What follows belongs to an exercise in optimizing a design on an open flow for a short achievable clock period and few clock cycles; a production flow would make more cautious choices. The RTL was checked by simulation tests, not by an equivalence proof against the original design. Some runs may be left out. An edit can pass the tests and still lose a function that they never use. Power and IR drop assume default switching activity.

$ cat flow/design.v
module adder (
	input    wire	signed  [31:0]	i_SrcA    	  ,
	input    wire	signed  [31:0]	i_SrcB		  ,
	output   wire	signed  [31:0]	o_AdderResult	 
	);
assign o_AdderResult = i_SrcA + i_SrcB ;
endmodule
module mux2 (
    input    wire  [31:0]  i_DataInA  ,
    input    wire  [31:0]  i_DataInB  ,
    input    wire          i_Select   ,
    output   reg   [31:0]  o_DataOut 
    );
always @(*) 
    begin
        case (i_Select)
        1'b0:
            begin
                o_DataOut = i_DataInA ;
            end
        1'b1:
            begin
                o_DataOut = i_DataInB ;
            end
        default:
            begin
                o_DataOut = 32'b0 ;
            end
        endcase
    end
endmodule
module mux3 (
    input    wire  [31:0]  i_DataInA  ,
    input    wire  [31:0]  i_DataInB  ,
    input    wire  [31:0]  i_DataInC  ,
    input    wire  [1:0]   i_Select   ,
    output   reg   [31:0]  o_DataOut 
    );
always @(*) 
    begin
        case (i_Select)
        2'b00:
            begin
                o_DataOut = i_DataInA ;
            end
        2'b01:
            begin
                o_DataOut = i_DataInB ;
            end
        2'b10:
            begin
                o_DataOut = i_DataInC ;
            end
        default:
            begin
                o_DataOut = 32'b0 ;
            end
        endcase
    end
endmodule
module extend (
	input    wire	[31:7]	i_Imm    ,
	input    wire	[1:0]	i_ImmSrc ,
	output   reg	[31:0]	o_ImmExt  
	);
always @(*) 
	begin
		case (i_ImmSrc)
		2'b00:  
			begin
				o_ImmExt = { {20{i_Imm[31]}} , i_Imm[31:20] } ;
			end
		2'b01:  
			begin
				o_ImmExt = { {20{i_Imm[31]}} , i_Imm[31:25] , i_Imm[11:7] } ;
			end
		2'b10:  
			begin
				o_ImmExt = { {20{i_Imm[31]}} , i_Imm[7] , i_Imm[30:25] , i_Imm[11:8] , 1'b0 } ;
			end
		2'b11:  
			begin
				o_ImmExt = { {12{i_Imm[31]}} , i_Imm[19:12] , i_Imm[20] , i_Imm[30:21] , 1'b0 } ;
			end
		default:
			begin
				o_ImmExt = 32'b0 ;
			end
		endcase
	end
endmodule
module alu (
	input    wire	[31:0]	i_SrcA    ,
	input    wire	[31:0]	i_SrcB    ,
	input    wire	[3:0]	i_ALUCtrl ,
	output   reg	[31:0]	o_ALUResult
	);
wire [31:0] sum  = i_SrcA + i_SrcB ;
wire [31:0] diff = i_SrcA - i_SrcB ;
always @(*)
	begin
		case (i_ALUCtrl)
		4'b0000: o_ALUResult = sum ;                                    
		4'b0001: o_ALUResult = diff ;                                   
		4'b0010: o_ALUResult = i_SrcA & i_SrcB ;                        
		4'b0011: o_ALUResult = i_SrcA | i_SrcB ;                        
		4'b0100: o_ALUResult = i_SrcA << i_SrcB[4:0] ;                  
		4'b0101: o_ALUResult = {31'b0, $signed(i_SrcA) < $signed(i_SrcB)} ;  
		4'b0110: o_ALUResult = i_SrcA ^ i_SrcB ;                        
		4'b0111: o_ALUResult = i_SrcA >> i_SrcB[4:0] ;                  
		4'b1000: o_ALUResult = {31'b0, i_SrcA < i_SrcB} ;               
		4'b1111: o_ALUResult = $signed(i_SrcA) >>> i_SrcB[4:0] ;        
		default: o_ALUResult = 32'b0 ;
		endcase
	end
endmodule
module maindec(
	input wire [6:0] op,
	output wire [1:0] ResultSrc,
	output wire MemWrite,
	output wire Branch, ALUSrcA, ALUSrcB,
	output wire RegWrite, Jump,
	output wire [1:0] ImmSrc,
	output wire [1:0] ALUOp
	);
reg [11:0] controls;
assign {RegWrite, ImmSrc, ALUSrcA, ALUSrcB, MemWrite, ResultSrc, Branch, ALUOp, Jump} = controls;
always @ (*)
	case(op)
		7'b0000011: controls = 12'b1_00_1_1_0_01_0_00_0;  
		7'b0100011: controls = 12'b0_01_1_1_1_00_0_00_0;  
		7'b0110011: controls = 12'b1_00_1_0_0_00_0_10_0;  
		7'b1100011: controls = 12'b0_10_0_1_0_00_1_00_0;  
		7'b0010011: controls = 12'b1_00_1_1_0_00_0_10_0;  
		7'b1101111: controls = 12'b1_11_0_1_0_10_0_00_1;  
		7'b1100111: controls = 12'b1_00_1_1_0_10_0_00_1;  
		default: 	controls = 12'b0_00_0_0_0_00_0_00_0;  
	endcase
endmodule
module aludec(input wire opb5,
	input wire [2:0] funct3,
	input wire funct7b5,
	input wire [1:0] ALUOp,
	output reg [3:0] ALUControl);
wire RtypeSub;
assign RtypeSub = funct7b5 & opb5;  
always @ (*) begin
	case(ALUOp)
		2'b00: ALUControl = 4'b0000;  
		2'b01: ALUControl = 4'b0001;  
		default: case(funct3)  
			3'b000: if (RtypeSub)
				ALUControl = 4'b0001;  
			else
				ALUControl = 4'b0000;  
			3'b001: ALUControl = 4'b0100;  
			3'b010: ALUControl = 4'b0101;  
			3'b011: ALUControl = 4'b1000;  
			3'b100: ALUControl = 4'b0110;  
			3'b101: if (~funct7b5)
				ALUControl = 4'b0111;	 
			else
				ALUControl = 4'b1111;   
			3'b110: ALUControl = 4'b0011;  
			3'b111: ALUControl = 4'b0010;  
			default: ALUControl = 4'bxxxx;  
			endcase
	endcase
end
endmodule
module cIDIEx (input wire clk, reset, clear,
        input wire RegWriteD, MemWriteD, JumpD, BranchD, ALUSrcAD,
		input wire ALUSrcBD,
        input wire [1:0] ResultSrcD, 
        input wire [3:0] ALUControlD,  
        input wire [2:0] funct3D,
        output reg RegWriteE, MemWriteE, JumpE, BranchE,  ALUSrcAE,
		output reg ALUSrcBE,
        output reg [1:0] ResultSrcE,
        output reg [3:0] ALUControlE,
        output reg [2:0] funct3E);
always @( posedge clk or negedge reset ) begin
		if (!reset) begin
			RegWriteE <= 0;
			MemWriteE <= 0;
			JumpE <= 0;
			BranchE <= 0; 
			ALUSrcAE <= 0;
			ALUSrcBE <= 0;
			ResultSrcE <= 0;
			ALUControlE <= 0;          
			funct3E <= 0;
		end
		else if (clear) begin
			RegWriteE <= 0;
			MemWriteE <= 0;
			JumpE <= 0;
			BranchE <= 0; 
			ALUSrcAE <= 0;
			ALUSrcBE <= 0;
			ResultSrcE <= 0;
			ALUControlE <= 0;    			
			funct3E <= 0;
		end
		else begin
			RegWriteE <= RegWriteD;
			MemWriteE <= MemWriteD;
			JumpE <= JumpD;
			BranchE <= BranchD; 
			ALUSrcAE <= ALUSrcAD;
			ALUSrcBE <= ALUSrcBD;
			ResultSrcE <= ResultSrcD;
			ALUControlE <= ALUControlD;   
			funct3E <= funct3D;
		end
	 end
endmodule
module cIExIM (input wire clk, reset,
                input wire RegWriteE, MemWriteE,
                input wire [1:0] ResultSrcE,  
                output reg RegWriteM, MemWriteM,
                output reg [1:0] ResultSrcM);
    always @( posedge clk or negedge reset ) begin
        if (!reset) begin
            RegWriteM <= 0;
            MemWriteM <= 0;
            ResultSrcM <= 0;
        end
        else begin
            RegWriteM <= RegWriteE;
            MemWriteM <= MemWriteE;
            ResultSrcM <= ResultSrcE; 
        end
    end
endmodule
module cIMIW (input wire clk, reset, 
                input wire RegWriteM, 
                input wire [1:0] ResultSrcM, 
                output reg RegWriteW, 
                output reg [1:0] ResultSrcW);
    always @( posedge clk or negedge reset ) begin
        if (!reset) begin
            RegWriteW <= 0;
            ResultSrcW <= 0;           
        end
        else begin
            RegWriteW <= RegWriteM;
            ResultSrcW <= ResultSrcM;  
        end
    end
endmodule
module controller(input wire clk, reset,
						input wire [6:0] op,
						input wire [2:0] funct3,
						input wire funct7b5,
						input wire ZeroE,
						input wire SignE,
						input wire LtuE,
						input wire FlushE,
						output wire ResultSrcE0,
						output wire [1:0] ResultSrcW,
						output wire MemWriteM,
						output wire PCSrcE, ALUSrcAE, ALUSrcBE,
						output wire RegWriteM, RegWriteW,
						output wire [1:0] ImmSrcD,
						output wire [3:0] ALUControlE);
wire [1:0] ALUOpD;
wire [1:0] ResultSrcD, ResultSrcE, ResultSrcM;
wire [3:0] ALUControlD;
wire [2:0] funct3E;
wire BranchD, BranchE, MemWriteD, MemWriteE, JumpD, JumpE;
wire ZeroOp, ALUSrcAD, RegWriteD, RegWriteE, ALUSrcBD;
wire SignOp;
wire BranchOp;
maindec md(op, ResultSrcD, MemWriteD, BranchD, ALUSrcAD, ALUSrcBD, RegWriteD, JumpD, ImmSrcD, ALUOpD);
aludec ad(op[5], funct3, funct7b5, ALUOpD, ALUControlD);
cIDIEx c_pipreg0(clk, reset, FlushE, RegWriteD, MemWriteD, JumpD, BranchD, ALUSrcAD, ALUSrcBD, ResultSrcD, ALUControlD, funct3,
										RegWriteE, MemWriteE, JumpE, BranchE, ALUSrcAE, ALUSrcBE, ResultSrcE, ALUControlE, funct3E);
assign ResultSrcE0 = ResultSrcE[0];
cIExIM c_pipreg1(clk, reset, RegWriteE, MemWriteE, ResultSrcE, RegWriteM,  MemWriteM, ResultSrcM);
cIMIW c_pipreg2 (clk, reset, RegWriteM, ResultSrcM, RegWriteW, ResultSrcW);
assign ZeroOp = ZeroE ^ funct3E[0];  
assign SignOp = (funct3E[1] ? LtuE : SignE) ^ funct3E[0];  
assign BranchOp = funct3E[2] ? (SignOp) : (ZeroOp); 
assign PCSrcE = (BranchE & BranchOp) | JumpE;
endmodule
module hazard(input wire [4:0] Rs1D, Rs2D, Rs1E, Rs2E,
                input wire [4:0] RdE, RdM, RdW,
                input wire RegWriteM, RegWriteW,
				    input wire ResultSrcE0, PCSrcE,
                output reg [1:0] ForwardAE, ForwardBE,
                output wire StallD, StallF, FlushD, FlushE);
wire lwStall;
    always @ (*) begin
	    ForwardAE = 2'b00;
		 ForwardBE = 2'b00;
        if ((Rs1E == RdM) & (RegWriteM) & (Rs1E != 0))  
            ForwardAE = 2'b10;  
        else if ((Rs1E == RdW) & (RegWriteW) & (Rs1E != 0))
            ForwardAE = 2'b01;  
        if ((Rs2E == RdM) & (RegWriteM) & (Rs2E != 0))
            ForwardBE = 2'b10;  
        else if ((Rs2E == RdW) & (RegWriteW) & (Rs2E != 0))
            ForwardBE = 2'b01;  
	  end
   assign lwStall = (ResultSrcE0 == 1) & ((RdE == Rs1D) | (RdE == Rs2D));
	assign StallF = lwStall;
	assign StallD = lwStall;
	assign FlushE = lwStall | PCSrcE;
	assign FlushD = PCSrcE;
endmodule
module regfile (
	input    wire			i_CLK   ,
	input    wire			i_Reset ,
	input    wire	[4:0]	i_A1	,
	input    wire	[4:0]	i_A2	,
	input    wire	[4:0]	i_A3	,
	input    wire			i_WE3	,
	input    wire	[31:0]	i_WD3	,
	output   wire	[31:0]	o_RD1	,
	output   wire	[31:0]	o_RD2  
	);
reg [31:0] register [31:0] ;
integer i ;
always @(posedge i_CLK or negedge i_Reset) 
	begin
		if (!i_Reset)
			begin
				for (i=0 ; i<32 ; i=i+1)
					begin
						register[i] <= 32'b0 ;
					end
			end
		else if (i_WE3) 
			begin
				register[i_A3] <= i_WD3 ;
			end
	end
assign  o_RD1 = (i_A1 == 5'b0) ? 32'b0 : ((i_WE3 && (i_A3 == i_A1)) ? i_WD3 : register[i_A1]) ;
assign  o_RD2 = (i_A2 == 5'b0) ? 32'b0 : ((i_WE3 && (i_A3 == i_A2)) ? i_WD3 : register[i_A2]) ;
endmodule
module d_ff (
	input    wire  [31:0]	i_D     ,
	input    wire 		    i_CLK	,
	input    wire 		    i_Reset ,
	input    wire 		    i_En    ,
	output   reg   [31:0]	o_Q	 
	);
always @(posedge i_CLK or negedge i_Reset) 
	begin
		if (!i_Reset) 
			begin
				o_Q <= 32'b0 ;
			end
		else if (i_En)
			begin
				o_Q <= i_D ;
			end
	end
endmodule
module ifid (
    input  wire        clk,
    input  wire        rst,
    input  wire        en,
    input  wire        clear,
    input  wire [31:0] InstrF,
    input  wire [31:0] PC,
    input  wire [31:0] Adder4,
    output reg  [31:0] InstrD,
    output reg  [31:0] PCD,
    output reg  [31:0] Adder4D
);
always @(posedge clk or negedge rst) begin
    if (!rst) begin
        InstrD  <= 32'b0;
        PCD     <= 32'b0;
        Adder4D <= 32'b0;
    end else if (clear) begin
        InstrD  <= 32'b0;
        PCD     <= 32'b0;
        Adder4D <= 32'b0;
    end else if (en) begin
        InstrD  <= InstrF;
        PCD     <= PC;
        Adder4D <= Adder4;
    end
end
endmodule
module idex (
    input  wire        clk,
    input  wire        rst,
    input  wire [31:0] PCD,
    input  wire [31:0] Adder4D,
    input  wire [31:0] RD1D,
    input  wire [31:0] RD2D,
    input  wire [31:0] ImmOD,
    input  wire [4:0]  RDD, RS1D, RS2D,
    output reg  [31:0] PCE,
    output reg  [31:0] Adder4E,
    output reg  [31:0] RD1E,
    output reg  [31:0] RD2E,
    output reg  [31:0] ImmOE,
    output reg  [4:0]  RDE, RS1E, RS2E
);
always @(posedge clk or negedge rst) begin
    if (!rst) begin
        PCE      <= 32'b0;
        Adder4E  <= 32'b0;
        RD1E     <= 32'b0;
        RD2E     <= 32'b0;
        ImmOE    <= 32'b0;
        RDE      <= 5'b0;
		  RS1E      <= 5'b0;
		  RS2E      <= 5'b0;
    end else begin
        PCE      <= PCD;
        Adder4E  <= Adder4D;
        RD1E     <= RD1D;
        RD2E     <= RD2D;
        ImmOE    <= ImmOD;
        RDE      <= RDD;
		  RS1E      <= RS1D;
		  RS2E      <= RS2D;
    end
end
endmodule
module exmem (
    input  wire        clk,
    input  wire        rst,
    input  wire [31:0] Adder4E,
    input  wire [31:0] ALUResultE,
    input  wire [31:0] BE,
    input  wire [4:0]  RDE,
    output reg  [31:0] Adder4M,
    output reg  [31:0] ALUResultM,
    output reg  [31:0] BM,
    output reg  [4:0]  RDM
);
always @(posedge clk or negedge rst) begin
    if (!rst) begin
        Adder4M    <= 32'b0;
        ALUResultM <= 32'b0;
        BM         <= 32'b0;
        RDM        <= 5'b0;
    end else begin
        Adder4M    <= Adder4E;
        ALUResultM <= ALUResultE;
        BM         <= BE;
        RDM        <= RDE;
    end
end
endmodule
module memwb (
    input  wire        clk,
    input  wire        rst,
    input  wire [31:0] Adder4M,
    input  wire [31:0] ALUResultM,
    input  wire [31:0] ReadDataM,
    input  wire [4:0]  RDM,
    output reg  [31:0] Adder4W,
    output reg  [31:0] ALUResultW,
    output reg  [31:0] ReadDataW,
    output reg  [4:0]  RDW
);
always @(posedge clk or negedge rst) begin
    if (!rst) begin
        Adder4W    <= 32'b0;
        ALUResultW <= 32'b0;
        ReadDataW  <= 32'b0;
        RDW        <= 5'b0;
    end else begin
        Adder4W    <= Adder4M;
        ALUResultW <= ALUResultM;
        ReadDataW  <= ReadDataM;
        RDW        <= RDM;
    end
end
endmodule
module datapath0(	input  wire clk, rst,
input wire [31:0] InstrF,
input wire [3:0]  ALUCtrLE,
input wire        ALUSrcAE, ALUSrcBE, RegWriteW, PCSrc,
input wire        StallF, StallD, FlushD,
input wire [1:0]  ForwardAE, ForwardBE, ImmSrcD, ResultSrcW,
output wire [31:0] InstrD, PC,
output wire [31:0] ALUResultM, BM,
input wire [31:0] ReadDataM,
output wire [4:0] RS1D, RS2D, RS1E, RS2E,
output wire [4:0] RDE, RDM, RDW,
output wire ZeroE, SignE, LtuE
);
wire [31:0] IfPC, Adder4, PCD, Adder4D, PCE, Adder4E, Adder4M, Adder4W;
wire [31:0] ALUResultE, ALUResultW;
wire [31:0] RD1D, RD2D, ImmOD, RD1E, RD2E, ImmOE;
wire [4:0]  RDD;
wire [31:0] AE, BE, ScrAE, ScrBE, ResultW, ReadDataW;
adder a0(PC, 32'd4, Adder4);
mux2 m_pcnext(Adder4, ALUResultE, PCSrc, IfPC);
d_ff pc0(IfPC, clk, rst, ~StallF, PC);
ifid i1(	clk, rst, ~StallD, FlushD, InstrF, PC, Adder4, 
			InstrD, PCD, Adder4D);
assign RS1D = InstrD[19:15];
assign RS2D = InstrD[24:20];	
assign RDD = InstrD[11:7];		
regfile reg0(	clk, rst, RS1D, RS2D, RDW, RegWriteW, ResultW,  
					RD1D, RD2D);
extend imm0(	InstrD[31:7], ImmSrcD,
					ImmOD);
idex i2(	clk, rst, PCD, Adder4D, RD1D, RD2D, ImmOD, RDD, RS1D, RS2D,
			PCE, Adder4E, RD1E, RD2E, ImmOE, RDE, RS1E, RS2E);
mux3 ma1(RD1E, ResultW, ALUResultM, ForwardAE, AE);
mux2 ma2(PCE, AE, ALUSrcAE, ScrAE);
mux3 mb1(RD2E, ResultW, ALUResultM, ForwardBE, BE);
mux2 mb2(BE, ImmOE, ALUSrcBE, ScrBE);
alu alu0(ScrAE, ScrBE, ALUCtrLE, ALUResultE);
assign ZeroE = (AE == BE);
assign SignE = ($signed(AE) < $signed(BE));
assign LtuE  = (AE < BE);
exmem i3(clk, rst, Adder4E, ALUResultE, BE, RDE, 
			Adder4M, ALUResultM, BM, RDM); 
memwb i4(clk, rst, Adder4M, ALUResultM, ReadDataM, RDM, 
			Adder4W, ALUResultW, ReadDataW, RDW);
mux3 wb(ALUResultW, ReadDataW, Adder4W, ResultSrcW, ResultW);
endmodule
module pipe(
    input  wire        clk,
    input  wire        rst,
    input  wire [31:0] InstrF,
	 output wire [31:0] PC,
	 output wire MemWriteM,
    output wire [31:0] ALUResultM,
    output wire [31:0] BM,
	 input  wire [31:0] ReadDataM
);
    wire [3:0]  ALUCtrLE;
    wire        ALUSrcAE, ALUSrcBE;
    wire        RegWriteM, RegWriteW, PCSrc, ResultSrcE0;
    wire [1:0]  ImmSrcD, ResultSrcW;
    wire [1:0]  ForwardAE, ForwardBE;
    wire        StallF, StallD, FlushD, FlushE;
    wire [4:0]  RS1D, RS2D, RS1E, RS2E;
    wire [4:0]  RDE, RDM, RDW;
    wire        ZeroE, SignE, LtuE;
	 wire [31:0] InstrD;
    controller control_unit (
        .clk(clk),
        .reset(rst),
        .op(InstrD[6:0]),
        .funct3(InstrD[14:12]),
        .funct7b5(InstrD[30]),
        .ZeroE(ZeroE),
        .SignE(SignE),
        .LtuE(LtuE),
        .FlushE(FlushE),
        .ResultSrcE0(ResultSrcE0),
        .ResultSrcW(ResultSrcW),
        .MemWriteM(MemWriteM),
        .PCSrcE(PCSrc),
        .ALUSrcAE(ALUSrcAE),
        .ALUSrcBE(ALUSrcBE),
        .RegWriteM(RegWriteM),
        .RegWriteW(RegWriteW),
        .ImmSrcD(ImmSrcD),
        .ALUControlE(ALUCtrLE)
    );
    datapath0 datapath01 (
        .clk(clk),
        .rst(rst),
        .InstrF(InstrF),
        .ALUCtrLE(ALUCtrLE),
        .ALUSrcAE(ALUSrcAE),
        .ALUSrcBE(ALUSrcBE),
        .RegWriteW(RegWriteW),
        .PCSrc(PCSrc),
        .StallF(StallF),
        .StallD(StallD),
        .FlushD(FlushD),
        .ForwardAE(ForwardAE),
        .ForwardBE(ForwardBE),
        .ImmSrcD(ImmSrcD),
        .ResultSrcW(ResultSrcW),
        .InstrD(InstrD),
		  .PC(PC),
        .ALUResultM(ALUResultM),
        .BM(BM),
        .ReadDataM(ReadDataM),
        .RS1D(RS1D), .RS2D(RS2D),
        .RS1E(RS1E), .RS2E(RS2E),
        .RDE(RDE), .RDM(RDM), .RDW(RDW),
        .ZeroE(ZeroE), .SignE(SignE), .LtuE(LtuE)
    );
    hazard haz (
        .Rs1D(RS1D),
        .Rs2D(RS2D),
        .Rs1E(RS1E),
        .Rs2E(RS2E),
        .RdE(RDE),
        .RdM(RDM),
        .RdW(RDW),
        .RegWriteM(RegWriteM), 
        .RegWriteW(RegWriteW),
        .ResultSrcE0(ResultSrcE0),
        .PCSrcE(PCSrc),
        .ForwardAE(ForwardAE),
        .ForwardBE(ForwardBE),
        .StallD(StallD),
        .StallF(StallF),
        .FlushD(FlushD),
        .FlushE(FlushE)
    );
endmodule
$ cat flow/run.sh
#!/bin/bash
# synth_recipe.tcl (not shown) runs the flow's synth.tcl, then flattens the netlist and writes it again
# the make line also repeats each setting of config.mk as NAME=value (left out here)
make -C /OpenROAD-flow-scripts/flow DESIGN_CONFIG=/design/flow/config.mk WORK_HOME=/design/flow/orfs CLKGATE_MAP_FILE= SYNTH_SCRIPT=/design/flow/synth_recipe.tcl finish
$ cat flow/config.mk
export PLATFORM = sky130hd
export DESIGN_NAME = pipe
export DESIGN_NICKNAME = pipe
export VERILOG_FILES = /design/flow/design.v
export SDC_FILE = /design/flow/constraint.sdc
export NUM_CORES = 8
export LEC_CHECK = 0
export CAP_MARGIN = 20
export CORE_MARGIN = 2
export CORE_UTILIZATION = 40
export SLEW_MARGIN = 20
$ cat flow/constraint.sdc
create_clock -name core_clock -period 7.5 [get_ports {clk}]
set_input_delay 1.5000 -clock core_clock [delete_from_list [all_inputs] [get_ports {clk}]]
set_output_delay 1.5000 -clock core_clock [all_outputs]
set_load 0.01 [all_outputs]
==> results.py, run 1 <==
metrics = {
    "clock_network": {
        "worstSkewPairLatency_ns": 0.86,
        "cts_setup_buffers": 0,
        "htreeDepth": 4,
        "cts_made_buffers": 165,
        "cts_hold_buf": 0,
        "cts_tree": "yes",
        "ctsResizeCount": 0,
        "root_buffer": "clkbuf_16",
        "cts.sinks": 1503,
        "clkTransAtPathRegs_ns": 0.06,
        "clockBufferDepth": 3,
    },
    "floorplanning": {
        "io_pins": 163,
        "fp.dieH_microns": 439.7,
        "die_area_sq_um": 193300,
        "initial_core_util_pct": 40.34,
        "die_w_microns": 439.7,
    },
    "synthesis": {
        "ys_types": 94,
        "async_flop_share_pct": 100.0,
        "synthesis.area_sq_um": 75920,
        "ys_warn_count": 17,
        "synth_edf_count": 0,
        "yosysSeqAreaShare_pct": 49.54,
        "avgSynthCellArea_sq_um": 9.235,
        "synth-seq-cells": 1503,
        "netlist_instances": 8221,
        "synth_flop_cell": "dfrtp_1",
    },
    "global_routing": {
        "grt.overflow.total": 0,
        "grt_max_degree": 167,
        "grt_pass1_vias": 70320,
        "grt_first_pass_wirelength_mm": 550.2,
        "antenna_found_initial": 29,
    },
    "placed_design": {
        "hpwl_mm": 253.7,
        "portBuffers": 162,
        "place_congestion": 1.018,
        "place_area_sq_um": 81320,
        "place_inst": 10450,
        "pre_cts_ws_ns": 0.9082,
    },
    "sta": {
        "fmax_mhz": 145.1,
        "fin_ws_ns": 0.6095,
        "rsz0062_at_grt": "no",
        "finalSetupTns_ns": 0,
        "hold_ws_ns": 0.3367,
        "slew_headroom_pct": 3.473,
        "tightest_slew_ns": 1.444,
        "setup_viol": 0,
        "drv_slew": 0,
        "skew_ns": 0.07251,
        "final.period_utilization_pct": 91.87,
        "hold_viol": 0,
        "final.min_clock_period_ns": 6.891,
    },
    "cells_and_area": {
        "nets": 8321,
        "layout_common_cells": "dfrtp_1 (1,500), a21oi_1 (927), nor2_1 (919)",
        "instances_no_fill": 10780,
        "largest_reg_flops": 992,
        "syn2layout_area_growth_pct": 14.85,
        "final_common_cell": "dfrtp_1",
        "largest-register": "datapath01.reg0.register",
        "drive_above_1_share_pct": 10.39,
    },
    "setup_path": {
        "end_kind": "flip-flop",
        "worstReg2RegStart": "control_unit.c_pipreg2.ResultSrcW[0]",
        "critical_path_class": "flip-flop to flip-flop",
        "critPathMaxStageDelay_ns": 0.55,
        "cp_slowest_cell": "or4_1",
        "crit_chain": "buf_4 > nor2b_4 > a22oi_2 > buf_4 > nand2_1 > o21ai_0 > o21ai_0 > mux2_2 > ha_1 > or4_1 > nor3_1 > nand2_1 > o31ai_1 > a21oi_1 > a31oi_1 > a311o_1 > mux2i_1 > o22ai_1 > or4_1 > a221o_1",
        "required_ns": 8.19,
        "critPathArrivalTime_ns": 7.58,
        "worst-path-buf-inv": 2,
        "rrSetupSlack_ns": 0.61,
        "cp_max_fo": 34,
        "rr_endpoint": "datapath01.pc0.o_Q[29]",
        "crit_family": "compound AO/OA/AOI/OAI gates",
        "reg2reg_depth": 20,
        "startpoint_type": "flip-flop",
    },
    "detailed_routing": {
        "drc": 0,
        "drtIter0Drc": 13710,
        "totalWireLength_mm": 398.1,
        "ant_nets": 0,
        "vias_per_cell": 6.933,
        "drt_pre_antenna_iters": 15,
        "via_count": 74730,
    },
    "min_path": {
        "whs_path_depth": 0,
        "hold_path_end": "datapath01.i4.Adder4W[12]",
        "hp-start": "datapath01.i3.Adder4M[12]",
        "min_path_type": "flip-flop to flip-flop",
    },
    "outcome": {
        "outcome": "complete, no violations",
    },
    "pwr": {
        "total_power_mw": 25.98,
        "powerDensity_nw_per_um2": 297.9,
        "vdd_drop_max_v": 0.0002737,
        "p_leak_nw": 37.57,
    },
    "run": {
        "cap_violations": 0,
    },
}
Testbench counts for the RTL of run 1, summed over its fixed seeds: cycles 34,187.
run 1: cell families after synthesis:
family,Yosys count,share of synthesized area [%]
adder cells (fa/ha/maj),135,2.245
multiplexers,224,3.177
flip-flops,1503,49.54
AO/OA/AOI/OAI,3005,25.78
XOR/XNOR,93,1.073
AND/OR/NAND/NOR,2377,13.70
buffers and inverters,884,4.492
run 1: power breakdown:
part           switching (mW)  total, mW  internal (mW)  leakage, nW
logic                    4.75       6.90           2.14         14.7
clock network            3.67       8.71           5.04         2.79
registers                1.27       10.4           9.10         20.1
total                    9.69       26.0           16.3         37.6
run 1: metal layers:
layer  vias up  GRT usage [%]  share of wire (%)
met5         -         0.5211              0.098
met4        30          24.94                8.2
met3      1954          16.21                 14
met2      6480          57.65                 41
met1     36350          50.39                 36
li1      29920              -                  -
run 1: cells in the mapped netlist (all sizes together) (135+ instances only):
| master | count | area, sq um |
|---|---|---|
| clkbuf | 643 | 2414 |
| nand4 | 147 | 919.6 |
| a22o | 207 | 1813 |
| mux2i | 157 | 1572 |
| nor2 | 997 | 3747 |
| a21oi | 955 | 4802 |
| o21ai | 636 | 3187 |
| nand2 | 761 | 2856 |
| a22oi | 443 | 3339 |
| inv | 135 | 511.7 |
| a221oi | 264 | 2330 |
| dfrtp | 1503 | 37610 |
run 1: worst max path at each step:
stage	slack [ns]	start	to	cells after the start
floorplan	1.48	datapath01.i2.RS2E[1]	datapath01.pc0.o_Q[29]	21
global placement	0.92	datapath01.i4.RDW[2]	datapath01.pc0.o_Q[29]	21
detailed placement	0.91	datapath01.i2.RS1E[0]	datapath01.pc0.o_Q[29]	18
CTS	0.83	datapath01.i2.RS1E[0]	datapath01.pc0.o_Q[29]	18
global route	0.35	datapath01.i4.RDW[2]	datapath01.pc0.o_Q[29]	19
finish	0.61	control_unit.c_pipreg2.ResultSrcW[0]	datapath01.pc0.o_Q[29]	20
run 1: final cells by class:
class | count | area [sq um]
multi-input cells | 5834 | 35780
clock inverters | 66 | 1028
repair buffers | 481 | 4328
well taps | 2495 | 3122
diodes | 29 | 72.57
inverters | 135 | 511.7
flip-flops and latches | 1503 | 37610
clock buffers | 235 | 4745
fillers | 17990 | 101000
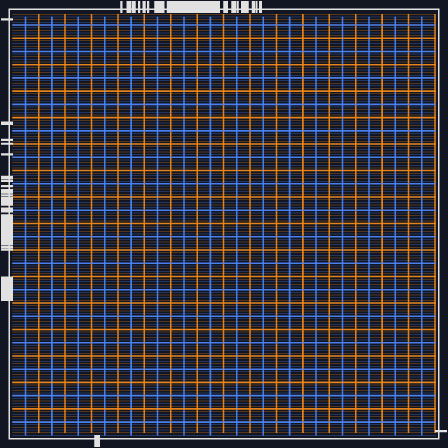
(run_1/power_grid.png)
Pins as bars on the die edge.
colour	net
blue	VSS
orange	VDD
signal pins	163
rows	159
met4 straps	32
met1 rails	160

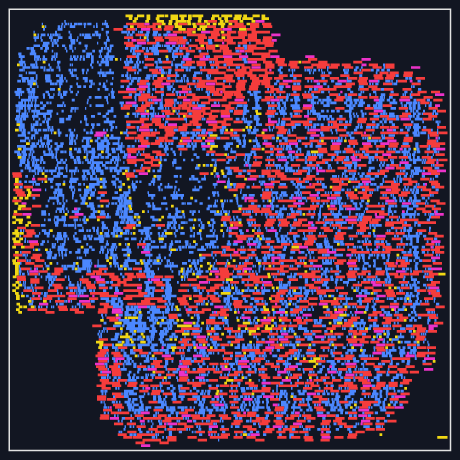
(run_1/placement_by_type.png)
(1 px per micron)
colour	class	cells	share of their area
yellow	remaining buffers and delay cells	481	5.2%
magenta	clock drivers and dummy loads	301	6.9%
blue	combinational and other logic	5,969	43%
red	sequential cells	1,503	45%
finished layout cell area: 87,200 sq um
row count: 159
core footprint: 188,200 sq um
Core Util, Final: 46.33%
Seq/total area: 43.14%

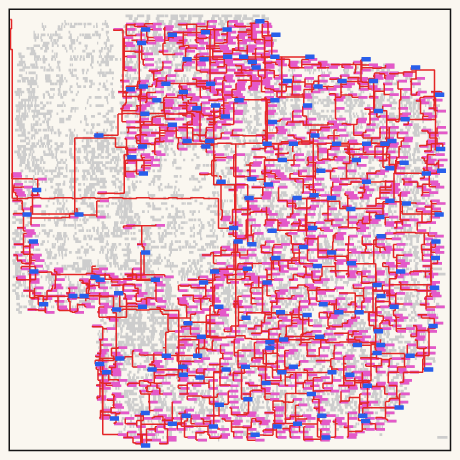
(run_1/clk_routes.png)
(1 px per micron)
[red] clock wires | length: 19,800 microns
[magenta] flip-flops | count: 1,503
[blue] clock drivers | count: 165
routed clock nets	166

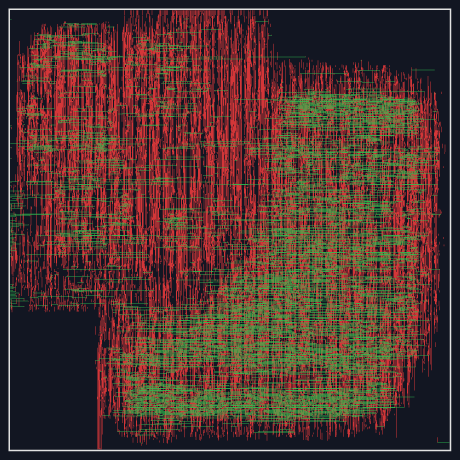
(run_1/wires.png)
(1 px per micron) Only two layers are drawn.
colour	layer	wire length
red	metal 2	163 mm
green	metal 3	57.3 mm
GRT Overall Usage: 40.23%
post-DR wirelength/cell: 36.94 microns

==> run_1/congestion.png <==
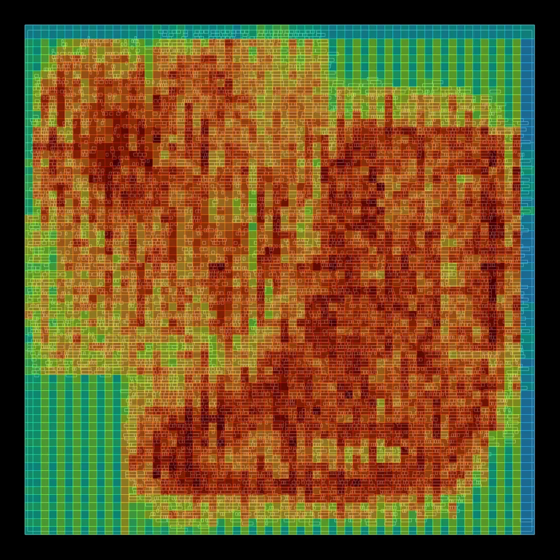

## Run 2: files that changed since run 1, shown whole
==> flow/design.v <==
module pipe(
    input  wire        clk,
    input  wire        rst,
    input  wire [31:0] InstrF,
    output wire [31:0] PC,
    output wire        MemWriteM,
    output wire [31:0] ALUResultM,
    output wire [31:0] BM,
    input  wire [31:0] ReadDataM
);
    reg  [31:2] pcF;
    reg         vD;
    reg  [31:0] insD;
    reg  [31:2] pcD, pc1D, altD;
    reg         predTD;
    reg         wrE, ldE, stE, brE, jrE, predTE;
    reg  [4:0]  rdE;
    reg  [2:0]  f3E;
    reg  [31:0] aE, bE, sdE;
    reg  [31:2] pcE, pc1E, altE;
    reg         sAddE, sSubE, sSllE, sSltE, sSltuE, sXorE, sSrE, sSraE, sOrE, sAndE, sLinkE;
    reg         wrM, ldM, MemWriteM_r;
    reg  [4:0]  rdM;
    reg  [31:0] ALUResultM_r, BM_r;
    reg  [31:0] rf [1:31];
    reg  [1:0]  bhc [0:63];
    reg         bhv [0:63];
    assign PC         = {pcF, 2'b00};
    assign MemWriteM  = MemWriteM_r;
    assign ALUResultM = ALUResultM_r;
    assign BM         = BM_r;
    wire [31:0] sumE  = aE + bE;
    wire [32:0] difE  = {1'b0, aE} - {1'b0, bE};
    wire        eqE   = (aE == bE);
    wire        ltuE  = difE[32];
    wire        ltE   = (aE[31] ^ bE[31]) ? aE[31] : difE[31];
    wire [31:0] sllE  = aE << bE[4:0];
    wire [31:0] srE   = aE >> bE[4:0];
    wire [31:0] sraE  = $signed(aE) >>> bE[4:0];
    wire [31:0] resE =
          ({32{sAddE}}  & sumE)
        | ({32{sSubE}}  & difE[31:0])
        | ({32{sSllE}}  & sllE)
        | ({32{sSltE}}  & {31'b0, ltE})
        | ({32{sSltuE}} & {31'b0, ltuE})
        | ({32{sXorE}}  & (aE ^ bE))
        | ({32{sSrE}}   & srE)
        | ({32{sSraE}}  & sraE)
        | ({32{sOrE}}   & (aE | bE))
        | ({32{sAndE}}  & (aE & bE))
        | ({32{sLinkE}} & {pc1E, 2'b00});
    reg takenE;
    always @(*) begin
        case (f3E)
            3'b000:  takenE = eqE;
            3'b001:  takenE = ~eqE;
            3'b100:  takenE = ltE;
            3'b101:  takenE = ~ltE;
            3'b110:  takenE = ltuE;
            default: takenE = ~ltuE;
        endcase
    end
    wire [31:2] rqc  = aE[31:2] ^ bE[31:2] ^ altE[31:2];
    wire [31:3] genc = (aE[30:2] & bE[30:2]) | ((aE[30:2] | bE[30:2]) & rqc[30:2]);
    wire        c2   = (aE[1] & bE[1]) | ((aE[1] | bE[1]) & aE[0] & bE[0]);
    wire        jokE = (rqc[2] == c2) & (rqc[31:3] == genc[31:3]);
    wire        misBrE = brE & (takenE ^ predTE);
    wire        misJrE = jrE & ~jokE;
    wire        redirE = misBrE | misJrE;
    wire [31:2] redirT = jrE ? sumE[31:2] : altE;
    wire [31:0] mvalM = ldM ? ReadDataM : ALUResultM_r;
    wire [6:0] opD  = insD[6:0];
    wire [4:0] rdD  = insD[11:7];
    wire [2:0] f3D  = insD[14:12];
    wire [4:0] rs1D = insD[19:15];
    wire [4:0] rs2D = insD[24:20];
    wire       f7D  = insD[30];
    wire isLdD  = opD == 7'b0000011;
    wire isStD  = opD == 7'b0100011;
    wire isRD   = opD == 7'b0110011;
    wire isID   = opD == 7'b0010011;
    wire isBrD  = opD == 7'b1100011;
    wire isJalD = opD == 7'b1101111;
    wire isJrD  = opD == 7'b1100111;
    wire use1D = isLdD | isStD | isRD | isID | isBrD | isJrD;
    wire use2D = isStD | isRD | isBrD;
    wire wrD   = (isLdD | isRD | isID | isJalD | isJrD) & (rdD != 5'd0);
    wire [31:0] immID = {{20{insD[31]}}, insD[31:20]};
    wire [31:0] immSD = {{20{insD[31]}}, insD[31:25], insD[11:7]};
    wire fa1E = wrE & (rdE == rs1D);
    wire fa2E = wrE & (rdE == rs2D);
    wire fa1M = wrM & (rdM == rs1D);
    wire fa2M = wrM & (rdM == rs2D);
    wire stallD = vD & ldE & ((use1D & fa1E) | (use2D & fa2E));
    wire [31:0] rf1 = (rs1D == 5'd0) ? 32'b0 : rf[rs1D];
    wire [31:0] rf2 = (rs2D == 5'd0) ? 32'b0 : rf[rs2D];
    wire [31:0] v1M = fa1M ? mvalM : rf1;
    wire [31:0] v2M = fa2M ? mvalM : rf2;
    wire [31:0] v1D = fa1E ? resE : v1M;
    wire [31:0] v2D = fa2E ? resE : v2M;
    wire        useImmD = isLdD | isStD | isID | isJrD;
    wire [31:0] immBD   = isStD ? immSD : immID;
    wire [31:0] opBD    = (~useImmD & fa2E) ? resE : (useImmD ? immBD : v2M);
    wire aluD  = isRD | isID;
    wire subD  = isRD & f7D;
    wire goD   = vD & ~stallD & ~redirE;
    wire [6:0] opF  = InstrF[6:0];
    wire [2:0] f3F  = InstrF[14:12];
    wire [4:0] rs1F = InstrF[19:15];
    wire [4:0] rs2F = InstrF[24:20];
    wire isBrF  = opF == 7'b1100011;
    wire isJalF = opF == 7'b1101111;
    wire isJrF  = opF == 7'b1100111;
    wire [31:2] immJF = {{12{InstrF[31]}}, InstrF[19:12], InstrF[20], InstrF[30:22]};
    wire [31:2] immBF = {{20{InstrF[31]}}, InstrF[7], InstrF[30:25], InstrF[11:9]};
    wire [31:2] immIF = {{20{InstrF[31]}}, InstrF[31:22]};
    wire [31:2] pc1F = pcF + 30'd1;
    wire [31:2] tJF  = pcF + immJF;
    wire [31:2] tBF  = pcF + immBF;
    wire [31:2] tRF  = pc1D + immIF;
    wire [5:0] bixF  = pcF[7:2];
    wire       selfF = (rs1F == rs2F);
    wire       eqTkF = (f3F == 3'b000) | (f3F == 3'b101) | (f3F == 3'b111);
    wire       bimF  = bhv[bixF] ? bhc[bixF][1] : InstrF[31];
    wire       pTF   = selfF ? eqTkF : bimF;
    wire       lnkF  = vD & (isJalD | isJrD) & (rdD != 5'd0) & (rdD == rs1F);
    wire        tkF    = isJalF | (isBrF & pTF) | (isJrF & lnkF);
    wire [31:2] predF  = isJalF ? tJF : (isBrF ? tBF : tRF);
    wire [31:2] nextF  = tkF ? predF : pc1F;
    wire [31:2] altF   = isBrF ? (pTF ? pc1F : tBF) : nextF;
    integer i;
    always @(posedge clk or negedge rst) begin
        if (!rst) begin
            pcF <= 30'b0;
        end else if (redirE) begin
            pcF <= redirT;
        end else if (!stallD) begin
            pcF <= nextF;
        end
    end
    always @(posedge clk or negedge rst) begin
        if (!rst) begin
            vD     <= 1'b0;
            insD   <= 32'b0;
            pcD    <= 30'b0;
            pc1D   <= 30'b0;
            altD   <= 30'b0;
            predTD <= 1'b0;
        end else if (redirE) begin
            vD     <= 1'b0;
        end else if (!stallD) begin
            vD     <= 1'b1;
            insD   <= InstrF;
            pcD    <= pcF;
            pc1D   <= pc1F;
            altD   <= altF;
            predTD <= pTF;
        end
    end
    always @(posedge clk or negedge rst) begin
        if (!rst) begin
            wrE <= 1'b0; ldE <= 1'b0; stE <= 1'b0; brE <= 1'b0; jrE <= 1'b0; predTE <= 1'b0;
            rdE <= 5'b0; f3E <= 3'b0;
            aE <= 32'b0; bE <= 32'b0; sdE <= 32'b0;
            pcE <= 30'b0; pc1E <= 30'b0; altE <= 30'b0;
            sAddE <= 1'b0; sSubE <= 1'b0; sSllE <= 1'b0; sSltE <= 1'b0; sSltuE <= 1'b0;
            sXorE <= 1'b0; sSrE <= 1'b0; sSraE <= 1'b0; sOrE <= 1'b0; sAndE <= 1'b0; sLinkE <= 1'b0;
        end else begin
            wrE    <= goD & wrD;
            ldE    <= goD & isLdD;
            stE    <= goD & isStD;
            brE    <= goD & isBrD;
            jrE    <= goD & isJrD;
            predTE <= predTD;
            rdE    <= rdD;
            f3E    <= f3D;
            aE     <= v1D;
            bE     <= opBD;
            sdE    <= v2D;
            pcE    <= pcD;
            pc1E   <= pc1D;
            altE   <= altD;
            sAddE  <= isLdD | isStD | (aluD & (f3D == 3'b000) & ~subD);
            sSubE  <= aluD & (f3D == 3'b000) & subD;
            sSllE  <= aluD & (f3D == 3'b001);
            sSltE  <= aluD & (f3D == 3'b010);
            sSltuE <= aluD & (f3D == 3'b011);
            sXorE  <= aluD & (f3D == 3'b100);
            sSrE   <= aluD & (f3D == 3'b101) & ~f7D;
            sSraE  <= aluD & (f3D == 3'b101) & f7D;
            sOrE   <= aluD & (f3D == 3'b110);
            sAndE  <= aluD & (f3D == 3'b111);
            sLinkE <= isJalD | isJrD;
        end
    end
    always @(posedge clk or negedge rst) begin
        if (!rst) begin
            wrM <= 1'b0; ldM <= 1'b0; MemWriteM_r <= 1'b0;
            rdM <= 5'b0; ALUResultM_r <= 32'b0; BM_r <= 32'b0;
        end else begin
            wrM          <= wrE;
            ldM          <= ldE;
            MemWriteM_r  <= stE;
            rdM          <= rdE;
            ALUResultM_r <= resE;
            BM_r         <= sdE;
        end
    end
    always @(posedge clk or negedge rst) begin
        if (!rst) begin
            for (i = 1; i < 32; i = i + 1) rf[i] <= 32'b0;
        end else if (wrM) begin
            rf[rdM] <= mvalM;
        end
    end
    wire [5:0] bixE = pcE[7:2];
    always @(posedge clk or negedge rst) begin
        if (!rst) begin
            for (i = 0; i < 64; i = i + 1) begin
                bhv[i] <= 1'b0;
                bhc[i] <= 2'b00;
            end
        end else if (brE) begin
            bhv[bixE] <= 1'b1;
            if (!bhv[bixE])
                bhc[bixE] <= takenE ? (predTE ? 2'b11 : 2'b10) : (predTE ? 2'b01 : 2'b00);
            else if (takenE && bhc[bixE] != 2'b11)
                bhc[bixE] <= bhc[bixE] + 2'b01;
            else if (!takenE && bhc[bixE] != 2'b00)
                bhc[bixE] <= bhc[bixE] - 2'b01;
        end
    end
endmodule
==> flow/config.mk <==
export PLATFORM = sky130hd
export DESIGN_NAME = pipe
export DESIGN_NICKNAME = pipe
export VERILOG_FILES = /design/flow/design.v
export SDC_FILE = /design/flow/constraint.sdc
export NUM_CORES = 8
export LEC_CHECK = 0
export ABC_CLOCK_PERIOD_IN_PS = 2800
export CAP_MARGIN = 20
export CORE_MARGIN = 2
export CORE_UTILIZATION = 40
export SETUP_SLACK_MARGIN = 4.5
export SLEW_MARGIN = 20
export TNS_END_PERCENT = 100
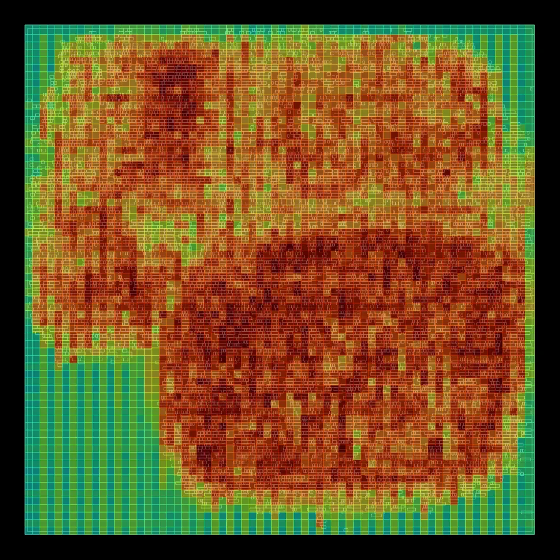
(run_2/congestion.png)
met1 Use GR: 55.27%
Core Util, Final: 50.82%
GR peak layer: met2

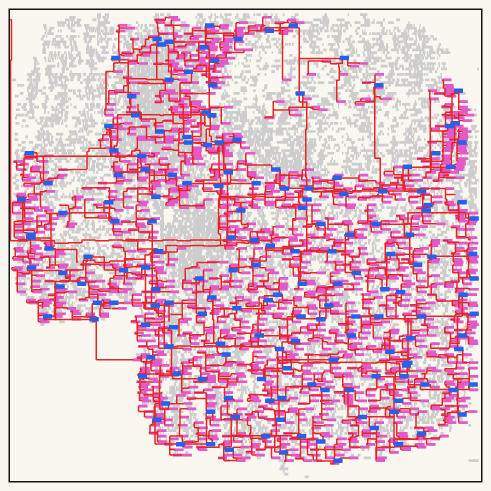
(run_2/clk_routes.png)
(1 px per micron)
[magenta] flip-flops | count: 1,573
[blue] clock drivers | count: 171
[red] clock wires | length: 21.2 mm
routed clock nets	172
flops lie	spread over the die
clock group total power: 9.20 mW
Clock Skew: 0.07734 ns
worst skew pair latency: 0.91 ns

==> run 2 against run 1 <==
  * Still clean on timing, DRC and antenna
  * Combinational power up 140%
  * Global-route usage grew 2.6 points
  * Clock skew up 0.0048 ns
  * Cell area rose by 26%
  * Worst hold slack better by 0.010 ns
  * Routed wire length up 25%
  * Sequential share of layout area fell by 7.3 points
  * Largest cell class is now multi-input gates
==> results.py, run 2 <==
metrics = {
    "outcome": {
        "outcome": "complete, no violations",
    },
    "clock_network": {
        "cts_made_buffers": 171,
        "htreeDepth": 4,
        "cts_hold_buf": 0,
        "clockBufferDepth": 3,
        "cts.sinks": 1573,
        "clkTransAtPathRegs_ns": 0.06,
        "cts_tree": "yes",
        "root_buffer": "clkbuf_16",
    },
    "floorplanning": {
        "die_w_microns": 471.0,
        "initial_core_util_pct": 40.21,
        "fp.dieH_microns": 471.0,
        "io_pins": 163,
        "rows": 171,
        "die_area_sq_um": 221900,
        "core_area_sq_um": 217000,
    },
    "min_path": {
        "hp-start": "sdE[20]",
        "min_path_type": "flip-flop to flip-flop",
    },
    "pwr": {
        "powerDensity_nw_per_um2": 335.7,
        "total_power_mw": 37.02,
        "vdd_drop_max_v": 0.0002689,
        "p_leak_nw": 45.36,
    },
    "synthesis": {
        "yosys-top-cells-count": "dfrtp_1 (1,573), nor2_1 (1,157), a21oi_1 (1,011)",
        "synth.top_cell.area_share_pct": 45.12,
        "yosysMostFrequentCell": "dfrtp_1",
        "async_flop_share_pct": 100.0,
        "synthesis.area_sq_um": 87240,
        "synth.area.top_cells": "dfrtp_1 (45%), a21oi_1 (5.8%), nor2_1 (5.0%)",
        "synth_flop_cell": "dfrtp_1",
        "avgSynthCellArea_sq_um": 9.081,
        "ys_types": 105,
        "synth_edf_count": 0,
        "netlist_instances": 9607,
        "ys_warn_count": 4,
        "yosysSeqAreaShare_pct": 45.12,
        "yosys.area.top_type": "dfrtp_1",
        "synth-seq-cells": 1573,
    },
    "placed_design": {
        "portBuffers": 160,
        "hpwl_mm": 291.3,
        "pre_cts_ws_ns": 0.8993,
        "place_congestion": 1.025,
        "place_inst": 12080,
        "place_area_sq_um": 93620,
    },
    "setup_path": {
        "crit_top_cell": "buf_6",
        "critical_path_class": "flip-flop to flip-flop",
        "critPathLaunch": "aE[16]",
        "worstReg2RegStart": "aE[16]",
        "end_kind": "flip-flop",
        "crit_family": "compound AO/OA/AOI/OAI gates",
        "critPathMaxStageDelay_ns": 0.59,
        "worst-path-buf-inv": 8,
        "cp_max_fo": 13,
        "startpoint_type": "flip-flop",
        "required_ns": 8.24,
        "critPathArrivalTime_ns": 6.48,
        "cp_slowest_cell": "or4_4",
    },
    "run": {
        "cap_violations": 0,
    },
    "sta": {
        "final.period_utilization_pct": 76.46,
        "rsz0062_at_grt": "yes",
        "fin_ws_ns": 1.765,
        "slew_headroom_pct": 8.199,
        "final.min_clock_period_ns": 5.735,
        "hold_viol": 0,
        "tightest_slew_ns": 1.376,
        "setup_viol": 0,
        "finalSetupTns_ns": 0,
        "hold_ws_ns": 0.3471,
        "fmax_mhz": 174.4,
        "drv_slew": 0,
    },
    "global_routing": {
        "grt.overflow.total": 0,
        "grt_pass1_vias": 85550,
        "grt_first_pass_wirelength_mm": 677.0,
        "grt_use_total_pct": 42.79,
        "antenna_found_initial": 43,
        "grt_max_degree": 180,
    },
    "cells_and_area": {
        "drive_above_1_share_pct": 22.63,
        "top_regs": "rf x992, bhc x128, bhv x64",
        "largest_reg_flops": 992,
        "final_area_sq_um": 110300,
        "final_common_cell": "dfrtp_1",
        "largest-register": "rf",
        "instances_no_fill": 13010,
        "syn2layout_area_growth_pct": 26.39,
        "layout_common_cells": "dfrtp_1 (1,496), nor2_1 (1,020), a21oi_1 (918)",
        "nets": 10250,
    },
    "detailed_routing": {
        "wl_per_cell_microns": 38.19,
        "drt_pre_antenna_iters": 15,
        "drtIter0Drc": 19080,
        "totalWireLength_mm": 496.9,
        "ant_nets": 0,
        "vias_per_cell": 7.143,
        "via_count": 92940,
        "drc": 0,
    },
}
Testbench counts for the RTL of run 2, summed over its fixed seeds: cycles 25,020.
-- run 2: cell families (layout without fill, tap and decap cells) --
logic type | after synthesis | after routing | share of synthesized area (%)
simple gates | 2825 | 2835 | 14.45
xor+xnor | 190 | 190 | 1.907
mux | 316 | 323 | 4.474
buf+inv | 1057 | 1547 | 4.715
other cells | 1 | 44 | 0.004298
compound gates | 3431 | 3431 | 25.96
flops | 1573 | 1573 | 45.12
fa+ha+maj | 214 | 214 | 3.370
-- run 2: path summary, 6_finish.rpt --
path,endpoint,slack [ns],depth (start not counted)
max in group asynchronous,pcF[7],4.96,2
worst max-delay path,altD[10],1.77,28
worst min register to register,BM_r[20],0.35,0
worst min-delay path,BM_r[20],0.35,0
min in group asynchronous,rf[4][30],0.50,1
worst max register to register,altD[10],1.77,28
-- run 2: worst reg2reg max path, delay by kind of cell (launching register included) --
| kind | cells | cell delay, ns |
|---|---|---|
| buf+inv | 8 | 1.17 |
| compound gates | 8 | 1.65 |
| mux | 1 | 0.29 |
| simple gates | 9 | 1.42 |
| fa+ha+maj | 2 | 0.68 |
| flops | 1 | 0.42 |
-- run 2: report_power, final --
group	internal (mW)	switching (mW)
Clock	5.23	3.98
Combinational	6.10	10.7
Sequential	9.55	1.44
-- run 2: final cells by class --
| class | instances | area, sq um |
|---|---|---|
| diodes | 42 | 105.1 |
| clock buffers | 237 | 4907 |
| clock inverters | 78 | 1180 |
| fillers | 19580 | 106700 |
| inverters | 215 | 824.5 |
| multi-input cells | 6995 | 49260 |
| flip-flops and latches | 1573 | 39470 |
| well taps | 2854 | 3571 |
| repair buffers | 1017 | 10950 |
-- run 2: routing by layer --
metal,GRT usage (%),up-vias,part of all wire [%]
met5,1.536,-,0.18
met3,21.00,2675,17
met1,55.27,44950,36
met2,56.32,9095,38
met4,26.57,48,8.4
li1,-,36170,-
-- run 2: repair_timing --
item,in CTS,in global routing
pin swaps,161,180
setup buffers,378,124
gates resized for setup,1014,510
endpoints found under the setup margin,568,617
cloned,48,18
==> run_2/placement_by_type.png <==
(1 px per micron)
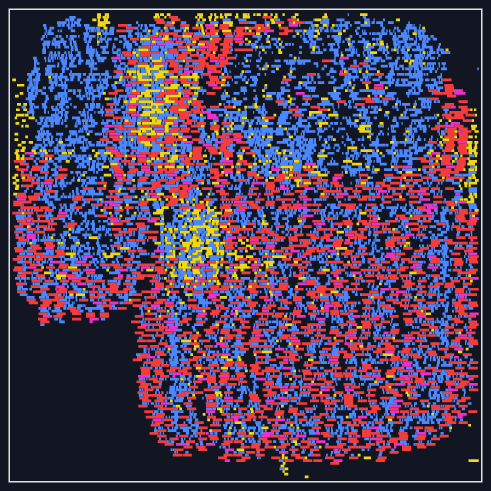

--- run 3 (diff from run 2) ---
==> flow/config.mk (replaced) <==
export PLATFORM = sky130hd
export DESIGN_NAME = pipe
export DESIGN_NICKNAME = pipe
export VERILOG_FILES = /design/flow/design.v
export SDC_FILE = /design/flow/constraint.sdc
export NUM_CORES = 8
export LEC_CHECK = 0
export CAP_MARGIN = 20
export CORE_MARGIN = 2
export CORE_UTILIZATION = 40
export SLEW_MARGIN = 20
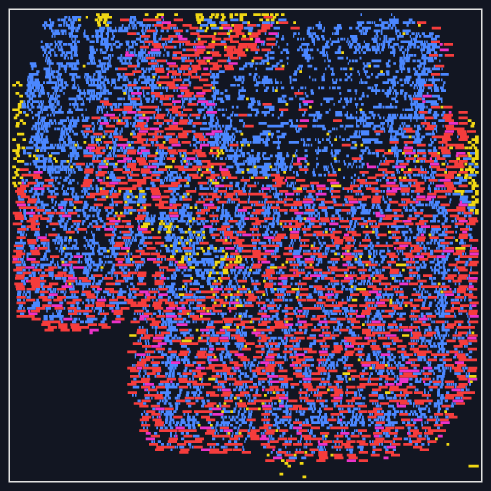
(run_3/placement_by_type.png)
(1 px per micron)
colour	class	cells	share of their area
magenta	clock drivers and dummy loads	314	6.5%
blue	combinational and other logic	7,193	48%
yellow	remaining buffers and delay cells	484	4.6%
red	sequential cells	1,573	41%
Seq/total area: 39.61%
row count: 171
finished layout cell area: 99,410 sq um

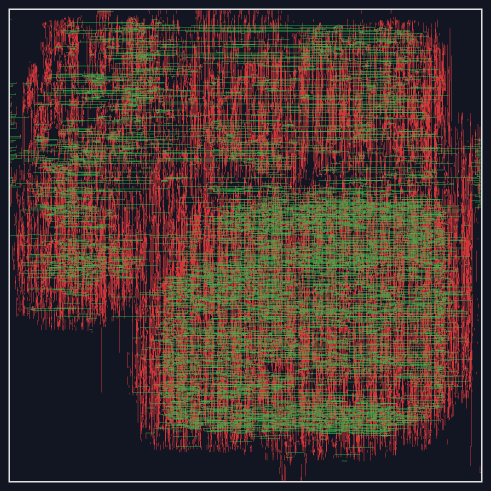
(run_3/wires.png)
(1 px per micron) Only two layers are drawn.
colour	layer	wire length
green	metal 3	73.7 mm
red	metal 2	177 mm
post-DR wirelength/cell: 37.10 microns
DR vias: 88,290
GRT Overall Usage: 40.23%

==> run 3 against run 2 <==
  * Sequential share of layout area is 3.8 points higher
  * Global-route usage is 2.6 points lower
  * Critical endpoint is now bhc[50][1]
  * Highest routed layer unchanged
  * Still clean
  * Cell count is 4.4% lower
==> results.py, run 3 <==
metrics = {
    "clock_network": {
        "cts_hold_buf": 0,
        "cts_made_buffers": 172,
        "root_buffer": "clkbuf_16",
        "cts_tree": "yes",
        "worstSkewPairLatency_ns": 0.91,
        "cts.sinks": 1573,
        "htreeDepth": 4,
        "clockBufferDepth": 3,
        "clkTransAtPathRegs_ns": 0.07,
    },
    "setup_path": {
        "worstReg2RegStart": "aE[8]",
        "reg2reg_depth": 23,
        "rr_endpoint": "bhc[50][1]",
        "startpoint_type": "flip-flop",
        "critPathMaxStageDelay_ns": 0.65,
        "cp_slowest_cell": "dfrtp_1",
        "rrSetupSlack_ns": 0.55,
        "critPathArrivalTime_ns": 7.66,
        "critPathLaunch": "aE[8]",
        "cp_max_fo": 51,
        "crit_chain": "inv_1 > ha_1 > or3_1 > or4_4 > o221a_2 > nor3b_1 > nor3_1 > a211oi_1 > nor2_1 > nor2_1 > nor2_1 > o31ai_2 > fa_2 > o21ai_0 > mux2_1 > o21ai_1 > a311oi_2 > and3_1 > a22oi_2 > buf_12 > and2_1 > nand2_1 > mux2_2",
        "required_ns": 8.21,
        "end_kind": "flip-flop",
        "critical_path_class": "flip-flop to flip-flop",
        "crit_top_cell": "nor2_1",
    },
    "outcome": {
        "outcome": "complete, no violations",
    },
    "min_path": {
        "min_path_type": "flip-flop to flip-flop",
        "hold_path_end": "BM_r[16]",
        "whs_path_depth": 0,
        "hp-start": "sdE[16]",
    },
    "sta": {
        "rsz0062_at_grt": "no",
        "hold_ws_ns": 0.3190,
        "slew_headroom_pct": 11.25,
        "skew_ns": 0.08053,
        "final.min_clock_period_ns": 6.948,
        "final.period_utilization_pct": 92.64,
        "hold_viol": 0,
        "tightest_slew_ns": 1.328,
        "drv_slew": 0,
        "fin_ws_ns": 0.5521,
        "finalSetupTns_ns": 0,
        "fmax_mhz": 143.9,
        "setup_viol": 0,
    },
    "floorplanning": {
        "initial_core_util_pct": 40.21,
        "die_area_sq_um": 221900,
        "io_pins": 163,
        "fp.dieH_microns": 471.0,
        "core_area_sq_um": 217000,
        "die_w_microns": 471.0,
    },
    "run": {
        "cap_violations": 0,
    },
    "synthesis": {
        "yosysMostFrequentCell": "dfrtp_1",
        "yosys-top-cells-count": "dfrtp_1 (1,573), nor2_1 (1,157), a21oi_1 (1,011)",
        "yosysSeqAreaShare_pct": 45.12,
        "synth.area.top_cells": "dfrtp_1 (45%), a21oi_1 (5.8%), nor2_1 (5.0%)",
        "ys_warn_count": 4,
        "synth_edf_count": 0,
        "synth.top_cell.area_share_pct": 45.12,
        "ys_types": 105,
        "synth-seq-cells": 1573,
        "netlist_instances": 9607,
        "async_flop_share_pct": 100.0,
        "synthesis.area_sq_um": 87240,
        "avgSynthCellArea_sq_um": 9.081,
        "synth_flop_cell": "dfrtp_1",
        "yosys.area.top_type": "dfrtp_1",
    },
    "cells_and_area": {
        "top_regs": "rf x992, bhc x128, bhv x64",
        "syn2layout_area_growth_pct": 13.95,
        "nets": 9704,
        "final_common_cell": "dfrtp_1",
        "largest_reg_flops": 992,
        "drive_above_1_share_pct": 10.78,
        "instances_no_fill": 12440,
        "layout_common_cells": "dfrtp_1 (1,563), nor2_1 (1,082), a21oi_1 (1,010)",
        "utilization_pct": 45.82,
        "largest-register": "rf",
    },
    "placed_design": {
        "place_inst": 12100,
        "hpwl_mm": 296.5,
        "place_area_sq_um": 92990,
        "pre_cts_ws_ns": 0.4166,
        "portBuffers": 160,
        "place_congestion": 1.027,
    },
    "pwr": {
        "total_power_mw": 33.44,
        "p_leak_nw": 40.50,
        "powerDensity_nw_per_um2": 336.4,
        "vdd_drop_max_v": 0.0003016,
    },
    "global_routing": {
        "grt.overflow.total": 0,
        "grt_max_degree": 183,
        "grt_pass1_vias": 81390,
        "antenna_found_initial": 37,
        "grt_first_pass_wirelength_mm": 639.5,
    },
    "detailed_routing": {
        "ant_nets": 0,
        "vias_per_cell": 7.096,
        "drtIter0Drc": 17600,
        "totalWireLength_mm": 461.6,
        "drc": 0,
        "drt_pre_antenna_iters": 12,
    },
}
## run 3: layout make-up
class / count / area [sq um]
sequential: 1573 / 39380
clock inverter: 72 / 1254
inverter: 215 / 807.0
timing repair buffer: 484 / 4384
tap: 2854 / 3571
antenna: 24 / 60.06
clock buffer: 242 / 4977
fill: 20700 / 117500
multi-input combinational: 6978 / 44980
## run 3: per-layer routing
layer  GRT usage (%)  share of wire, %  up-vias  wire length, microns
li1                -                 -    35020                     -
met1           54.25                38    43130                177200
met2           53.18                38     8099                177100
met3           17.90                16     2023                 73730
met4           21.80               7.2       24                 33280
met5          0.4975             0.062        -                   288
## run 3: cell families (layout without fill, tap and decap cells)
group           after synthesis  count (layout)  share of synthesized area [%]
fa+ha+maj                   214             214                          3.370
simple gates               2825            2825                          14.45
flops                      1573            1573                          45.12
mux                         316             316                          4.474
buf+inv                    1057            1013                          4.715
xor+xnor                    190             190                          1.907
compound gates             3431            3431                          25.96
other cells                   1              26                       0.004298
## run 3: worst max-delay path by stage
stage | endpoint | slack (ns)
after floorplan | bhc[28][1] | 1.30
after global placement | bhc[50][1] | 0.55
after detailed placement | bhc[50][1] | 0.42
after CTS | bhc[50][1] | 0.36
after global routing | bhc[50][0] | 0.12
final | bhc[50][1] | 0.55
## run 3: repair_timing
item | 4_1_cts | 5_1_grt
buffers inserted | 0 | 0
resized for setup | 0 | 2
setup endpoints to repair | 0 | 66
## run 3: worst max-delay path: cells and delay by family, from the launching register on
family,cells,cell delay (ns)
compound gates,7,1.85
fa+ha+maj,2,0.92
buf+inv,2,0.41
flops,1,0.65
mux,2,0.63
simple gates,10,2.26
## run 3: where the power goes
group	total, mW	leakage [nW]	internal, mW	switching [mW]
clock network	9.38	3.02	5.41	3.97
logic	13.0	21.3	4.16	8.80
registers	11.1	16.1	9.52	1.58
==> run_3/power_grid.png <==
Pins as bars on the die edge.
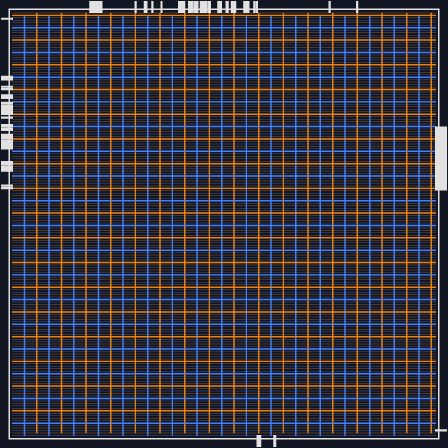

--- run 4 (diff from run 3) ---
--- a/flow/design.v
+++ b/flow/design.v
@@ -30,10 +30,10 @@
     assign ALUResultM = ALUResultM_r;
     assign BM         = BM_r;
     wire [31:0] sumE  = aE + bE;
-    wire [32:0] difE  = {1'b0, aE} - {1'b0, bE};
+    wire [31:0] difE  = aE - bE;
     wire        eqE   = (aE == bE);
-    wire        ltuE  = difE[32];
-    wire        ltE   = (aE[31] ^ bE[31]) ? aE[31] : difE[31];
+    wire        ltuE, ltE;
+    cmp32 cmpE (.a(aE), .b(bE), .ltu(ltuE), .lt(ltE));
     wire [31:0] sllE  = aE << bE[4:0];
     wire [31:0] srE   = aE >> bE[4:0];
     wire [31:0] sraE  = $signed(aE) >>> bE[4:0];
@@ -141,15 +141,20 @@
     always @(posedge clk or negedge rst) begin
         if (!rst) begin
             vD     <= 1'b0;
+        end else if (redirE) begin
+            vD     <= 1'b0;
+        end else if (!stallD) begin
+            vD     <= 1'b1;
+        end
+    end
+    always @(posedge clk or negedge rst) begin
+        if (!rst) begin
             insD   <= 32'b0;
             pcD    <= 30'b0;
             pc1D   <= 30'b0;
             altD   <= 30'b0;
             predTD <= 1'b0;
-        end else if (redirE) begin
-            vD     <= 1'b0;
         end else if (!stallD) begin
-            vD     <= 1'b1;
             insD   <= InstrF;
             pcD    <= pcF;
             pc1D   <= pc1F;
@@ -213,21 +218,68 @@
             rf[rdM] <= mvalM;
         end
     end
-    wire [5:0] bixE = pcE[7:2];
+    reg       brM, tkM, ptM;
+    reg [5:0] bixM;
+    always @(posedge clk or negedge rst) begin
+        if (!rst) begin
+            brM <= 1'b0; tkM <= 1'b0; ptM <= 1'b0; bixM <= 6'b0;
+        end else begin
+            brM <= brE; tkM <= takenE; ptM <= predTE; bixM <= pcE[7:2];
+        end
+    end
     always @(posedge clk or negedge rst) begin
         if (!rst) begin
             for (i = 0; i < 64; i = i + 1) begin
                 bhv[i] <= 1'b0;
                 bhc[i] <= 2'b00;
             end
-        end else if (brE) begin
-            bhv[bixE] <= 1'b1;
-            if (!bhv[bixE])
-                bhc[bixE] <= takenE ? (predTE ? 2'b11 : 2'b10) : (predTE ? 2'b01 : 2'b00);
-            else if (takenE && bhc[bixE] != 2'b11)
-                bhc[bixE] <= bhc[bixE] + 2'b01;
-            else if (!takenE && bhc[bixE] != 2'b00)
-                bhc[bixE] <= bhc[bixE] - 2'b01;
+        end else if (brM) begin
+            bhv[bixM] <= 1'b1;
+            if (!bhv[bixM])
+                bhc[bixM] <= tkM ? (ptM ? 2'b11 : 2'b10) : (ptM ? 2'b01 : 2'b00);
+            else if (tkM && bhc[bixM] != 2'b11)
+                bhc[bixM] <= bhc[bixM] + 2'b01;
+            else if (!tkM && bhc[bixM] != 2'b00)
+                bhc[bixM] <= bhc[bixM] - 2'b01;
         end
     end
 endmodule
+module cmp32 (
+    input  wire [31:0] a,
+    input  wire [31:0] b,
+    output wire        ltu,
+    output wire        lt
+);
+    wire [31:0] l0 = ~a & b;
+    wire [31:0] e0 = ~(a ^ b);
+    wire        ls = a[31] & ~b[31];
+    function [1:0] comb;    
+        input lh, eh, ll, el;
+        comb = {lh | (eh & ll), eh & el};
+    endfunction
+    genvar k;
+    wire [15:0] l1, e1;
+    wire [7:0]  l2, e2;
+    wire [3:0]  l3, e3;
+    wire [1:0]  l4, e4;
+    generate
+        for (k = 0; k < 16; k = k + 1) begin : g1
+            assign {l1[k], e1[k]} = comb(l0[2*k+1], e0[2*k+1], l0[2*k], e0[2*k]);
+        end
+        for (k = 0; k < 8; k = k + 1) begin : g2
+            assign {l2[k], e2[k]} = comb(l1[2*k+1], e1[2*k+1], l1[2*k], e1[2*k]);
+        end
+        for (k = 0; k < 4; k = k + 1) begin : g3
+            assign {l3[k], e3[k]} = comb(l2[2*k+1], e2[2*k+1], l2[2*k], e2[2*k]);
+        end
+        for (k = 0; k < 2; k = k + 1) begin : g4
+            assign {l4[k], e4[k]} = comb(l3[2*k+1], e3[2*k+1], l3[2*k], e3[2*k]);
+        end
+    endgenerate
+    assign ltu = l4[1] | (e4[1] & l4[0]);
+    wire l1s = ls | (e0[31] & l0[30]);
+    wire l2s = l1s | (e1[15] & l1[14]);
+    wire l3s = l2s | (e2[7] & l2[6]);
+    wire l4s = l3s | (e3[3] & l3[2]);
+    assign lt = l4s | (e4[1] & l4[0]);
+endmodule
--- a/flow/config.mk
+++ b/flow/config.mk
@@ -8,4 +8,6 @@
 export CAP_MARGIN = 20
 export CORE_MARGIN = 2
 export CORE_UTILIZATION = 40
+export SETUP_SLACK_MARGIN = 4.5
 export SLEW_MARGIN = 20
+export TNS_END_PERCENT = 100
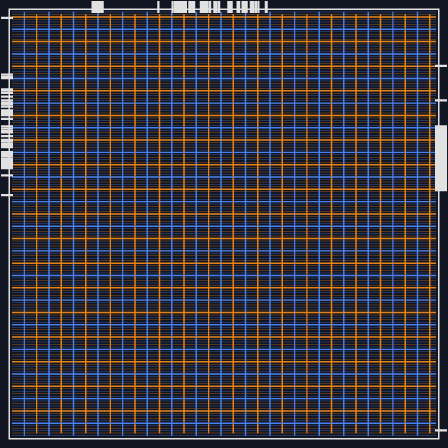
(run_4/power_grid.png)
Pins as bars on the die edge.
colour	net
orange	VDD
blue	VSS
met5 straps	34
signal pins	163
rows	172
met4 straps	34

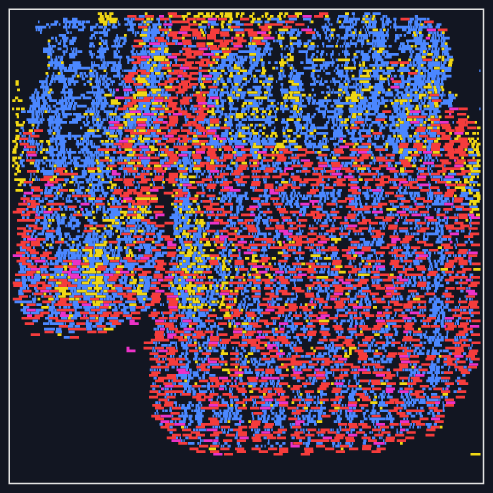
(run_4/placement_by_type.png)
(1 px per micron)
colour	class	cells	share of their area
blue	combinational and other logic	7,253	48%
yellow	remaining buffers and delay cells	1,206	11%
magenta	clock drivers and dummy loads	310	5.4%
red	sequential cells	1,582	36%
row count: 172
core footprint: 219,100 sq um
Core Util, Final: 52.43%
finished layout cell area: 114,900 sq um
Seq/total area: 34.63%

==> run 4 against run 3 <==
  * Count of clock-buffer cells in the layout decreased by 3
  * Combinational power increased by 41%
  * Critical path depth decreased by 7
  * Maximum frequency increased by 71%
  * Die area increased by 0.77%
==> results.py, run 4 <==
metrics = {
    "clock_network": {
        "htreeDepth": 4,
        "cts.sinks": 1582,
        "clkTransAtPathRegs_ns": 0.08,
        "cts_hold_buf": 0,
        "worstSkewPairLatency_ns": 0.89,
        "root_buffer": "clkbuf_16",
        "cts_tree": "yes",
        "cts_made_buffers": 172,
        "clockBufferDepth": 3,
    },
    "cells_and_area": {
        "instances_no_fill": 13260,
        "final_common_cell": "dfrtp_1",
        "nets": 10520,
        "layout_common_cells": "dfrtp_1 (1,469), nor2_1 (939), a21oi_1 (888)",
        "drive_above_1_share_pct": 26.75,
        "top_regs": "rf x992, bhc x128, bhv x64",
        "syn2layout_area_growth_pct": 30.64,
        "largest_reg_flops": 992,
        "largest-register": "rf",
    },
    "setup_path": {
        "required_ns": 8.23,
        "crit_family": "compound AO/OA/AOI/OAI gates",
        "crit_top_cell": "buf_6",
        "critPathMaxStageDelay_ns": 0.50,
        "startpoint_type": "flip-flop",
        "worst-path-buf-inv": 5,
        "crit_chain": "buf_6 > and2_1 > o21ai_1 > a222oi_1 > o2111ai_1 > nor2_2 > mux2_4 > o32ai_4 > o31ai_4 > buf_6 > buf_6 > buf_12 > buf_12 > mux2i_4 > mux2i_1 > a21oi_1",
        "cp_max_fo": 35,
        "critPathArrivalTime_ns": 4.80,
        "end_kind": "flip-flop",
        "critical_path_class": "flip-flop to flip-flop",
        "cp_slowest_cell": "and2_1",
    },
    "global_routing": {
        "grt_first_pass_wirelength_mm": 676.3,
        "grt_max_degree": 178,
        "grt_pass1_vias": 87400,
        "antenna_found_initial": 36,
        "grt.overflow.total": 0,
        "grt_use_total_pct": 42.25,
    },
    "synthesis": {
        "yosysSeqAreaShare_pct": 45.03,
        "synthesis.area_sq_um": 87920,
        "ys_types": 99,
        "avgSynthCellArea_sq_um": 9.110,
        "netlist_instances": 9651,
        "synth_edf_count": 0,
        "synth_flop_cell": "dfrtp_1",
        "async_flop_share_pct": 100.0,
        "synth-seq-cells": 1582,
        "yosysMostFrequentCell": "dfrtp_1",
        "synth.area.top_cells": "dfrtp_1 (45%), a21oi_1 (6.0%), nor2_1 (4.5%)",
        "synth.top_cell.area_share_pct": 45.03,
        "yosys-top-cells-count": "dfrtp_1 (1,582), nor2_1 (1,051), a21oi_1 (1,048)",
        "yosys.area.top_type": "dfrtp_1",
        "ys_warn_count": 5,
    },
    "sta": {
        "hold_viol": 0,
        "rsz0062_at_grt": "yes",
        "fin_ws_ns": 3.428,
        "tightest_slew_ns": 1.396,
        "setup_viol": 0,
        "finalSetupTns_ns": 0,
        "fmax_mhz": 245.6,
        "drv_slew": 0,
        "final.period_utilization_pct": 54.29,
        "final.min_clock_period_ns": 4.072,
        "skew_ns": 0.06726,
        "slew_headroom_pct": 6.858,
    },
    "placed_design": {
        "pre_cts_ws_ns": 2.125,
        "place_inst": 12130,
        "hpwl_mm": 287.6,
        "portBuffers": 160,
        "place_congestion": 1.036,
    },
    "pwr": {
        "total_power_mw": 38.35,
        "vdd_drop_max_v": 0.0003042,
        "p_leak_nw": 46.90,
        "powerDensity_nw_per_um2": 333.9,
    },
    "detailed_routing": {
        "wl_per_cell_microns": 36.97,
        "drtIter0Drc": 19370,
        "drc": 0,
        "ant_nets": 0,
        "drt_pre_antenna_iters": 13,
        "via_count": 94340,
        "totalWireLength_mm": 490.1,
        "vias_per_cell": 7.117,
    },
    "floorplanning": {
        "fp.dieH_microns": 472.8,
        "initial_core_util_pct": 40.13,
        "die_area_sq_um": 223600,
        "io_pins": 163,
        "die_w_microns": 472.8,
    },
    "run": {
        "cap_violations": 0,
    },
    "min_path": {
        "min_path_type": "flip-flop to flip-flop",
    },
    "outcome": {
        "outcome": "complete, no violations",
    },
}
Testbench counts for the RTL of run 4, summed over its fixed seeds: cycles 25,020.
==> run 4: cell count changes in the layout (fill, tap and decap cells not counted), sizes merged, moves of 37 or more <==
cell / delta
a22oi: -50
buf: +771
clkdlybuf4s50: -114
mux2: -37
nand2: +42
nor2: -100
==> run 4: kinds of logic (layout without fill, tap and decap cells) <==
kind of cell	after synthesis	after routing	share of synthesized area [%]
compound gates	3485	3491	26.08
other cells	1	35	0.004265
buf+inv	1070	1743	4.692
simple gates	2768	2780	14.06
xor+xnor	194	194	1.933
flops	1582	1582	45.03
fa+ha+maj	243	243	3.749
mux	308	316	4.453
==> run 4: where the power goes <==
part           internal [mW]  switching, mW
logic                   7.31           11.0
registers               9.55           1.26
clock network           5.31           3.93
==> run 4: through the flow <==
step                      hold slack, ns  cell area, sq um  util (%)
after CTS                         0.3391            111300     50.80
after global routing              0.3479            114800     52.39
final                             0.3313            114900     52.43
after global placement            0.3335             95170     43.44
after floorplan                   0.3312             90060         -
after detailed placement          0.3347             95370     43.53
==> run 4: repair_timing <==
item,CTS,global route
gates resized for setup,1483,415
setup buffers,529,188
hold endpoints to repair,0,0
gates cloned,54,3
pin swaps,315,241
endpoints found under the setup margin,725,761
==> run 4: path summary, 6_finish.rpt <==
kind / from / end / slack, ns / depth (start not counted)
setup / recovery: pcF[7] / pcF[25] / 3.43 / 16
hold / removal: pcE[5] / bixM[5] / 0.33 / 0
setup reg to reg: pcF[7] / pcF[25] / 3.43 / 16
hold reg to reg: pcE[5] / bixM[5] / 0.33 / 0
max in group asynchronous: rst / pcF[7] / 4.80 / 3
min in group asynchronous: rst / rf[19][18] / 0.64 / 1
==> run 4: cell type report <==
| cell class | instances | area (sq um) |
|---|---|---|
| clock inverter | 71 | 1101 |
| inverter | 222 | 932.1 |
| sequential | 1582 | 39770 |
| timing repair buffer | 1206 | 12360 |
| tap | 2871 | 3592 |
| timing repair inverter | 5 | 55.05 |
| clock buffer | 239 | 4917 |
| antenna | 33 | 82.58 |
| multi-input combinational | 7026 | 52050 |
| fill | 19210 | 104200 |
==> run 4: per-layer routing <==
| metal | GRT usage (%) | part of all wire, % | up-vias |
|---|---|---|---|
| li1 | - | - | 36770 |
| met1 | 53.90 | 36 | 45480 |
| met2 | 55.63 | 38 | 9305 |
| met3 | 21.39 | 17 | 2741 |
| met4 | 27.08 | 8.8 | 34 |
| met5 | 0.4975 | 0.11 | - |

what the ideal ports hide:
The results above use ideal ports. As a check the final layouts listed here were re-extracted and re-timed, cells and wires unchanged.
Step 1, drivers: a clkbuf_16 drives clk and a buf_2 each remaining input, both assumed.
Step 2 also shifts input and output timing later by t, the mid clock arrival at the registers, as if the neighbouring blocks saw the same clock.
a / b / c = no drivers / after step 1 / after step 2; a / b = the first two.
| run | t (ns) | setup WS [ns] | worst hold slack (ns) | latest minus earliest clock arrival (ns) |
|---|---|---|---|---|
| run 1 | 0.913 | 0.609 / 0.609 / 0.609 | 0.337 / 0.337 / 0.337 | 0.074 / 0.073 |
| run 2 | 0.960 | 1.765 / 1.765 / 1.349 | 0.347 / 0.347 / 0.347 | 0.113 / 0.113 |
| run 3 | 0.952 | 0.552 / 0.552 / 0.552 | 0.319 / 0.319 / 0.319 | 0.106 / 0.106 |
| run 4 | 0.947 | 3.428 / 3.428 / 2.779 | 0.331 / 0.331 / 0.331 | 0.068 / 0.067 |
After both steps every run listed still meets setup and hold. For run 4, which loses most, drivers alone change the setup slack by 0.000 ns; drivers and shift together by -0.649 ns.
